From an optimization exercise on the open Yosys and OpenROAD flow, aimed at a short achievable clock period and few clock cycles; shortcuts taken in it are not production practice.
Only simulation tests tie the RTL to the original design; equivalence was not proved.
Not every run is shown, and edits may drop behaviour that the tests do not exercise.
Power and IR drop assume default switching activity.

run_1/cts.png
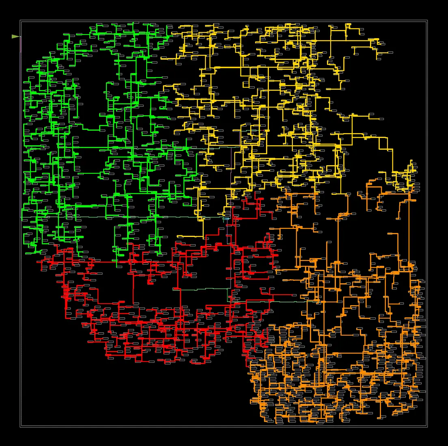
run_1/congestion_map.png
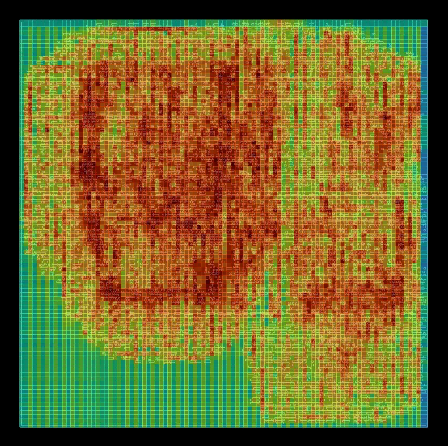
run_1/m3.png
Scale: 1 px per µm.
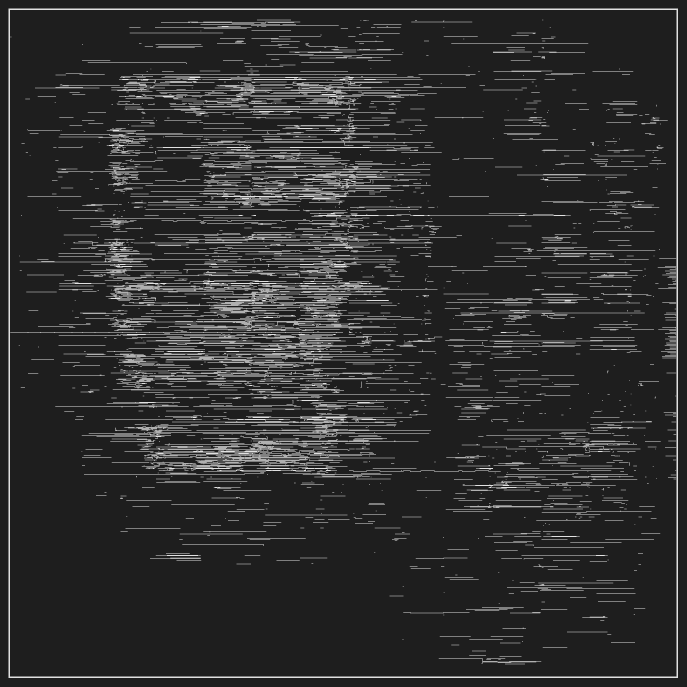
`flow/config.mk`:
```
export PLATFORM = sky130hd
export DESIGN_NAME = CPU
export DESIGN_NICKNAME = CPU
export VERILOG_FILES = /design/flow/design.v
export SDC_FILE = /design/flow/constraint.sdc
export NUM_CORES = 4
export LEC_CHECK = 0
export CAP_MARGIN = 20
export CELL_PAD_IN_SITES_DETAIL_PLACEMENT = 1
export CELL_PAD_IN_SITES_GLOBAL_PLACEMENT = 1
export CORE_MARGIN = 2
export CORE_UTILIZATION = 25
export PLACE_DENSITY = 0.45
export SETUP_SLACK_MARGIN = 4.5
export SLEW_MARGIN = 20
```
`flow/constraint.sdc`:
```
create_clock -name core_clock -period 8.0 [get_ports {clk}]
set_input_delay 1.6000 -clock core_clock [delete_from_list [all_inputs] [get_ports {clk}]]
set_output_delay 1.6000 -clock core_clock [all_outputs]
set_load 0.01 [all_outputs]
```
`flow/design.v`:
```
module Add4 (
    input [31:0] in,
    output logic [31:0] out
);
always_comb begin
    out = in + 32'd4;
end
endmodule
module Add_1_1 (
    input [31:0] in1,
    input [31:0] in2,
    output logic [31:0] out
);
always_comb begin
    out = in1 + in2;
end
endmodule
module ALU_Control (
    input [6:0] funct7,
    input [2:0] funct3,
    input [6:0] opcode,
    output logic [4:0] alu_ctrl
);
parameter [4:0] alu_nop = 5'd0,
                alu_add = 5'd1,
                alu_sub = 5'd2,
                alu_slts = 5'd3,
                alu_sltu = 5'd4,
                alu_slu = 5'd5,
                alu_srs = 5'd6,
                alu_sru = 5'd7,
                alu_and = 5'd8,
                alu_or = 5'd9,
                alu_xor = 5'd10,
                alu_beq = 5'd11,
                alu_bne = 5'd12,
                alu_blts = 5'd13,
                alu_bltu = 5'd14,
                alu_bges = 5'd15,
                alu_bgeu = 5'd16;
always_comb begin
    case({funct3, opcode})
        {3'b000, 7'b0110011},
        {3'b010, 7'b0000011},
        {3'b000, 7'b0010011},
        {3'b000, 7'b0000011},
        {3'b000, 7'b1100111},
        {3'b010, 7'b0100011},
        {3'b000, 7'b0100011}: begin
            if(funct7[5] == 1'b1 && opcode == 7'b0110011)
                alu_ctrl = alu_sub;    
            else 
                alu_ctrl = alu_add;
        end
        {3'b001, 7'b0110011},
        {3'b001, 7'b0010011}: begin
            alu_ctrl = alu_slu;    
        end
        {3'b010, 7'b0110011},
        {3'b010, 7'b0010011}: begin
            alu_ctrl = alu_slts;    
        end
        {3'b011, 7'b0110011},
        {3'b011, 7'b0010011}: begin
            alu_ctrl = alu_sltu;    
        end
        {3'b100, 7'b0110011},
        {3'b100, 7'b0010011}: begin
            alu_ctrl = alu_xor;    
        end
        {3'b101, 7'b0110011},
        {3'b101, 7'b0010011}: begin
            if(funct7[5] == 1'b0)
                alu_ctrl = alu_sru;    
            else 
                alu_ctrl = alu_srs;
        end
        {3'b110, 7'b0110011},
        {3'b110, 7'b0010011}: begin
            alu_ctrl = alu_or;    
        end
        {3'b111, 7'b0110011},
        {3'b111, 7'b0010011}: begin
            alu_ctrl = alu_and;    
        end
        {3'b000, 7'b1100011}: begin
            alu_ctrl = alu_beq;
        end
        {3'b001, 7'b1100011}: begin
            alu_ctrl = alu_bne;
        end
        {3'b100, 7'b1100011}: begin
            alu_ctrl = alu_blts;
        end
        {3'b101, 7'b1100011}: begin
            alu_ctrl = alu_bges;
        end
        {3'b110, 7'b1100011}: begin
            alu_ctrl = alu_bltu;
        end
        {3'b111, 7'b1100011}: begin
            alu_ctrl = alu_bgeu;
        end
        default: 
            alu_ctrl = alu_nop;
    endcase
end
endmodule
module ALU (
    input [4:0] alu_ctrl,
    input [31:0] alu_in1,
    input [31:0] alu_in2,
    output logic [31:0] alu_out,
    output logic branch_flag
);
parameter [4:0] alu_nop = 5'd0,
                alu_add = 5'd1,
                alu_sub = 5'd2,
                alu_slts = 5'd3,
                alu_sltu = 5'd4,
                alu_slu = 5'd5,
                alu_srs = 5'd6,
                alu_sru = 5'd7,
                alu_and = 5'd8,
                alu_or = 5'd9,
                alu_xor = 5'd10,
                alu_beq = 5'd11,
                alu_bne = 5'd12,
                alu_blts = 5'd13,
                alu_bltu = 5'd14,
                alu_bges = 5'd15,
                alu_bgeu = 5'd16;
always_comb begin
    case(alu_ctrl)
        alu_nop: begin
            alu_out = alu_in2;
            branch_flag = 1'b0;
        end 
        alu_add: begin
            alu_out = alu_in1 + alu_in2;
            branch_flag = 1'b0;
        end
        alu_sub: begin
            alu_out = alu_in1 - alu_in2;
            branch_flag = 1'b0;
        end 
        alu_slts: begin
            alu_out = ($signed(alu_in1) < $signed(alu_in2)) ? 1 : 0;
            branch_flag = 1'b0;
        end
        alu_sltu: begin
            alu_out = (alu_in1 < alu_in2) ? 1 : 0;
            branch_flag = 1'b0;
        end
        alu_slu: begin
            alu_out = alu_in1 << alu_in2[4:0];
            branch_flag = 1'b0;
        end 
        alu_srs: begin
            alu_out = $signed(alu_in1) >>> alu_in2[4:0];
            branch_flag = 1'b0;
        end 
        alu_sru: begin
            alu_out = alu_in1 >> alu_in2[4:0];
            branch_flag = 1'b0;
        end 
        alu_and: begin
            alu_out = alu_in1 & alu_in2;
            branch_flag = 1'b0;
        end 
        alu_or: begin
            alu_out = alu_in1 | alu_in2;
            branch_flag = 1'b0;
        end 
        alu_xor: begin
            alu_out = alu_in1 ^ alu_in2;
            branch_flag = 1'b0;
        end 
        alu_beq: begin
            alu_out = 32'd0;
            branch_flag = (alu_in1 == alu_in2) ? 1'b1 : 1'b0;
        end 
        alu_bne: begin
            alu_out = 32'd0;
            branch_flag = (alu_in1 != alu_in2) ? 1'b1 : 1'b0;
        end 
        alu_blts: begin
            alu_out = 32'd0;
            branch_flag = ($signed(alu_in1) < $signed(alu_in2)) ? 1'b1 : 1'b0;
        end
        alu_bltu: begin
            alu_out = 32'd0;
            branch_flag = (alu_in1 < alu_in2) ? 1'b1 : 1'b0;
        end
        alu_bges: begin
            alu_out = 32'd0;
            branch_flag = ($signed(alu_in1) >= $signed(alu_in2)) ? 1'b1 : 1'b0;
        end
        alu_bgeu: begin
            alu_out = 32'd0;
            branch_flag = (alu_in1 >= alu_in2) ? 1'b1 : 1'b0;
        end
        default: begin
            alu_out = 32'd0;
            branch_flag = 1'b0;
        end
    endcase
end
endmodule
module Branch_Control (
    input [6:0] opcode,
    input branch_flag,
    output logic [1:0] branch_ctrl
);
always_comb begin
    if(branch_flag == 1'b1 || opcode == 7'b1101111)
        branch_ctrl = 2'b10;
    else if(opcode == 7'b1100111) 
        branch_ctrl = 2'b01;
    else 
        branch_ctrl = 2'b00;
end
endmodule
module Control_Unit (
    input [6:0] opcode,
    output logic rd_src,  
    output logic alu_in2_sel,
    output logic pc_src,
    output logic wb_sel,
    output logic imm_sel,
    output logic reg_w,
    output logic mem_r,
    output logic mem_w,
    output logic disable_stall
);
always_comb begin
    case (opcode)
        7'b0110011:  begin
            rd_src = 1'b1;          
            alu_in2_sel = 1'b0;     
            pc_src = 1'b0;          
            wb_sel = 1'b0;          
            imm_sel = 1'b0;        
            reg_w = 1'b1;          
            mem_r = 1'b0;          
            mem_w = 1'b0;
            disable_stall = 1'b0;
        end 
        7'b0010011: begin
            rd_src = 1'b1;          
            alu_in2_sel = 1'b1;     
            pc_src = 1'b0;          
            wb_sel = 1'b0;          
            imm_sel = 1'b1;
            reg_w = 1'b1;
            mem_r = 1'b0;
            mem_w = 1'b0;
            disable_stall = 1'b0;
        end  
        7'b0000011: begin
            rd_src = 1'b1;          
            alu_in2_sel = 1'b1;     
            pc_src = 1'b0;          
            wb_sel = 1'b1;          
            imm_sel = 1'b1;
            reg_w = 1'b1;
            mem_r = 1'b1;
            mem_w = 1'b0;
            disable_stall = 1'b1;
        end 
        7'b1100111: begin
            rd_src = 1'b0;          
            alu_in2_sel = 1'b1;     
            pc_src = 1'b0;          
            wb_sel = 1'b0;          
            imm_sel = 1'b1;        
            reg_w = 1'b1;
            mem_r = 1'b0;
            mem_w = 1'b0;  
            disable_stall = 1'b0;
        end
        7'b0100011: begin
            rd_src = 1'b1;          
            alu_in2_sel = 1'b1;     
            pc_src = 1'b0;          
            wb_sel = 1'b0;          
            imm_sel = 1'b1;
            reg_w = 1'b0;
            mem_r = 1'b0;
            mem_w = 1'b1;  
            disable_stall = 1'b0;
        end
        7'b1100011: begin
            rd_src = 1'b0;          
            alu_in2_sel = 1'b0;     
            pc_src = 1'b1;          
            wb_sel = 1'b0;          
            imm_sel = 1'b1;
            reg_w = 1'b0;
            mem_r = 1'b0;
            mem_w = 1'b0;  
            disable_stall = 1'b0;
        end
        7'b0010111: begin
            rd_src = 1'b0;          
            alu_in2_sel = 1'b0;     
            pc_src = 1'b1;          
            wb_sel = 1'b0;          
            imm_sel = 1'b1;
            reg_w = 1'b1;
            mem_r = 1'b0;
            mem_w = 1'b0;
            disable_stall = 1'b0;
        end 
        7'b0110111: begin
            rd_src = 1'b1;          
            alu_in2_sel = 1'b1;     
            pc_src = 1'b0;          
            wb_sel = 1'b0;          
            imm_sel = 1'b1;
            reg_w = 1'b1;
            mem_r = 1'b0;
            mem_w = 1'b0; 
            disable_stall = 1'b0;
        end
        7'b1101111: begin
            rd_src = 1'b0;          
            alu_in2_sel = 1'b1;     
            pc_src = 1'b0;          
            wb_sel = 1'b0;          
            imm_sel = 1'b1;
            reg_w = 1'b1;
            mem_r = 1'b0;
            mem_w = 1'b0;    
            disable_stall = 1'b0;
        end 
        default: begin
            rd_src = 1'b0;         
            alu_in2_sel = 1'b0;    
            pc_src = 1'b0;         
            wb_sel = 1'b0;         
            imm_sel = 1'b0;
            reg_w = 1'b0;
            mem_r = 1'b0;
            mem_w = 1'b0;
            disable_stall = 1'b0;
        end 
    endcase
end
endmodule
module DM_Read_Gen (
    input [2:0] funct3,
    input [31:0] pc,
    input [31:0] data,
    input mem_r,
    output logic [31:0] read_data
);
always_comb begin
    if(mem_r) begin
        if(funct3 == 3'b000) begin
            case (pc[1:0])
                2'b00: begin
                    read_data = {{24{data[7]}}, data[7:0]};
                end
                2'b01: begin
                    read_data = {{24{data[15]}}, data[15:8]};
                end
                2'b10: begin
                    read_data = {{24{data[23]}}, data[23:16]};
                end
                2'b11: begin
                    read_data = {{24{data[31]}}, data[31:24]};
                end 
            endcase
        end
        else begin
            read_data = data;
        end
    end
    else begin
        read_data = 32'd0;
    end
end
endmodule
module DM_Write_Gen (
    input [2:0] funct3,
    input [31:0] alu,
    input [31:0] data,
    input mem_w,
    output logic [3:0] write_en,
    output logic [31:0] write_data
);
always_comb begin
    if(mem_w) begin
        if(funct3 == 3'b000) begin
            case (alu[1:0])
                2'b00: begin
                    write_en = 4'b1110;
                    write_data = {24'd0, data[7:0]};
                end
                2'b01: begin
                    write_en = 4'b1101;
                    write_data = {16'd0, data[7:0], 8'd0};
                end
                2'b10: begin
                    write_en = 4'b1011;
                    write_data = {8'd0, data[7:0], 16'd0};
                end
                2'b11: begin
                    write_en = 4'b0111;
                    write_data = {data[7:0], 24'd0};
                end 
            endcase
        end
        else begin
            write_en = 4'd0;
            write_data = data;
        end
    end
    else begin
        write_en = 4'b1111;
        write_data = 32'd0;
    end
end
endmodule
module EX_MEM_reg (
    input clk,
    input rst,
    input EX_MEM_stall,
    input EX_MEM_flush,
    input rd_src_in,
    input wb_sel_in,
    input reg_w_in,
    input mem_r_in,
    input mem_w_in,
    input disable_stall_in,
    input [31:0] pc_in,
    input [31:0] alu_in,
    input [4:0] rr2_addr_in,
    input [31:0] rr2_data_in,
    input [4:0] wr_addr_in,
    input [6:0] opcode_in,
    input [2:0] funct3_in,
    input branch_flag_in,
    input [31:0] pc_add_imm_in,
    output logic rd_src_out,
    output logic wb_sel_out,
    output logic reg_w_out,
    output logic mem_r_out,
    output logic mem_w_out,
    output logic disable_stall_out,
    output logic [31:0] pc_out,
    output logic [31:0] alu_out,
    output logic [4:0] rr2_addr_out,
    output logic [31:0] rr2_data_out,
    output logic [4:0] wr_addr_out,
    output logic [6:0] opcode_out,
    output logic [2:0] funct3_out,
    output logic branch_flag_out,
    output logic [31:0] pc_add_imm_out
);
always_ff @(posedge clk, posedge rst) begin
    if(rst) begin
        rd_src_out <= 1'b0;
        wb_sel_out <= 1'b0;
        reg_w_out <= 1'b0;
        mem_r_out <= 1'b0;
        mem_w_out <= 1'b0;
        disable_stall_out <= 1'b0;
        pc_out <= 32'd0;
        alu_out <= 32'd0;
        rr2_addr_out <= 5'd0;
        rr2_data_out <= 32'd0;
        wr_addr_out <= 5'd0;
        opcode_out <= 7'd0;
        funct3_out <= 3'd0;
        branch_flag_out <= 1'b0;
        pc_add_imm_out <= 32'd0;
    end
    else if(EX_MEM_flush) begin
    	rd_src_out <= 1'b0;
        wb_sel_out <= 1'b0;
        reg_w_out <= 1'b0;
        mem_r_out <= 1'b0;
        mem_w_out <= 1'b0;
        disable_stall_out <= 1'b0;
        pc_out <= 32'd0;
        alu_out <= 32'd0;
        rr2_addr_out <= 5'd0;
        rr2_data_out <= 32'd0;
        wr_addr_out <= 5'd0;
        opcode_out <= 7'd0;
        funct3_out <= 3'd0;
        branch_flag_out <= 1'b0;
        pc_add_imm_out <= 32'd0;
    end
    else if(EX_MEM_stall) begin
        disable_stall_out <= 1'd0;
    end
    else begin
        rd_src_out <= rd_src_in;
        wb_sel_out <= wb_sel_in;
        reg_w_out <= reg_w_in;
        mem_r_out <= mem_r_in;
        mem_w_out <= mem_w_in;
        disable_stall_out <= disable_stall_in;
        pc_out <= pc_in;
        alu_out <= alu_in;
        rr2_addr_out <= rr2_addr_in;
        rr2_data_out <= rr2_data_in;
        wr_addr_out <= wr_addr_in;
        opcode_out <= opcode_in;
        funct3_out <= funct3_in;
        branch_flag_out <= branch_flag_in;
        pc_add_imm_out <= pc_add_imm_in;
    end
end
endmodule
module Forward_Control (
    input [4:0] EX_MEM_wr_addr,
    input [4:0] MEM_WB_wr_addr,
    input [4:0] ID_EX_rr1_addr,
    input [4:0] ID_EX_rr2_addr,
    input [4:0] EX_MEM_rr2_addr,
    input EX_MEM_reg_w,
    input MEM_WB_reg_w,
    input EX_MEM_mem_w,
    output logic [1:0] forward_alu_in1,
    output logic [1:0] forward_alu_in2,
    output logic forward_data_memory
);
always_comb begin
    if(EX_MEM_reg_w && (EX_MEM_wr_addr != 5'b0) && (EX_MEM_wr_addr == ID_EX_rr1_addr))
       forward_alu_in1 = 2'b10;
    else if(MEM_WB_reg_w && (MEM_WB_wr_addr != 5'b0) && (MEM_WB_wr_addr == ID_EX_rr1_addr))
        forward_alu_in1 = 2'b01;
    else 
        forward_alu_in1 = 2'b00;
    if(EX_MEM_reg_w && (EX_MEM_wr_addr != 5'b0) && (EX_MEM_wr_addr == ID_EX_rr2_addr))
       forward_alu_in2 = 2'b10;
    else if(MEM_WB_reg_w && (MEM_WB_wr_addr != 5'b0) && (MEM_WB_wr_addr == ID_EX_rr2_addr))
        forward_alu_in2 = 2'b01;
    else 
       forward_alu_in2 = 2'b00;
    if(MEM_WB_reg_w && EX_MEM_mem_w && (MEM_WB_wr_addr != 5'b0) && (EX_MEM_rr2_addr == MEM_WB_wr_addr))
        forward_data_memory = 1'b1;
    else 
        forward_data_memory = 1'b0;
end
endmodule
module Hazard_Control (
    input [1:0] branch_ctrl,
    input EX_MEM_mem_r,
    input EX_MEM_reg_disable_stall,
    output logic PC_stall,
    output logic IM_stall,
    output logic IF_ID_stall,
    output logic ID_EX_stall,
    output logic EX_MEM_stall,
    output logic MEM_WB_stall,
    output logic IM_flush,
    output logic IF_ID_flush,
    output logic ID_EX_flush,
    output logic EX_MEM_flush
);
always_comb begin
    PC_stall = 1'b0;
    IM_stall = 1'b0;
    IF_ID_stall = 1'b0;
    ID_EX_stall = 1'b0;
    EX_MEM_stall = 1'b0;
    MEM_WB_stall = 1'b0;
    IM_flush = 1'b0;
    IF_ID_flush = 1'b0;
    ID_EX_flush = 1'b0;
    EX_MEM_flush = 1'b0;
    if(EX_MEM_mem_r) begin 
        PC_stall = EX_MEM_reg_disable_stall;
        IM_stall = 1'b1;
        IF_ID_stall = EX_MEM_reg_disable_stall;
        ID_EX_stall = EX_MEM_reg_disable_stall;
        EX_MEM_stall = EX_MEM_reg_disable_stall;
        MEM_WB_stall = EX_MEM_reg_disable_stall;
    end
    else begin
        PC_stall = 1'b0;
        IM_stall = 1'b0;
        IF_ID_stall = 1'b0;
        ID_EX_stall = 1'b0;
        EX_MEM_stall = 1'b0;
        MEM_WB_stall = 1'b0;
    end
    if(branch_ctrl != 2'b00) begin
        IM_flush = 1'b1;
        IF_ID_flush = 1'b1;
        ID_EX_flush = 1'b1;
        EX_MEM_flush = 1'b1;
    end
    else begin
        IM_flush = 1'b0;
        IF_ID_flush = 1'b0;
        ID_EX_flush = 1'b0;
        EX_MEM_flush = 1'b0;
    end
end
endmodule
module ID_EX_reg (
    input clk,
    input rst,
    input ID_EX_stall,
    input ID_EX_flush,
    input rd_src_in,
    input alu_in2_sel_in,
    input pc_src_in,
    input wb_sel_in,
    input reg_w_in,
    input mem_r_in,
    input mem_w_in,
    input disable_stall_in,
    input [31:0] pc_in,
    input [31:0] rr1_data_in,
    input [31:0] rr2_data_in,
    input [4:0] rr1_addr_in,
    input [4:0] rr2_addr_in,
    input [4:0] wr_addr_in,
    input [4:0] alu_ctrl_in,
    input [31:0] imm_in,
    input [6:0] opcode_in,
    input [2:0] funct3_in,
    output logic rd_src_out,
    output logic alu_in2_sel_out,
    output logic pc_src_out,
    output logic wb_sel_out,
    output logic reg_w_out,
    output logic mem_r_out,
    output logic mem_w_out,
    output logic disable_stall_out,
    output logic [31:0] pc_out,
    output logic [31:0] rr1_data_out,
    output logic [31:0] rr2_data_out,
    output logic [4:0] rr1_addr_out,
    output logic [4:0] rr2_addr_out,
    output logic [4:0] wr_addr_out,
    output logic [4:0] alu_ctrl_out,
    output logic [31:0] imm_out,
    output logic [6:0] opcode_out,
    output logic [2:0] funct3_out
);
logic flush_second_time;
always_ff @(posedge clk, posedge rst) begin
    if(rst) begin
        rd_src_out <= 1'd0;
        alu_in2_sel_out <= 1'd0;
        pc_src_out <= 1'd0;
        wb_sel_out <= 1'd0;
        reg_w_out <= 1'd0;
        mem_r_out <= 1'd0;
        mem_w_out <= 1'd0;
        disable_stall_out <= 1'd0;
        pc_out <= 32'd0;
        rr1_data_out <= 32'd0;
        rr2_data_out <= 32'd0;
        rr1_addr_out <= 5'd0;
        rr2_addr_out <= 5'd0;
        wr_addr_out <= 5'd0;
        alu_ctrl_out <= 5'd0;
        imm_out <= 32'd0;
        opcode_out <= 7'd0;
        funct3_out <= 3'd0;
        flush_second_time <= 1'b0;
    end
    else if (ID_EX_flush || flush_second_time) begin
        rd_src_out <= 1'd0;
        alu_in2_sel_out <= 1'd0;
        pc_src_out <= 1'd0;
        wb_sel_out <= 1'd0;
        reg_w_out <= 1'd0;
        mem_r_out <= 1'd0;
        mem_w_out <= 1'd0;
        disable_stall_out <= 1'd0;
        pc_out <= 32'd0;
        rr1_data_out <= 32'd0;
        rr2_data_out <= 32'd0;
        rr1_addr_out <= 5'd0;
        rr2_addr_out <= 5'd0;
        wr_addr_out <= 5'd0;
        alu_ctrl_out <= 5'd0;
        imm_out <= 32'd0;
        opcode_out <= 7'd0;
        funct3_out <= 3'd0;
        flush_second_time <= !flush_second_time;
    end
    else if(!ID_EX_stall) begin
        rd_src_out <= rd_src_in;
        alu_in2_sel_out <= alu_in2_sel_in;
        pc_src_out <= pc_src_in;
        wb_sel_out <= wb_sel_in;
        reg_w_out <= reg_w_in;
        mem_r_out <= mem_r_in;
        mem_w_out <= mem_w_in;
        disable_stall_out <= disable_stall_in;
        pc_out <= pc_in;
        rr1_data_out <= rr1_data_in;
        rr2_data_out <= rr2_data_in;
        rr1_addr_out <= rr1_addr_in;
        rr2_addr_out <= rr2_addr_in;
        wr_addr_out <= wr_addr_in;
        alu_ctrl_out <= alu_ctrl_in;
        imm_out <= imm_in;
        opcode_out <= opcode_in;
        funct3_out <= funct3_in;
    end
end
endmodule
module IF_ID_reg (
    input clk,
    input rst,
    input IF_ID_stall,
    input IF_ID_flush,
    input [31:0] pc_in,
    input [31:0] instr_in,
    output logic [31:0] pc_out,
    output logic [31:0] instr_out
);
always_ff @(posedge clk, posedge rst) begin
    if(rst) begin
        pc_out <= 32'd0;
        instr_out <= 32'd0;
    end
    else if(IF_ID_flush) begin
	pc_out <= 32'd0;
	instr_out <= 32'd0;
    end
    else if(!IF_ID_stall) begin
        pc_out <= pc_in; 
        instr_out <= instr_in;  
    end
    else begin
        instr_out <= instr_in;  
    end
end
endmodule
module IM_Mux (
    input [31:0] instr_1,
    input [31:0] instr_2,
    input IM_stall,
    input IM_flush,
    output logic [31:0] instr_out
);
always_comb begin
    if(IM_flush) begin
        instr_out = 32'd0;
    end
    else if(IM_stall) begin
        instr_out = instr_2;
    end
    else begin
        instr_out = instr_1;
    end
end
endmodule
module Imm_Gen (
    input imm_sel,
    input [31:0] imm_in,
    output logic [31:0] imm_out
);
always_comb begin
   if (imm_sel) begin
       if (imm_in[6:0] == 7'b0000011 || imm_in[6:0] == 7'b0010011 || imm_in[6:0] == 7'b1100111) begin
           if (imm_in[14:12] == 3'b001 && imm_in[14:12] == 3'b101) begin
               imm_out = {27'd0, imm_in[4:0]};
           end
           else begin
               imm_out = {{20{imm_in[31]}}, imm_in[31:20]};
           end
       end
       else if (imm_in[6:0] == 7'b0100011) begin
           imm_out = {{20{imm_in[31]}}, imm_in[31:25], imm_in[11:7]};
       end
       else if (imm_in[6:0] == 7'b1100011) begin
           imm_out = {{20{imm_in[31]}}, imm_in[7], imm_in[30:25], imm_in[11:8], 1'd0};
       end
       else if (imm_in[6:0] == 7'b0010111 || imm_in[6:0] == 7'b0110111) begin
           imm_out = {imm_in[31:12], 12'd0};
       end
       else if (imm_in[6:0] == 7'b1101111) begin
           imm_out = {{12{imm_in[31]}}, imm_in[19:12], imm_in[20], imm_in[30:21], 1'd0};
       end
       else begin
           imm_out = 32'd0;
       end
   end
   else begin
       imm_out = 32'd0;
   end 
end
endmodule
module MEM_WB_reg (
    input clk,
    input rst,
    input MEM_WB_stall,
    input wb_sel_in,
    input reg_w_in,
    input [31:0] rd_data_in,
    input [31:0] rb_data_in,
    input [4:0] wr_addr_in,
    output logic wb_sel_out,
    output logic reg_w_out,
    output logic [31:0] rd_data_out,
    output logic [31:0] rb_data_out,
    output logic [4:0] wr_addr_out
);
always_ff @(posedge clk, posedge rst) begin
    if(rst) begin
        wb_sel_out <= 1'b0;
        reg_w_out <= 1'b0;
        rd_data_out <= 32'd0;
        rb_data_out <= 32'd0;
        wr_addr_out <= 5'd0;
    end
    else if(!MEM_WB_stall) begin
        wb_sel_out <= wb_sel_in;
        reg_w_out <= reg_w_in;
        rd_data_out <= rd_data_in;
        rb_data_out <= rb_data_in;
        wr_addr_out <= wr_addr_in;
    end
end
endmodule
module Mux_2_1 (
    input [31:0] in1,
    input [31:0] in2,
    input sel,
    output logic [31:0] out
);
always_comb begin
    case (sel)
        1'b0:
            out = in1;
        1'b1:
            out = in2;
    endcase
end 
endmodule
module Mux_3_1 (
    input [31:0] in1,
    input [31:0] in2,
    input [31:0] in3,
    input [1:0] sel,
    output logic [31:0] out
);
always_comb begin
    case (sel)
        2'b00:
            out = in1;
        2'b01:
            out = in2;
        2'b10:
            out = in3;
        default: 
            out = 32'd0;
    endcase
end
endmodule
module PC (
    input clk,
    input rst,
    input PC_stall,
    input [31:0] pc_in,
    output logic [31:0] pc_out
);
logic stall_after;
always_ff @(posedge clk, posedge rst) begin
    if (rst) begin
        pc_out <= 32'd0;
        stall_after <= 1'd0;
    end
    else if(!PC_stall) 
        pc_out <= pc_in;
end
endmodule
module Register (
    input clk,
    input rst,
    input [4:0] rr1_addr,
    input [4:0] rr2_addr,
    input [4:0] wr_addr,
    input [31:0] wd,
    input reg_w, 
    output logic [31:0] rr1_data,
    output logic [31:0] rr2_data
);
logic [31:0] reg_data [0:31];
assign rr1_data[31:0] = (wr_addr == rr1_addr && wr_addr != 5'd0 && reg_w) ? wd : reg_data[rr1_addr];
assign rr2_data[31:0] = (wr_addr == rr2_addr && wr_addr != 5'd0 && reg_w) ? wd : reg_data[rr2_addr];
always_ff @(posedge clk, posedge rst) begin
    if (rst) begin
        for (int i = 0; i < 32; i = i + 1) begin
            reg_data[i] <= 32'd0;
        end
    end
    else if (reg_w) begin
        if(wr_addr != 5'd0)
            reg_data[wr_addr] <= wd;
    end
end
endmodule
module cpu_add #(parameter int W = 32, parameter int L = 5) (
    input  [W-1:0] a,
    input  [W-1:0] b,
    input          cin,
    output [W-1:0] s,
    output         cout
);
    logic [W-1:0] g [0:L];
    logic [W-1:0] p [0:L];
    assign g[0] = (a & b) | {{(W-1){1'b0}}, (a[0] ^ b[0]) & cin};
    assign p[0] = a ^ b;
    for (genvar l = 0; l < L; l++) begin : lv
        for (genvar i = 0; i < W; i++) begin : bt
            if (i >= (1 << l)) begin : c
                assign g[l+1][i] = g[l][i] | (p[l][i] & g[l][i - (1 << l)]);
                assign p[l+1][i] = p[l][i] & p[l][i - (1 << l)];
            end else begin : n
                assign g[l+1][i] = g[l][i];
                assign p[l+1][i] = p[l][i];
            end
        end
    end
    assign s = p[0] ^ {g[L][W-2:0], cin};
    assign cout = g[L][W-1];
endmodule
module cpu_addoff #(parameter int LW = 13) (
    input  [31:0]   a,
    input  [LW-1:0] off,
    output [31:0]   s
);
    logic c;
    logic [31-LW:0] hi, hi_p1, hi_m1;
    cpu_add #(.W(LW), .L(LW > 16 ? 5 : 4)) lo (.a(a[LW-1:0]), .b(off), .cin(1'b0), .s(s[LW-1:0]), .cout(c));
    assign hi    = a[31:LW];
    assign hi_p1 = hi + 1'b1;
    assign hi_m1 = hi - 1'b1;
    assign s[31:LW] = off[LW-1] ? (c ? hi : hi_m1) : (c ? hi_p1 : hi);
endmodule
module cpu_ltu32 (
    input  [31:0] a,
    input  [31:0] b,
    output        lt
);
    logic [31:0] g [0:5];
    logic [31:0] p [0:5];
    assign g[0] = a & ~b;
    assign p[0] = ~(a ^ b);
    for (genvar l = 0; l < 5; l++) begin : lv
        localparam int N = 32 >> (l + 1);
        for (genvar i = 0; i < N; i++) begin : bt
            assign g[l+1][i] = g[l][2*i+1] | (p[l][2*i+1] & g[l][2*i]);
            assign p[l+1][i] = p[l][2*i+1] & p[l][2*i];
        end
        for (genvar i = N; i < 32; i++) begin : z
            assign g[l+1][i] = 1'b0;
            assign p[l+1][i] = 1'b0;
        end
    end
    assign lt = ~(g[5][0] | p[5][0]);
endmodule
module cpu_next #(parameter int C = 0) (
    input         t_d, t_f, a_d, a_f,
    input         x_valid, x_jalr, x_br, x_jal, x_pred, x_t4, x_bwd,
    input         dvalid, d_haz, d_pd, dpred,
    input  [31:0] x_t, x_pc4, fseq, pcd, pcd4, d_pdt,
    output [31:0] fn,
    output        dvn, fpn, gon, insn, drpn
);
    logic hd, hf, exr, exs, uk, dv, kill;
    logic [31:0] dflt;
    assign hd   = C ? t_d : a_d;
    assign hf   = C ? t_f : a_f;
    assign exr  = x_valid & (x_jalr | (x_br & ~hd & ~hf));
    assign exs  = x_valid & x_br & ~hd & hf;
    assign uk   = x_valid & x_br & hd & ~dvalid;
    assign dv   = dvalid | uk;
    assign kill = exr | exs;
    assign gon  = dv & ~d_haz & ~kill;
    assign insn = x_valid & ~x_pred & ~x_t4 & ((x_br & (C == 1)) | x_jal);
    assign drpn = x_valid & x_pred & x_br & (C == 0) & ~x_bwd;
    assign dflt = uk ? pcd4 : fseq;
    logic sel_pd, quiet;
    logic [31:0] other;
    assign quiet  = exs | ~dv;        
    assign sel_pd = ~exr & ~quiet & ~d_haz & d_pd & ~dpred;
    assign other  = exr ? (C ? x_t : x_pc4) : (quiet ? fseq : (d_haz ? pcd : dflt));
    assign fn     = sel_pd ? d_pdt : other;
    assign fpn    = ~exr & (quiet | (~d_haz & ~(d_pd & ~dpred) & ~uk));
    assign dvn    = fpn;
endmodule
module CPU (
    input clk,
    input rst,
    input [31:0] im_data_out,
    input [31:0] dm_data_out,
    output [13:0] im_addr,
    output [3:0] dm_write_en,
    output [13:0] dm_addr,
    output [31:0] dm_data_in
);
localparam [6:0] OP_LUI   = 7'b0110111,
                 OP_AUIPC = 7'b0010111,
                 OP_JAL   = 7'b1101111,
                 OP_JALR  = 7'b1100111,
                 OP_BR    = 7'b1100011,
                 OP_LD    = 7'b0000011,
                 OP_ST    = 7'b0100011,
                 OP_IMM   = 7'b0010011,
                 OP_OP    = 7'b0110011;
logic [31:0] F;
logic [31:0] pcd;
logic        dvalid;
logic        dpred;                
logic [2:0]  dpidx;
logic        x_valid;
logic [31:0] x_pc4, x_t, x_pre;
logic [31:0] x_a, x_b, x_op2;     
logic [31:0] x_an, x_bn, x_op2n;
logic [4:0]  x_rd;
logic        x_wrnz, x_ld, x_st, x_br, x_jalr;
logic        x_beq, x_bne, x_blt, x_bge, x_bltu, x_bgeu;
logic        x_sb;
logic        x_pred, x_bwd, x_jal, x_t4;
logic [2:0]  x_pidx;
logic        x_r_add, x_r_sll, x_r_slt, x_r_sltu, x_r_xor, x_r_srl, x_r_or, x_r_and;
logic        x_r_sub, x_sra;
logic        x_r_t;                
logic        x_ldnz, m_ldnz;       
logic [31:0] m_res;
logic [4:0]  m_rd;
logic        m_wrnz, m_ld;         
logic        m_lb;
logic [1:0]  m_off;
logic        m_jr;                 
logic [31:0] m_jt;
logic [4:0]  w_rd;
logic        w_wrnz, w_ld, w_lb;
logic [1:0]  w_off;
logic [13:0] o_dm_addr;
logic [3:0]  o_we_n;
logic [31:0] o_wdata;
logic [31:0] rf [1:31];
logic [31:0] x_result, ld_data;
logic [15:2] f_out;
assign im_addr     = f_out;
assign dm_addr     = o_dm_addr;
assign dm_write_en = o_we_n;
assign dm_data_in  = o_wdata;
logic [31:0] F4, pcd4;
assign F4   = F + 32'd4;
assign pcd4 = pcd + 32'd4;
logic [31:0] inst;
assign inst = im_data_out;
logic [6:0] opc;
logic [4:0] rd, rs1, rs2;
logic [2:0] f3;
assign opc = inst[6:0];
assign rd  = inst[11:7];
assign rs1 = inst[19:15];
assign rs2 = inst[24:20];
assign f3  = inst[14:12];
logic d_lui, d_auipc, d_jal, d_jalr, d_br, d_ld, d_st, d_imm, d_op;
assign d_lui   = (opc == OP_LUI);
assign d_auipc = (opc == OP_AUIPC);
assign d_jal   = (opc == OP_JAL);
assign d_jalr  = (opc == OP_JALR);
assign d_br    = (opc == OP_BR);
assign d_ld    = (opc == OP_LD);
assign d_st    = (opc == OP_ST);
assign d_imm   = (opc == OP_IMM);
assign d_op    = (opc == OP_OP);
logic d_use1, d_use2, d_wr;
assign d_use1 = d_jalr | d_br | d_ld | d_st | d_imm | d_op;
assign d_use2 = d_br | d_st | d_op;
assign d_wr   = d_lui | d_auipc | d_jal | d_jalr | d_ld | d_imm | d_op;
logic [31:0] imm_i, imm_s, imm_b, imm_u, imm_j;
assign imm_i = {{20{inst[31]}}, inst[31:20]};
assign imm_s = {{20{inst[31]}}, inst[31:25], inst[11:7]};
assign imm_b = {{20{inst[31]}}, inst[7], inst[30:25], inst[11:8], 1'b0};
assign imm_u = {inst[31:12], 12'd0};
assign imm_j = {{12{inst[31]}}, inst[19:12], inst[20], inst[30:21], 1'b0};
logic [31:0] t_b, t_j, t_u, t_jf;
cpu_addoff #(.LW(13)) add_tb (.a(pcd), .off(imm_b[12:0]), .s(t_b));
cpu_addoff #(.LW(21)) add_tj (.a(pcd), .off(imm_j[20:0]), .s(t_j));
cpu_add    #(.W(20), .L(5))  add_tu (.a(pcd[31:12]), .b(imm_u[31:12]), .cin(1'b0), .s(t_u[31:12]), .cout());
assign t_u[11:0] = pcd[11:0];
cpu_addoff #(.LW(12)) add_tjf (.a(x_pre), .off(imm_i[11:0]), .s(t_jf));
logic [31:0] d_aimm;
assign d_aimm = d_st ? imm_s : imm_i;
logic [31:0] d_pre;
assign d_pre = ({32{d_lui}} & imm_u) | ({32{d_auipc}} & t_u) |
               ({32{d_jal | d_jalr}} & pcd4);
logic [31:1] dec1, dec2;
logic [31:0] rv1, rv2;
logic xm1, xm2, mm1, mm2, lm1, lm2;
assign xm1 = x_valid & x_wrnz & (x_rd == rs1);
assign xm2 = x_valid & x_wrnz & (x_rd == rs2);
assign mm1 = m_wrnz & (m_rd == rs1);
assign mm2 = m_wrnz & (m_rd == rs2);
assign lm1 = w_wrnz & w_ld & (w_rd == rs1);
assign lm2 = w_wrnz & w_ld & (w_rd == rs2);
logic d_haz;
assign d_haz = (d_use1 & ((x_ldnz & (x_rd == rs1)) | (m_ldnz & (m_rd == rs1)))) |
               (d_use2 & ((x_ldnz & (x_rd == rs2)) | (m_ldnz & (m_rd == rs2))));
logic d_useimm;
assign d_useimm = ~(d_op | d_br);
logic s1x, s1m, s1l, s1r, s2x, s2m, s2l, s2r;
assign s1x = xm1;
assign s1m = ~xm1 & mm1;
assign s1l = ~xm1 & ~mm1 & lm1;
assign s1r = ~xm1 & ~mm1 & ~lm1;
assign s2x = xm2;
assign s2m = ~xm2 & mm2;
assign s2l = ~xm2 & ~mm2 & lm2;
assign s2r = ~xm2 & ~mm2 & ~lm2;
always_comb begin
    rv1 = 32'd0;
    rv2 = 32'd0;
    for (int i = 1; i < 32; i++) begin
        dec1[i] = (rs1 == 5'(i));
        dec2[i] = (rs2 == 5'(i));
        rv1 = rv1 | ({32{dec1[i]}} & rf[i]);
        rv2 = rv2 | ({32{dec2[i]}} & rf[i]);
    end
end
logic [31:0] fa, fb, fo;
assign fa = ({32{s1r}} & rv1) | ({32{s1x}} & x_result) |
            ({32{s1m}} & m_res) | ({32{s1l}} & ld_data);
assign fb = ({32{s2r}} & rv2) | ({32{s2x}} & x_result) |
            ({32{s2m}} & m_res) | ({32{s2l}} & ld_data);
assign fo = d_useimm ? d_aimm : fb;
logic d_jf, d_pd;
logic [31:0] d_pdt;
assign d_jf  = d_jalr & xm1 & x_r_t;
assign d_pd  = (d_jal & ~(inst[31:12] == 20'h00400)) | (d_br & inst[31]) | d_jf;
assign d_pdt = d_jf ? t_jf : (d_jal ? t_j : t_b);
logic [31:0] a, b, op2;           
logic [31:0] ac, bc, o2c;           
assign a   = x_a;
assign b   = x_b;
assign op2 = x_op2;
assign ac  = ~x_an;
assign bc  = ~x_bn;
assign o2c  = ~x_op2n;
logic [31:0] sum;
logic [31:0] dif;
cpu_add #(.W(32)) add_x (.a(a), .b(op2), .cin(1'b0), .s(sum), .cout());
cpu_add #(.W(32)) sub_x (.a(a), .b(~op2), .cin(1'b1), .s(dif), .cout());
logic [31:0] sll_r, srl_r;
logic [32:0] sr33;
assign sll_r = ac << o2c[4:0];
assign sr33  = $signed({x_sra & ac[31], ac}) >>> o2c[4:0];
assign srl_r = sr33[31:0];
logic lt_u, lt_s;
cpu_ltu32 cmp_alu (.a(ac), .b(o2c), .lt(lt_u));
assign lt_s = (ac[31] ^ o2c[31]) ? ac[31] : lt_u;
logic [31:0] x_other;
assign x_other = ({32{x_r_sll}}  & sll_r) |
                 ({32{x_r_slt}}  & {31'd0, lt_s}) |
                 ({32{x_r_sltu}} & {31'd0, lt_u}) |
                 ({32{x_r_xor}}  & (ac ^ o2c)) |
                 ({32{x_r_srl}}  & srl_r) |
                 ({32{x_r_or}}   & (ac | o2c)) |
                 ({32{x_r_and}}  & (ac & o2c)) |
                 x_pre;
assign x_result = x_r_add ? sum : (x_r_sub ? dif : x_other);
logic beq, bltu, blt, cond;
assign beq = (ac == bc);
cpu_ltu32 cmp_br (.a(ac), .b(bc), .lt(bltu));
assign blt = (ac[31] ^ bc[31]) ? ac[31] : bltu;
assign cond = (x_beq & beq) | (x_bne & ~beq) | (x_blt & blt) | (x_bge & ~blt) |
              (x_bltu & bltu) | (x_bgeu & ~bltu);
localparam int NB = 8;
logic [NB-1:0]  bv;
logic [13:0]    btag [NB];
logic [31:0]    btgt [NB];
logic [2:0]     bptr;
logic [NB-1:0]  bh;
logic           bhit;
logic [31:0]    bt;
logic [2:0]     bidx;
always_comb begin
    bt = 32'd0;
    bidx = 3'd0;
    for (int i = 0; i < NB; i++) begin
        bh[i] = bv[i] & (btag[i] == F[15:2]);
        bt = bt | ({32{bh[i]}} & btgt[i]);
        bidx = bidx | ({3{bh[i]}} & 3'(i));
    end
end
assign bhit = |bh;
logic [31:0] fseq;
assign fseq = bhit ? bt : F4;
logic        u_ins, u_drop;
logic [13:0] u_tag;
logic [31:0] u_tgt;
logic [2:0]  u_idx;
logic t_d, t_f, a_d, a_f;
assign t_d = (x_t[31:2] == pcd[31:2]);
assign t_f = (x_t[31:2] == F[31:2]);
assign a_d = (x_pc4[31:2] == pcd[31:2]);
assign a_f = (x_pc4[31:2] == F[31:2]);
logic [31:0] Fn   [2];
logic        dvn  [2];
logic        fpn  [2];
logic        gon  [2];
logic        insn [2];
logic        drpn [2];
for (genvar c = 0; c < 2; c++) begin : outc
    cpu_next #(.C(c)) nx (
        .t_d(t_d), .t_f(t_f), .a_d(a_d), .a_f(a_f),
        .x_valid(x_valid), .x_jalr(x_jalr), .x_br(x_br), .x_jal(x_jal),
        .x_pred(x_pred), .x_t4(x_t4), .x_bwd(x_bwd),
        .dvalid(dvalid), .d_haz(d_haz), .d_pd(d_pd), .dpred(dpred),
        .x_t(x_t), .x_pc4(x_pc4), .fseq(fseq), .pcd(pcd),
        .pcd4(pcd4), .d_pdt(d_pdt),
        .fn(Fn[c]), .dvn(dvn[c]), .fpn(fpn[c]), .gon(gon[c]),
        .insn(insn[c]), .drpn(drpn[c])
    );
end
logic [31:0] F_next;
logic        dvalid_next, fpred, go, bt_ins, bt_drop;
always_comb begin
    if (m_jr) begin
        F_next = m_jt; dvalid_next = 1'b0; fpred = 1'b0; go = 1'b0;
    end else begin
        F_next      = cond ? Fn[1]  : Fn[0];
        dvalid_next = cond ? dvn[1] : dvn[0];
        fpred       = cond ? fpn[1] : fpn[0];    
        go          = cond ? gon[1] : gon[0];
    end
end
assign bt_ins  = cond ? insn[1] : insn[0];
assign bt_drop = cond ? drpn[1] : drpn[0];
logic [3:0]  st_we_n;
logic [31:0] st_data;
assign st_data = x_sb ? {4{b[7:0]}} : b;
assign st_we_n = x_sb ? ~(4'b0001 << sum[1:0]) : 4'b0000;
logic [7:0]  ld_byte;
always_comb begin
    case (w_off)
        2'd0: ld_byte = dm_data_out[7:0];
        2'd1: ld_byte = dm_data_out[15:8];
        2'd2: ld_byte = dm_data_out[23:16];
        default: ld_byte = dm_data_out[31:24];
    endcase
end
assign ld_data = w_lb ? {{24{ld_byte[7]}}, ld_byte} : dm_data_out;
always_ff @(posedge clk or posedge rst) begin
    if (rst) begin
        F       <= 32'd0;
        pcd     <= 32'd0;
        dvalid  <= 1'b0;
        dpred   <= 1'b0;
        dpidx   <= 3'd0;
        bv      <= '0;
        bptr    <= 3'd0;
        u_ins   <= 1'b0;
        u_drop  <= 1'b0;
        x_valid <= 1'b0;
        m_wrnz  <= 1'b0;
        m_ld    <= 1'b0;
        m_ldnz  <= 1'b0;
        x_ldnz  <= 1'b0;
        m_jr    <= 1'b0;
        w_wrnz  <= 1'b0;
        w_ld    <= 1'b0;
        o_we_n  <= 4'b1111;
    end else begin
        F       <= F_next;
        pcd     <= F;
        dvalid  <= dvalid_next;
        dpred   <= fpred & bhit;
        dpidx   <= bidx;
        u_ins   <= bt_ins;
        u_drop  <= bt_drop;
        if (u_ins) begin
            bv[bptr] <= 1'b1;
            bptr <= bptr + 3'd1;
        end else if (u_drop) begin
            bv[u_idx] <= 1'b0;
        end
        x_valid <= go;
        x_ldnz  <= go & d_ld & (rd != 5'd0);
        m_wrnz  <= x_valid & x_wrnz;
        m_ld    <= x_valid & x_ld;
        m_ldnz  <= x_valid & x_ld & x_wrnz;
        m_jr    <= x_valid & x_jalr;
        w_wrnz  <= m_wrnz;
        w_ld    <= m_ld;
        o_we_n  <= (x_valid & x_st) ? st_we_n : 4'b1111;
    end
end
always_ff @(posedge clk) begin
    f_out    <= rst ? 14'd0 : F_next[15:2];
    x_pc4    <= pcd4;
    x_t      <= d_br ? t_b : t_j;
    x_pre    <= d_pre;
    x_a      <= fa;
    x_b      <= fb;
    x_op2    <= fo;
    x_an     <= ~fa;
    x_bn     <= ~fb;
    x_op2n   <= ~fo;
    x_rd     <= rd;
    x_wrnz   <= d_wr & (rd != 5'd0);
    x_ld     <= d_ld;
    x_st     <= d_st;
    x_sb     <= (f3[1:0] == 2'b00);
    x_br     <= d_br;
    x_beq    <= (f3 == 3'b000);
    x_bne    <= (f3 == 3'b001);
    x_blt    <= (f3 == 3'b100);
    x_bge    <= (f3 == 3'b101);
    x_bltu   <= (f3 == 3'b110);
    x_bgeu   <= (f3 == 3'b111);
    x_jalr   <= d_jalr & ~d_jf;
    x_pred   <= dpred;
    x_pidx   <= dpidx;
    x_bwd    <= inst[31];
    x_jal    <= d_jal;
    x_t4     <= d_jal ? (inst[31:12] == 20'h00400) : (imm_b == 32'd4);
    x_r_sub  <= d_op & (f3 == 3'b000) & inst[30];
    x_sra    <= inst[30];
    x_r_add  <= d_ld | d_st | (d_imm & (f3 == 3'b000)) | (d_op & (f3 == 3'b000) & ~inst[30]);
    x_r_sll  <= (d_op | d_imm) & (f3 == 3'b001);
    x_r_slt  <= (d_op | d_imm) & (f3 == 3'b010);
    x_r_sltu <= (d_op | d_imm) & (f3 == 3'b011);
    x_r_xor  <= (d_op | d_imm) & (f3 == 3'b100);
    x_r_srl  <= (d_op | d_imm) & (f3 == 3'b101);
    x_r_or   <= (d_op | d_imm) & (f3 == 3'b110);
    x_r_and  <= (d_op | d_imm) & (f3 == 3'b111);
    x_r_t    <= d_auipc;
    u_tag    <= x_pc4[15:2] - 14'd1;
    u_tgt    <= x_t;
    u_idx    <= x_pidx;
    if (u_ins) begin
        btag[bptr] <= u_tag;
        btgt[bptr] <= u_tgt;
    end
    m_res    <= x_result;
    m_jt     <= {sum[31:1], 1'b0};
    m_rd     <= x_rd;
    m_lb     <= x_sb;
    m_off    <= sum[1:0];
    o_dm_addr <= sum[15:2];
    o_wdata  <= st_data;
    w_rd     <= m_rd;
    w_lb     <= m_lb;
    w_off    <= m_off;
end
always_ff @(posedge clk or posedge rst) begin
    if (rst) begin
        for (int i = 1; i < 32; i++) rf[i] <= 32'd0;
    end else begin
        for (int i = 1; i < 32; i++) begin
            if (m_wrnz && !m_ld && m_rd == 5'(i))
                rf[i] <= m_res;
            else if (w_wrnz && w_ld && w_rd == 5'(i))
                rf[i] <= ld_data;
        end
    end
end
endmodule
```
`flow/run.sh`:
```
#!/bin/bash
# synth_recipe.tcl (not shown) runs the flow's synth.tcl, then flattens the netlist and writes it again
# the make line also repeats each setting of config.mk as NAME=value (left out here)
make -C /OpenROAD-flow-scripts/flow DESIGN_CONFIG=/design/flow/config.mk WORK_HOME=/design/flow/orfs CLKGATE_MAP_FILE= SYNTH_SCRIPT=/design/flow/synth_recipe.tcl finish
```
==> results.tsv, run 1 <==
stage	metric	value	unit
timing	Final Max Tran Viols	11	
floorplanning	die area	444000	µm²
power	PwrDens	262	nW/µm²
logic_synthesis	FFs w/ async S/R, synth	55.7	%
run	MaxCap Viol Count	1	
timing	setup TNS	0	ns
detailed_routing	DRT iter0 DRCs	14595	
detailed_routing	aggregate routed wire length	776000	µm
final_layout	area delta synth->final	27.3	%
clocking	hold buffer count at cts	0	
logic_synthesis	Post-Syn Area	110000	µm²
timing	RSZ-0062 raised after global routing	true	
detailed_routing	ANT nets after route	0	
power	Logic pwr share	29.1	%
hold_path	HP Class	reg -> reg	
timing	Slew @ Worst Pin	1.61	ns
logic_synthesis	Seq/Total Area, Yosys	43.9	%
worst_setup_path	worst-path maximum fanout	46	
floorplanning	Chip Height	667	µm
final_layout	# fillers	49586	
logic_synthesis	Yosys cell types	117	
logic_synthesis	top_reg_cell synth	dfrtp_1	
power	Pleak	49.7	nW
global_routing	initial antenna violation count	72	
worst_setup_path	Startpoint Class	flip-flop	
logic_synthesis	area leader, netlist	dfrtp_1	
power	Sequential Power Share	38.6	%
logic_synthesis	post-synthesis cell count	12742	
worst_setup_path	CP Cell Sequence	xor2_1 > nor4_2 > nand4_1 > or3_4 > a31oi_4 > buf_8 > nand2_1 > a21oi_1 > a21oi_1 > nor3b_1 > a2111oi_2 > and2_1	
clocking	CTS Buffer Depth	4	
power	peak supply drop	0.215	mV
detailed_routing	average vias per placed instance	6.05	
clocking	clock-pin slew on the worst setup and hold paths	0.06	ns
worst_setup_path	crit path max-delay cell type	dfxtp_1	
global_routing	global-route wire length before repair	1030000	µm
logic_synthesis	Synth top cells by count	nand2_1, o21ai_0, dfrtp_1	
logic_synthesis	ranking of synthesized cells by area	dfrtp_1, edfxtp_1, dfxtp_1	
worst_setup_path	Worst Path Required	8.95	ns
timing	max frequency	241	MHz
detailed_routing	DR vias	115350	
placed_design	setup slack at placement	1.27	ns
final_layout	layout cell share with drive strength beyond 1	20.1	%
logic_synthesis	Yosys reg bits	1949	
timing	Rel. slew slack	-7.50	%
clocking	CTS tree	built	
worst_setup_path	most used cell, CP	a21oi_1	
global_routing	total congestion overflow	0	
final_layout	number of nets in the layout	13369	
timing	clock skew	0.0886	ns
power	Switching Share	38.7	%
logic_synthesis	post-synthesis area per instance	8.61	µm²
power	clock power share	32.3	%
global_routing	vias in the first global route	111965	
status	Layout Check Failures	max-capacitance violations, max-slew violations	
floorplanning	Initial Utilization	25.1	%
timing	Final Setup Violations	0	
timing	setup ws final	3.84	ns
worst_setup_path	Largest stage delay, worst path	0.76	ns
timing	min Tclk post-route	4.16	ns
global_routing	largest net degree at the start of global routing	142	
timing	Final period util	52.0	%
logic_synthesis	Post-synth EDFFs	368	
power	switching power	14.2	mW
clocking	Worst-Skew Late Latency	1.02	ns
power	P_int	22.5	mW
logic_synthesis	cell with the most instances after synthesis	nand2_1	
status	status	complete, but fails checks	
floorplanning	Site Rows	243	
placed_design	routability cong.	0.962	
detailed_routing	drt first pass iters	7	
floorplanning	I/O Pins	130	
placed_design	dpl hpwl	510000	µm
logic_synthesis	Yosys top cell area share	24.7	%
floorplanning	die width	667	µm
worst_setup_path	Worst Path Class, Setup	reg -> reg	
worst_setup_path	worst path arrival time	5.11	ns
timing	final count of hold timing violations	0	
detailed_routing	Remaining DRCs	0	
logic_synthesis	syn_nets	13069	
logic_synthesis	Yosys warning count	27	
placed_design	IO Port Bufs	129	
worst_setup_path	Setup crit end kind	flip-flop	
floorplanning	core footprint	438000	µm²
Testbench counts for the RTL of run 1, summed over its fixed seeds: cycles 117,341.
## Picture notes: cts.png
root buffer cell: clkbuf_16
Num CTS Buffers: 243
Max H-tree Level: 4
Seq Cell Count: 1949
Sink Count: 1949

## Picture notes: congestion_map.png
Util after Layout: 31.9%
WL per Instance: 40.7 µm
gr usage total: 33.5%

## Picture notes: m3.png
nets with wire on the layer: 1760
wire length on this layer: 68.6 mm
share of all routed wire: 8.8%

-- run 1: metal layers --
metal  vias up  track usage, %  share of wire [%]
met2      6825            50.7                 43
met3      2011            7.51                8.8
met1     59803            44.0                 42
met4        14            18.5                6.7
met5         -               0              0.014
li1      46697               -                  -
-- run 1: cells in the final DEF (no fill, tap or decap), types with 163 or more instances in the layout --
cell type and count:
a21oi_1 537, a22oi_1 830, buf_4 759, buf_6 166, clkbuf_16 252, dfrtp_1 1060, dfxtp_1 401, edfxtp_1 368
ha_1 204, inv_1 223, mux2i_1 311, nand2_1 1972, nand3_1 247, nand4_1 163, nor2_1 698, o21ai_0 1791
xnor2_1 303
-- run 1: critical path, delay by kind of cell (launching register included) --
family                 cells  cell delay [ns]
AO/OA/AOI/OAI              4             0.85
XOR/XNOR                   1             0.19
buffers and inverters      1             0.36
flip-flops                 1             0.76
AND/OR/NAND/NOR            6             1.85
-- run 1: registers in the layout, summed over array words and instances, names as in the netlist, 8 cells and up --
signal / flops
f_out: 14
pcd: 32
u_tag: 14
m_jt: 18
x_an: 32
m_res: 32
x_bn: 32
bv: 8
x_op2n: 32
btag: 112
x_a: 32
x_op2: 32
x_pc4: 31
o_wdata: 32
x_b: 32
F: 32
rf: 992
btgt: 256
o_dm_addr: 13
u_tgt: 32
x_t: 32
x_pre: 32
-- run 1: per-stage QoR --
| stage | hold slack [ns] | cells | total power [mW] | cell area [µm²] |
|---|---|---|---|---|
| 5_1_grt | 0.334 | 19007 | 37.8 | 140000 |
| 2_1_floorplan | 0.310 | 12742 | 17.9 | 110000 |
| 3_5_place_dp | 0.313 | 17898 | 22.9 | 119000 |
| 3_3_place_gp | 0.316 | 17898 | 22.8 | 119000 |
| 6_report | 0.327 | 19056 | 36.7 | 140000 |
| 4_1_cts | 0.328 | 18826 | 35.9 | 136000 |
-- run 1: cell families (layout without fill, tap and decap cells) --
kind of cell	Yosys count	after routing	synth area share, %
AO/OA/AOI/OAI	4325	4327	24.7
buffers and inverters	1470	1961	5.27
other	0	57	0
AND/OR/NAND/NOR	3871	3878	15.3
flip-flops	1949	1949	43.9
XOR/XNOR	464	464	3.70
multiplexers	402	402	4.15
adder cells (fa/ha/maj)	261	261	3.02
-- run 1: worst paths after layout --
| kind | start | endpoint | slack (ns) | cells after the start |
|---|---|---|---|---|
| setup / recovery | x_t[7]$_DFF_P_ | f_out[15]$_SDFF_PP0_ | 3.84 | 12 |
| hold reg to reg | x_pidx[0]$_DFF_P_ | u_idx[0]$_DFF_P_ | 0.33 | 0 |
| min in group asynchronous | rst | F[15]$_DFF_PP0_ | 1.26 | 2 |
| max in group asynchronous | rst | rf[19][30]$_DFFE_PP0P_ | 4.83 | 4 |
| setup reg to reg | x_t[7]$_DFF_P_ | f_out[15]$_SDFF_PP0_ | 3.84 | 12 |
| hold / removal | x_pidx[0]$_DFF_P_ | u_idx[0]$_DFF_P_ | 0.33 | 0 |
-- run 1: power by group through the flow --
| stage | Combinational, mW | Sequential, mW | Clock, mW |
|---|---|---|---|
| final | 10.7 | 14.2 | 11.8 |
| after global routing | 11.2 | 14.2 | 12.3 |
| after CTS | 9.82 | 14.1 | 12.0 |
| after detailed placement | 8.66 | 14.2 | 0 |
| after global placement | 8.60 | 14.2 | 0 |
| after floorplan | 5.47 | 12.5 | 0 |
-- run 1: timing repair --
| action | CTS | global route |
|---|---|---|
| cloned | 20 | 8 |
| pin swaps | 321 | 260 |
| resized for setup | 1171 | 492 |
| endpoints found under the setup margin | 1032 | 395 |
| buffers inserted | 463 | 165 |
-- run 1: area by class of cell --
type / instances / area (µm²) / share of cell area, %
multi-input cells: 9332 / 61900 / 44.3
inverters: 275 / 1110 / 0.794
well taps: 5757 / 7200 / 5.16
flip-flops and latches: 1949 / 48400 / 34.6
clock inverters: 87 / 1160 / 0.829
clock buffers: 358 / 7110 / 5.09
repair buffers: 1241 / 12700 / 9.09
diodes: 57 / 143 / 0.102
==> run 1 -> run 2 <==
--- a/flow/design.v
+++ b/flow/design.v
@@ -1048,6 +1048,7 @@
 logic [31:0] o_wdata;
 logic [31:0] rf [1:31];
 logic [31:0] x_result, ld_data;
+logic [31:0] w_res, w_data;
 logic [15:2] f_out;
 assign im_addr     = f_out;
 assign dm_addr     = o_dm_addr;
@@ -1104,8 +1105,8 @@
 assign xm2 = x_valid & x_wrnz & (x_rd == rs2);
 assign mm1 = m_wrnz & (m_rd == rs1);
 assign mm2 = m_wrnz & (m_rd == rs2);
-assign lm1 = w_wrnz & w_ld & (w_rd == rs1);
-assign lm2 = w_wrnz & w_ld & (w_rd == rs2);
+assign lm1 = w_wrnz & (w_rd == rs1);
+assign lm2 = w_wrnz & (w_rd == rs2);
 logic d_haz;
 assign d_haz = (d_use1 & ((x_ldnz & (x_rd == rs1)) | (m_ldnz & (m_rd == rs1)))) |
                (d_use2 & ((x_ldnz & (x_rd == rs2)) | (m_ldnz & (m_rd == rs2))));
@@ -1132,9 +1133,9 @@
 end
 logic [31:0] fa, fb, fo;
 assign fa = ({32{s1r}} & rv1) | ({32{s1x}} & x_result) |
-            ({32{s1m}} & m_res) | ({32{s1l}} & ld_data);
+            ({32{s1m}} & m_res) | ({32{s1l}} & w_data);
 assign fb = ({32{s2r}} & rv2) | ({32{s2x}} & x_result) |
-            ({32{s2m}} & m_res) | ({32{s2l}} & ld_data);
+            ({32{s2m}} & m_res) | ({32{s2l}} & w_data);
 assign fo = d_useimm ? d_aimm : fb;
 logic d_jf, d_pd;
 logic [31:0] d_pdt;
@@ -1253,6 +1254,7 @@
     endcase
 end
 assign ld_data = w_lb ? {{24{ld_byte[7]}}, ld_byte} : dm_data_out;
+assign w_data  = w_ld ? ld_data : w_res;
 always_ff @(posedge clk or posedge rst) begin
     if (rst) begin
         F       <= 32'd0;
@@ -1352,6 +1354,7 @@
     m_off    <= sum[1:0];
     o_dm_addr <= sum[15:2];
     o_wdata  <= st_data;
+    w_res    <= m_res;
     w_rd     <= m_rd;
     w_lb     <= m_lb;
     w_off    <= m_off;
@@ -1361,10 +1364,8 @@
         for (int i = 1; i < 32; i++) rf[i] <= 32'd0;
     end else begin
         for (int i = 1; i < 32; i++) begin
-            if (m_wrnz && !m_ld && m_rd == 5'(i))
-                rf[i] <= m_res;
-            else if (w_wrnz && w_ld && w_rd == 5'(i))
-                rf[i] <= ld_data;
+            if (w_wrnz && w_rd == 5'(i))
+                rf[i] <= w_data;
         end
     end
 end
--- a/flow/config.mk
+++ b/flow/config.mk
@@ -6,8 +6,6 @@
 export NUM_CORES = 4
 export LEC_CHECK = 0
 export CAP_MARGIN = 20
-export CELL_PAD_IN_SITES_DETAIL_PLACEMENT = 1
-export CELL_PAD_IN_SITES_GLOBAL_PLACEMENT = 1
 export CORE_MARGIN = 2
 export CORE_UTILIZATION = 25
 export PLACE_DENSITY = 0.45
run_2/m3.png
Scale: 1 px per µm.
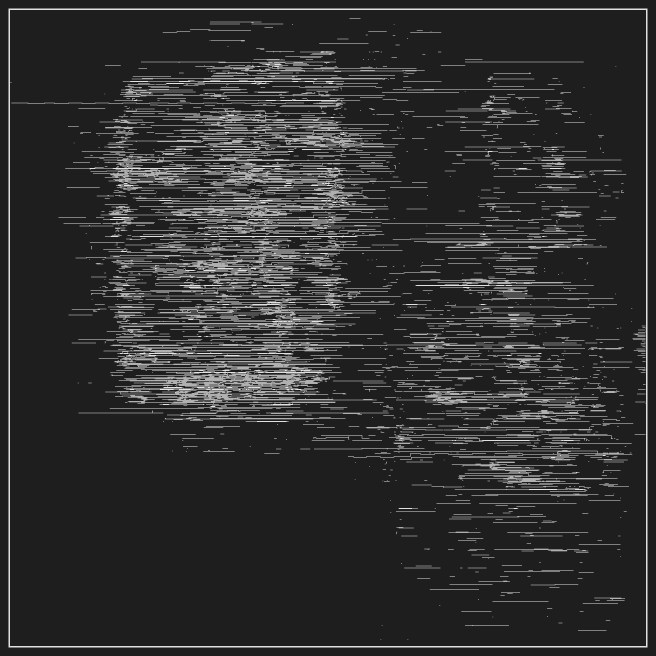
longest straight run: 258 µm
main direction: horizontal

run_2/layers.png
Scale: 1 px per µm. Only two layers are drawn.
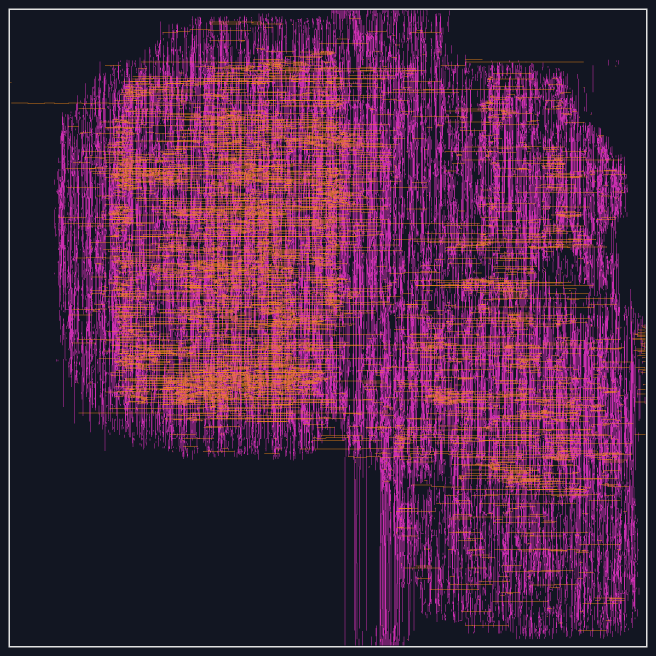
| color | layer | wire length |
|---|---|---|
| magenta | M2 | 263 mm |
| orange | M3 | 68.9 mm |

==> results.tsv, run 2 <==
stage	metric	value	unit
final_layout	commonest non-fill, non-tap cell in the layout	nand2_1	
logic_synthesis	post-synthesis xor/xnor area fraction	4.09	%
detailed_routing	DRT iter0 DRCs	14152	
logic_synthesis	Simple-Gate Fraction of Synth Area	12.9	%
logic_synthesis	Yosys warning count	27	
final_layout	area delta synth->final	35.6	%
final_layout	most flop-heavy register	rf	
global_routing	largest net degree at the start of global routing	166	
floorplanning	Chip Height	636	µm
logic_synthesis	top_reg_cell synth	dfrtp_1	
logic_synthesis	Synth top cells by count	nand2_1, o21ai_0, dfrtp_1	
worst_setup_path	Startpoint Class	primary input	
hold_path	HP Class	reg -> reg	
detailed_routing	drt first pass iters	12	
clocking	root buffer cell	clkbuf_16	
timing	Final Max Tran Viols	0	
global_routing	gr usage total	29.4	%
timing	Rel. slew slack	17.6	%
placed_design	dpl hpwl	385000	µm
status	status	finished clean	
timing	Final period util	48.8	%
worst_setup_path	Worst Path Required	8.81	ns
global_routing	total congestion overflow	0	
clocking	CTS tree	built	
logic_synthesis	post-synthesis area per instance	9.54	µm²
logic_synthesis	post-synthesis cell count	10460	
logic_synthesis	area leader, netlist	dfrtp_1	
timing	min Tclk post-route	3.90	ns
power	PwrDens	276	nW/µm²
power	peak supply drop	0.219	mV
final_layout	max reg flops	992	
detailed_routing	average vias per placed instance	5.87	
logic_synthesis	Post-Syn Area	99800	µm²
logic_synthesis	syn_nets	10789	
global_routing	global-route wire length before repair	825000	µm
logic_synthesis	Synth Area in Compound Gates	23.3	%
logic_synthesis	Adder-Cell Fraction of Synth Area	3.34	%
clocking	Worst-Skew Late Latency	1.02	ns
logic_synthesis	Yosys cell types	106	
timing	RSZ-0062 raised after global routing	true	
final_layout	# fillers	40274	
timing	Slew @ Worst Pin	1.24	ns
clocking	CTS Buffer Depth	4	
detailed_routing	ANT nets after route	0	
logic_synthesis	Seq/Total Area, Yosys	48.9	%
detailed_routing	Remaining DRCs	0	
clocking	Num CTS Buffers	228	
clocking	clock-pin slew on the worst setup and hold paths	0.06	ns
timing	setup TNS	0	ns
run	MaxCap Viol Count	0	
logic_synthesis	multiplexer share of the synthesized area	2.67	%
timing	Final Setup Violations	0	
placed_design	routability cong.	0.976	
logic_synthesis	cell with the most instances after synthesis	nand2_1	
floorplanning	Site Rows	232	
final_layout	most frequent cells in the layout	nand2_1, o21ai_0, dfrtp_1, buf_4, a22oi_1	
floorplanning	Initial Utilization	25.1	%
clocking	Sink Count	1981	
worst_setup_path	worst path arrival time	4.71	ns
logic_synthesis	Post-synth EDFFs	368	
final_layout	number of nets in the layout	11580	
timing	clock skew	0.122	ns
logic_synthesis	main combinational cell family by area after synthesis	compound AO/OA/AOI/OAI gates	
worst_setup_path	Worst Path Class, Setup	in -> reg	
floorplanning	core footprint	398000	µm²
logic_synthesis	FFs w/ async S/R, synth	54.8	%
worst_setup_path	worst-path maximum fanout	7	
floorplanning	die width	636	µm
final_layout	biggest regs	rf x992, btgt x256, btag x112	
timing	max frequency	256	MHz
placed_design	IO Port Bufs	129	
power	Pleak	55.5	nW
logic_synthesis	Yosys reg bits	1981	
detailed_routing	WL per Instance	37.3	µm
final_layout	layout cell share with drive strength beyond 1	26.7	%
detailed_routing	aggregate routed wire length	625000	µm
timing	Hold Worst Slack	0.277	ns
timing	final count of hold timing violations	0	
logic_synthesis	Yosys top cell area share	27.1	%
worst_setup_path	Setup crit end kind	flip-flop	
clocking	hold buffer count at cts	0	
global_routing	initial antenna violation count	56	
detailed_routing	DR vias	98294	
clocking	Max H-tree Level	4	
global_routing	vias in the first global route	91903	
logic_synthesis	ranking of synthesized cells by area	dfrtp_1, edfxtp_1, dfxtp_1	
floorplanning	I/O Pins	130	
Testbench counts for the RTL of run 2, summed over its fixed seeds: cycles 117,341.
run_2/congestion_map.png
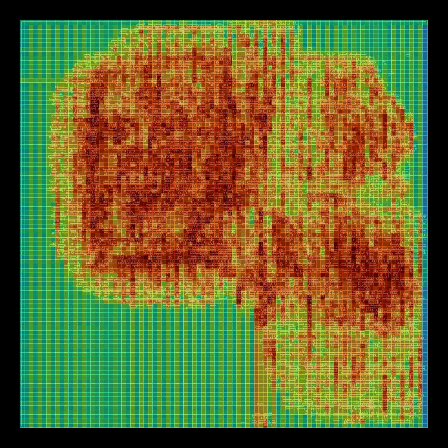
M3 GR Usage: 9.27%
grt met2 use: 43.8%
Util after Layout: 34.0%

## run 2: cell count changes in the layout (fill, tap and decap cells not counted), moves of 53 or more
| cell | delta |
|---|---|
| buf_12 | +59 |
| a21oi_1 | -320 |
| a22oi_1 | -325 |
| a22o_1 | +147 |
| dfxtp_1 | +53 |
| a221oi_1 | +77 |
| inv_1 | +53 |
| mux2i_1 | -182 |
| nor2_1 | -333 |
| nand2_1 | -627 |
| o21ai_0 | -576 |
| buf_6 | +78 |
| a221oi_2 | +88 |
## run 2: worst paths after layout
| kind | startpoint | depth (start not counted) | endpoint | slack, ns |
|---|---|---|---|---|
| max in group asynchronous | rst | 4 | rf[14][16]$_DFFE_PP0P_ | 4.71 |
| min in group asynchronous | rst | 2 | pcd[30]$_DFF_PP0_ | 1.39 |
| max | im_data_out[20] | 16 | x_op2[28]$_DFF_P_ | 4.10 |
| min | x_pidx[1]$_DFF_P_ | 0 | u_idx[1]$_DFF_P_ | 0.28 |
| min reg2reg | x_pidx[1]$_DFF_P_ | 0 | u_idx[1]$_DFF_P_ | 0.28 |
| max reg2reg | F[23]$_DFF_PP0_ | 12 | f_out[5]$_SDFF_PP0_ | 4.11 |
## run 2: cell type report
class	instances	area (µm²)	share of cell area, %
multi-input combinational	7305	54200	40.1
sequential	1981	49000	36.2
timing repair buffer	1406	16000	11.8
tap	5265	6590	4.87
clock buffer	302	6350	4.69
clock inverter	123	1820	1.34
inverter	329	1320	0.974
antenna	33	82.6	0.0610
## run 2: critical path: stages
cell and delay (ns):
buf_16 0.13, buf_12 0.13, buf_12 0.13, nand3b_1 0.09, buf_6 0.14, buf_12 0.11
nor2_4 0.05, buf_12 0.14, buf_16 0.16, a22o_1 0.22, a221oi_2 0.23, nand3_1 0.11
or4_4 0.68, a222oi_1 0.40, nand2_2 0.15, o21a_1 0.21
## run 2: kinds of logic (layout without fill, tap and decap cells)
family / count (synthesis) / count (layout)
AOI/OAI and AO/OA: 3486 / 3497
and+or+nand+nor: 2854 / 2862
DFF: 1981 / 1981
buffers and inverters: 1193 / 2160
xor gates and xnor gates: 465 / 465
adders and majority gates: 263 / 263
muxes: 218 / 218
other: 0 / 33
## run 2: where the power goes
part	switching (mW)	leakage [nW]	total (mW)	internal, mW
logic	7.06	33.7	11.7	4.62
clock network	4.88	3.95	11.6	6.75
registers	2.34	17.9	14.1	11.7
## run 2: what timing repair did
action / 4_1_cts / 5_1_grt
setup endpoints to repair: 488 / 509
gates cloned: 47 / 16
setup buffers: 612 / 262
pin swaps: 459 / 491
gates resized for setup: 1657 / 683
endpoints found under the hold margin: 0 / 0
## run 2: stage by stage
stage / power (mW) / setup WS [ns] / std cells / instance area (µm²)
4_1_cts: 36.3 / 4.15 / 16433 / 130000
3_3_place_gp: 22.9 / 0.318 / 15344 / 108000
6_report: 37.4 / 4.10 / 16744 / 135000
3_5_place_dp: 22.8 / 0.718 / 15349 / 108000
5_1_grt: 38.3 / 4.09 / 16715 / 135000
2_1_floorplan: 18.1 / 2.78 / 10460 / 99900
## run 2: per-layer routing
| layer | track usage [%] | share of wire [%] |
|---|---|---|
| met5 | 0.0945 | 0.054 |
| met1 | 36.5 | 38 |
| met4 | 19.4 | 8.4 |
| met2 | 43.8 | 42 |
| met3 | 9.27 | 11 |
==> run 2 -> run 3 <==
==> flow/config.mk (replaced) <==
export PLATFORM = sky130hd
export DESIGN_NAME = CPU
export DESIGN_NICKNAME = CPU
export VERILOG_FILES = /design/flow/design.v
export SDC_FILE = /design/flow/constraint.sdc
export NUM_CORES = 4
export LEC_CHECK = 0
export CAP_MARGIN = 40
export CORE_MARGIN = 2
export CORE_UTILIZATION = 25
export PLACE_DENSITY = 0.45
export SETUP_SLACK_MARGIN = 4.2
export SLEW_MARGIN = 40
run_3/layers.png
Scale: 1 px per µm. Only two layers are drawn.
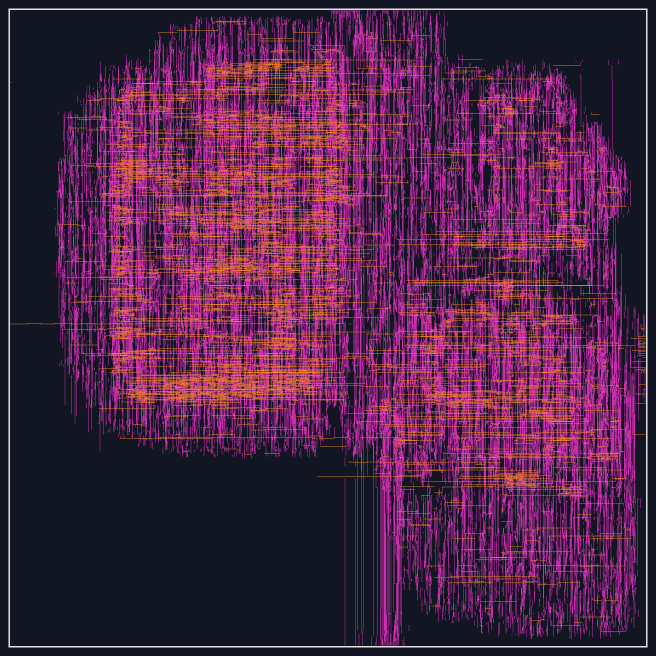
| color | layer | wire length |
|---|---|---|
| magenta | M2 | 255 mm |
| orange | M3 | 56.7 mm |

run_3/cts.png
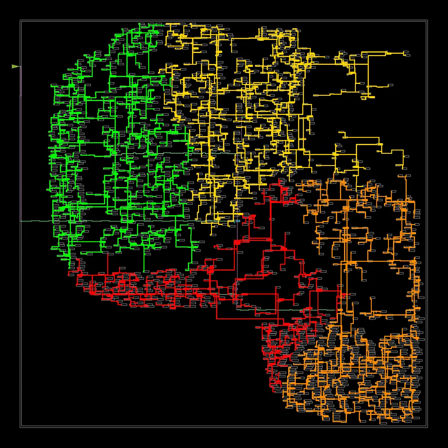
Num CTS Buffers: 232
Sink Count: 1981

==> results.tsv, run 3 <==
stage	metric	value	unit
logic_synthesis	Synth top cells by count	nand2_1, o21ai_0, dfrtp_1	
final_layout	number of nets in the layout	11068	
global_routing	initial antenna violation count	47	
detailed_routing	aggregate routed wire length	589000	µm
clocking	CTS tree	built	
final_layout	layout cell share with drive strength beyond 1	18.8	%
final_layout	commonest non-fill, non-tap cell in the layout	nand2_1	
logic_synthesis	Yosys reg bits	1981	
detailed_routing	DR vias	94491	
final_layout	most frequent cells in the layout	nand2_1, o21ai_0, dfrtp_1, a22oi_1, buf_4	
logic_synthesis	Yosys warning count	27	
logic_synthesis	area leader, netlist	dfrtp_1	
logic_synthesis	Post-synth EDFFs	368	
clocking	root buffer cell	clkbuf_16	
timing	Final Max Tran Viols	0	
floorplanning	core footprint	398000	µm²
final_layout	biggest regs	rf x992, btgt x256, btag x112	
logic_synthesis	top_reg_cell synth	dfrtp_1	
clocking	Worst-Skew Late Latency	0.97	ns
timing	setup TNS	0	ns
power	Pleak	51.5	nW
placed_design	routability cong.	0.976	
worst_setup_path	worst-path maximum fanout	16	
floorplanning	Initial Utilization	25.1	%
clocking	clock-pin slew on the worst setup and hold paths	0.07	ns
placed_design	dpl hpwl	391000	µm
global_routing	vias in the first global route	88764	
floorplanning	Chip Height	636	µm
floorplanning	die area	404000	µm²
logic_synthesis	Yosys top cell area share	27.1	%
logic_synthesis	Post-Syn Area	99800	µm²
global_routing	gr usage total	27.7	%
run	MaxCap Viol Count	0	
floorplanning	I/O Pins	130	
power	peak supply drop	0.242	mV
logic_synthesis	Seq/Total Area, Yosys	48.9	%
worst_setup_path	r2r setup slk	4.12	ns
clocking	CTS Buffer Depth	4	
timing	Rel. slew slack	36.6	%
detailed_routing	WL per Instance	36.3	µm
global_routing	total congestion overflow	0	
timing	min Tclk post-route	3.92	ns
global_routing	global-route wire length before repair	783000	µm
hold_path	HP Class	reg -> reg	
logic_synthesis	Yosys cell types	106	
detailed_routing	average vias per placed instance	5.82	
timing	clock skew	0.113	ns
placed_design	setup slack at placement	0.910	ns
logic_synthesis	cell with the most instances after synthesis	nand2_1	
worst_setup_path	worst path arrival time	4.79	ns
logic_synthesis	FFs w/ async S/R, synth	54.8	%
detailed_routing	drt first pass iters	8	
global_routing	largest net degree at the start of global routing	138	
timing	Slew @ Worst Pin	0.951	ns
worst_setup_path	Startpoint Class	primary input	
timing	final count of hold timing violations	0	
detailed_routing	Remaining DRCs	0	
worst_setup_path	Worst Path Class, Setup	in -> reg	
timing	Final period util	49.0	%
timing	RSZ-0062 raised after global routing	true	
final_layout	max reg flops	992	
final_layout	most flop-heavy register	rf	
logic_synthesis	syn_nets	10789	
power	PwrDens	287	nW/µm²
logic_synthesis	ranking of synthesized cells by area	dfrtp_1, edfxtp_1, dfxtp_1	
logic_synthesis	post-synthesis cell count	10460	
timing	max frequency	255	MHz
floorplanning	Site Rows	232	
timing	setup ws final	4.08	ns
logic_synthesis	post-synthesis area per instance	9.54	µm²
detailed_routing	ANT nets after route	0	
timing	Final Setup Violations	0	
final_layout	area delta synth->final	25.9	%
floorplanning	die width	636	µm
placed_design	IO Port Bufs	129	
worst_setup_path	Worst Path Required	8.87	ns
status	status	finished clean	
clocking	Max H-tree Level	4	
final_layout	# fillers	40926	
worst_setup_path	Setup crit end kind	flip-flop	
detailed_routing	DRT iter0 DRCs	13354	
run_3/port_trees.png
Scale: 1 px per µm.
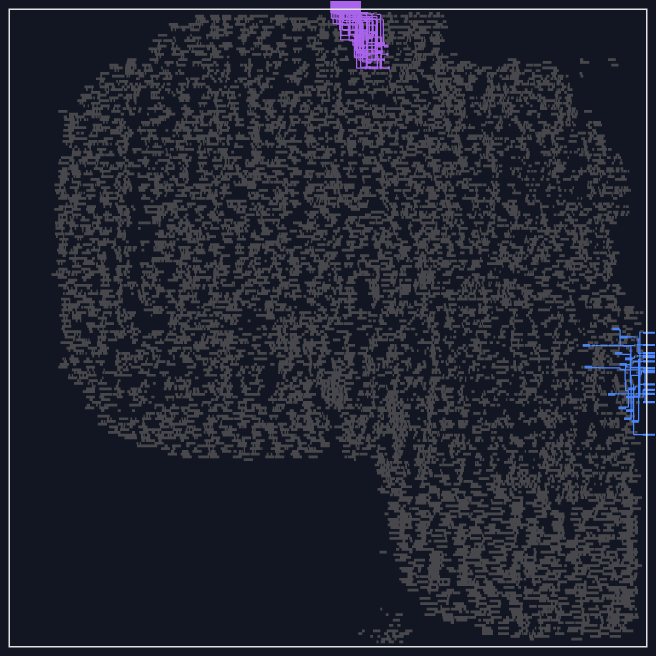
| color | port | direction | edge | end cells | wire |
|---|---|---|---|---|---|
| blue | `im_addr` | output | east | 14 | 693 µm |
| purple | `dm_data_out` | input | north | 45 | 2210 µm |

## run 3: cell types whose count changed in the layout (fill, tap and decap cells not counted), moves of 29 or more
| cell | previous run | this run |
|---|---|---|
| buf_6 | 244 | 89 |
| o21ai_2 | 65 | 28 |
| dlygate4sd2_1 | 45 | 3 |
| a221oi_1 | 130 | 242 |
| a21oi_1 | 217 | 259 |
| inv_1 | 276 | 305 |
| buf_12 | 209 | 104 |
| o21ai_0 | 1215 | 1249 |
| a22oi_1 | 505 | 559 |
| clkdlybuf4s50_1 | 51 | 97 |
| a22oi_2 | 65 | 11 |
| buf_4 | 727 | 521 |
| a221oi_2 | 150 | 49 |
## run 3: area by class of cell
| class | count | area [µm²] | area share [%] |
|---|---|---|---|
| multi-input cells | 7289 | 50800 | 40.4 |
| flip-flops and latches | 1981 | 48900 | 38.9 |
| repair buffers | 906 | 9770 | 7.77 |
| clock buffers | 321 | 6760 | 5.38 |
| well taps | 5265 | 6590 | 5.24 |
| clock inverters | 108 | 1450 | 1.15 |
| inverters | 329 | 1300 | 1.03 |
| diodes | 29 | 72.6 | 0.0577 |
## run 3: final timing paths
kind / cells after the start / endpoint / start
hold / removal: 0 / u_idx[0]$_DFF_P_ / x_pidx[0]$_DFF_P_
max in group asynchronous: 5 / rf[14][16]$_DFFE_PP0P_ / rst
setup / recovery: 12 / x_op2[12]$_DFF_P_ / im_data_out[24]
hold reg to reg: 0 / u_idx[0]$_DFF_P_ / x_pidx[0]$_DFF_P_
setup reg to reg: 13 / f_out[15]$_SDFF_PP0_ / x_t[15]$_DFF_P_
min in group asynchronous: 2 / F[26]$_DFF_PP0_ / rst
## run 3: kinds of logic (layout without fill, tap and decap cells)
group	after synthesis	in the layout	share of synthesized area [%]
mux	218	218	2.67
buf+inv	1193	1664	4.78
other cells	0	29	0
compound gates	3486	3487	23.3
flops	1981	1981	48.9
xor+xnor	465	465	4.09
simple gates	2854	2856	12.9
fa+ha+maj	263	263	3.34
## run 3: stage by stage
step,instance area (µm²),std cells,util [%],hold WS (ns),total power [mW]
floorplan,99900,10460,-,0.310,18.1
global placement,108000,15344,27.2,0.313,22.9
detailed placement,110000,15394,27.5,0.314,22.9
CTS,122000,16012,30.7,0.328,35.3
global route,126000,16202,31.5,0.335,37.1
finish,126000,16228,31.6,0.328,36.1
## run 3: timing repair
action,CTS,global route
gates cloned,4,16
endpoints found under the setup margin,308,198
hold buffers,0,0
pin swaps,143,197
gates resized for setup,746,362
setup buffers,185,166
## run 3: critical path: stages
cell	delay, ns
buf_6	0.21
or3_4	0.24
nor2_4	0.11
buf_16	0.20
buf_4	0.18
a22o_1	0.23
a221oi_1	0.22
nand3_1	0.11
or4_4	0.64
a222oi_1	0.47
nand2_2	0.24
o21a_1	0.25
## run 3: power by group
| part | switching (mW) | leakage [nW] | internal, mW |
|---|---|---|---|
| Clock | 4.78 | 4.02 | 6.76 |
| Combinational | 6.59 | 29.6 | 3.92 |
| Sequential | 2.31 | 17.9 | 11.7 |
| Total | 13.7 | 51.5 | 22.4 |
## run 3: per-layer routing
layer | part of all wire, % | track usage, % | vias up
met2 | 43 | 42.3 | 6165
met5 | 0.033 | 0 | -
met4 | 7.1 | 15.3 | 26
li1 | - | - | 39020
met1 | 40 | 35.7 | 47508
met3 | 9.6 | 6.89 | 1772

## what the ideal ports hide
The results above use ideal ports. As a check the final layouts listed here were re-extracted and re-timed, cells and wires unchanged.
Step 1, drivers: a clkbuf_16 drives clk and a buf_2 each remaining input, both assumed.
Step 2 moves the port delays by t, midway between the first and last clock arrival at a register: inputs arrive t later, outputs are due t later. That takes back most of the time a late clock gives input paths.
a / b / c = ideal / step 1 / step 2; a / b = the first two.
run	shift t [ns]	setup slack, ns	cell pins on the clock port's net
run 1	1.093	3.842 / 3.842 / 2.861	1
run 2	1.068	4.099 / 4.113 / 3.095	1
run 3	1.036	4.077 / 4.101 / 3.065	1
For run 3, which loses most, drivers alone change the setup slack by +0.024 ns; drivers and shift together by -1.012 ns.
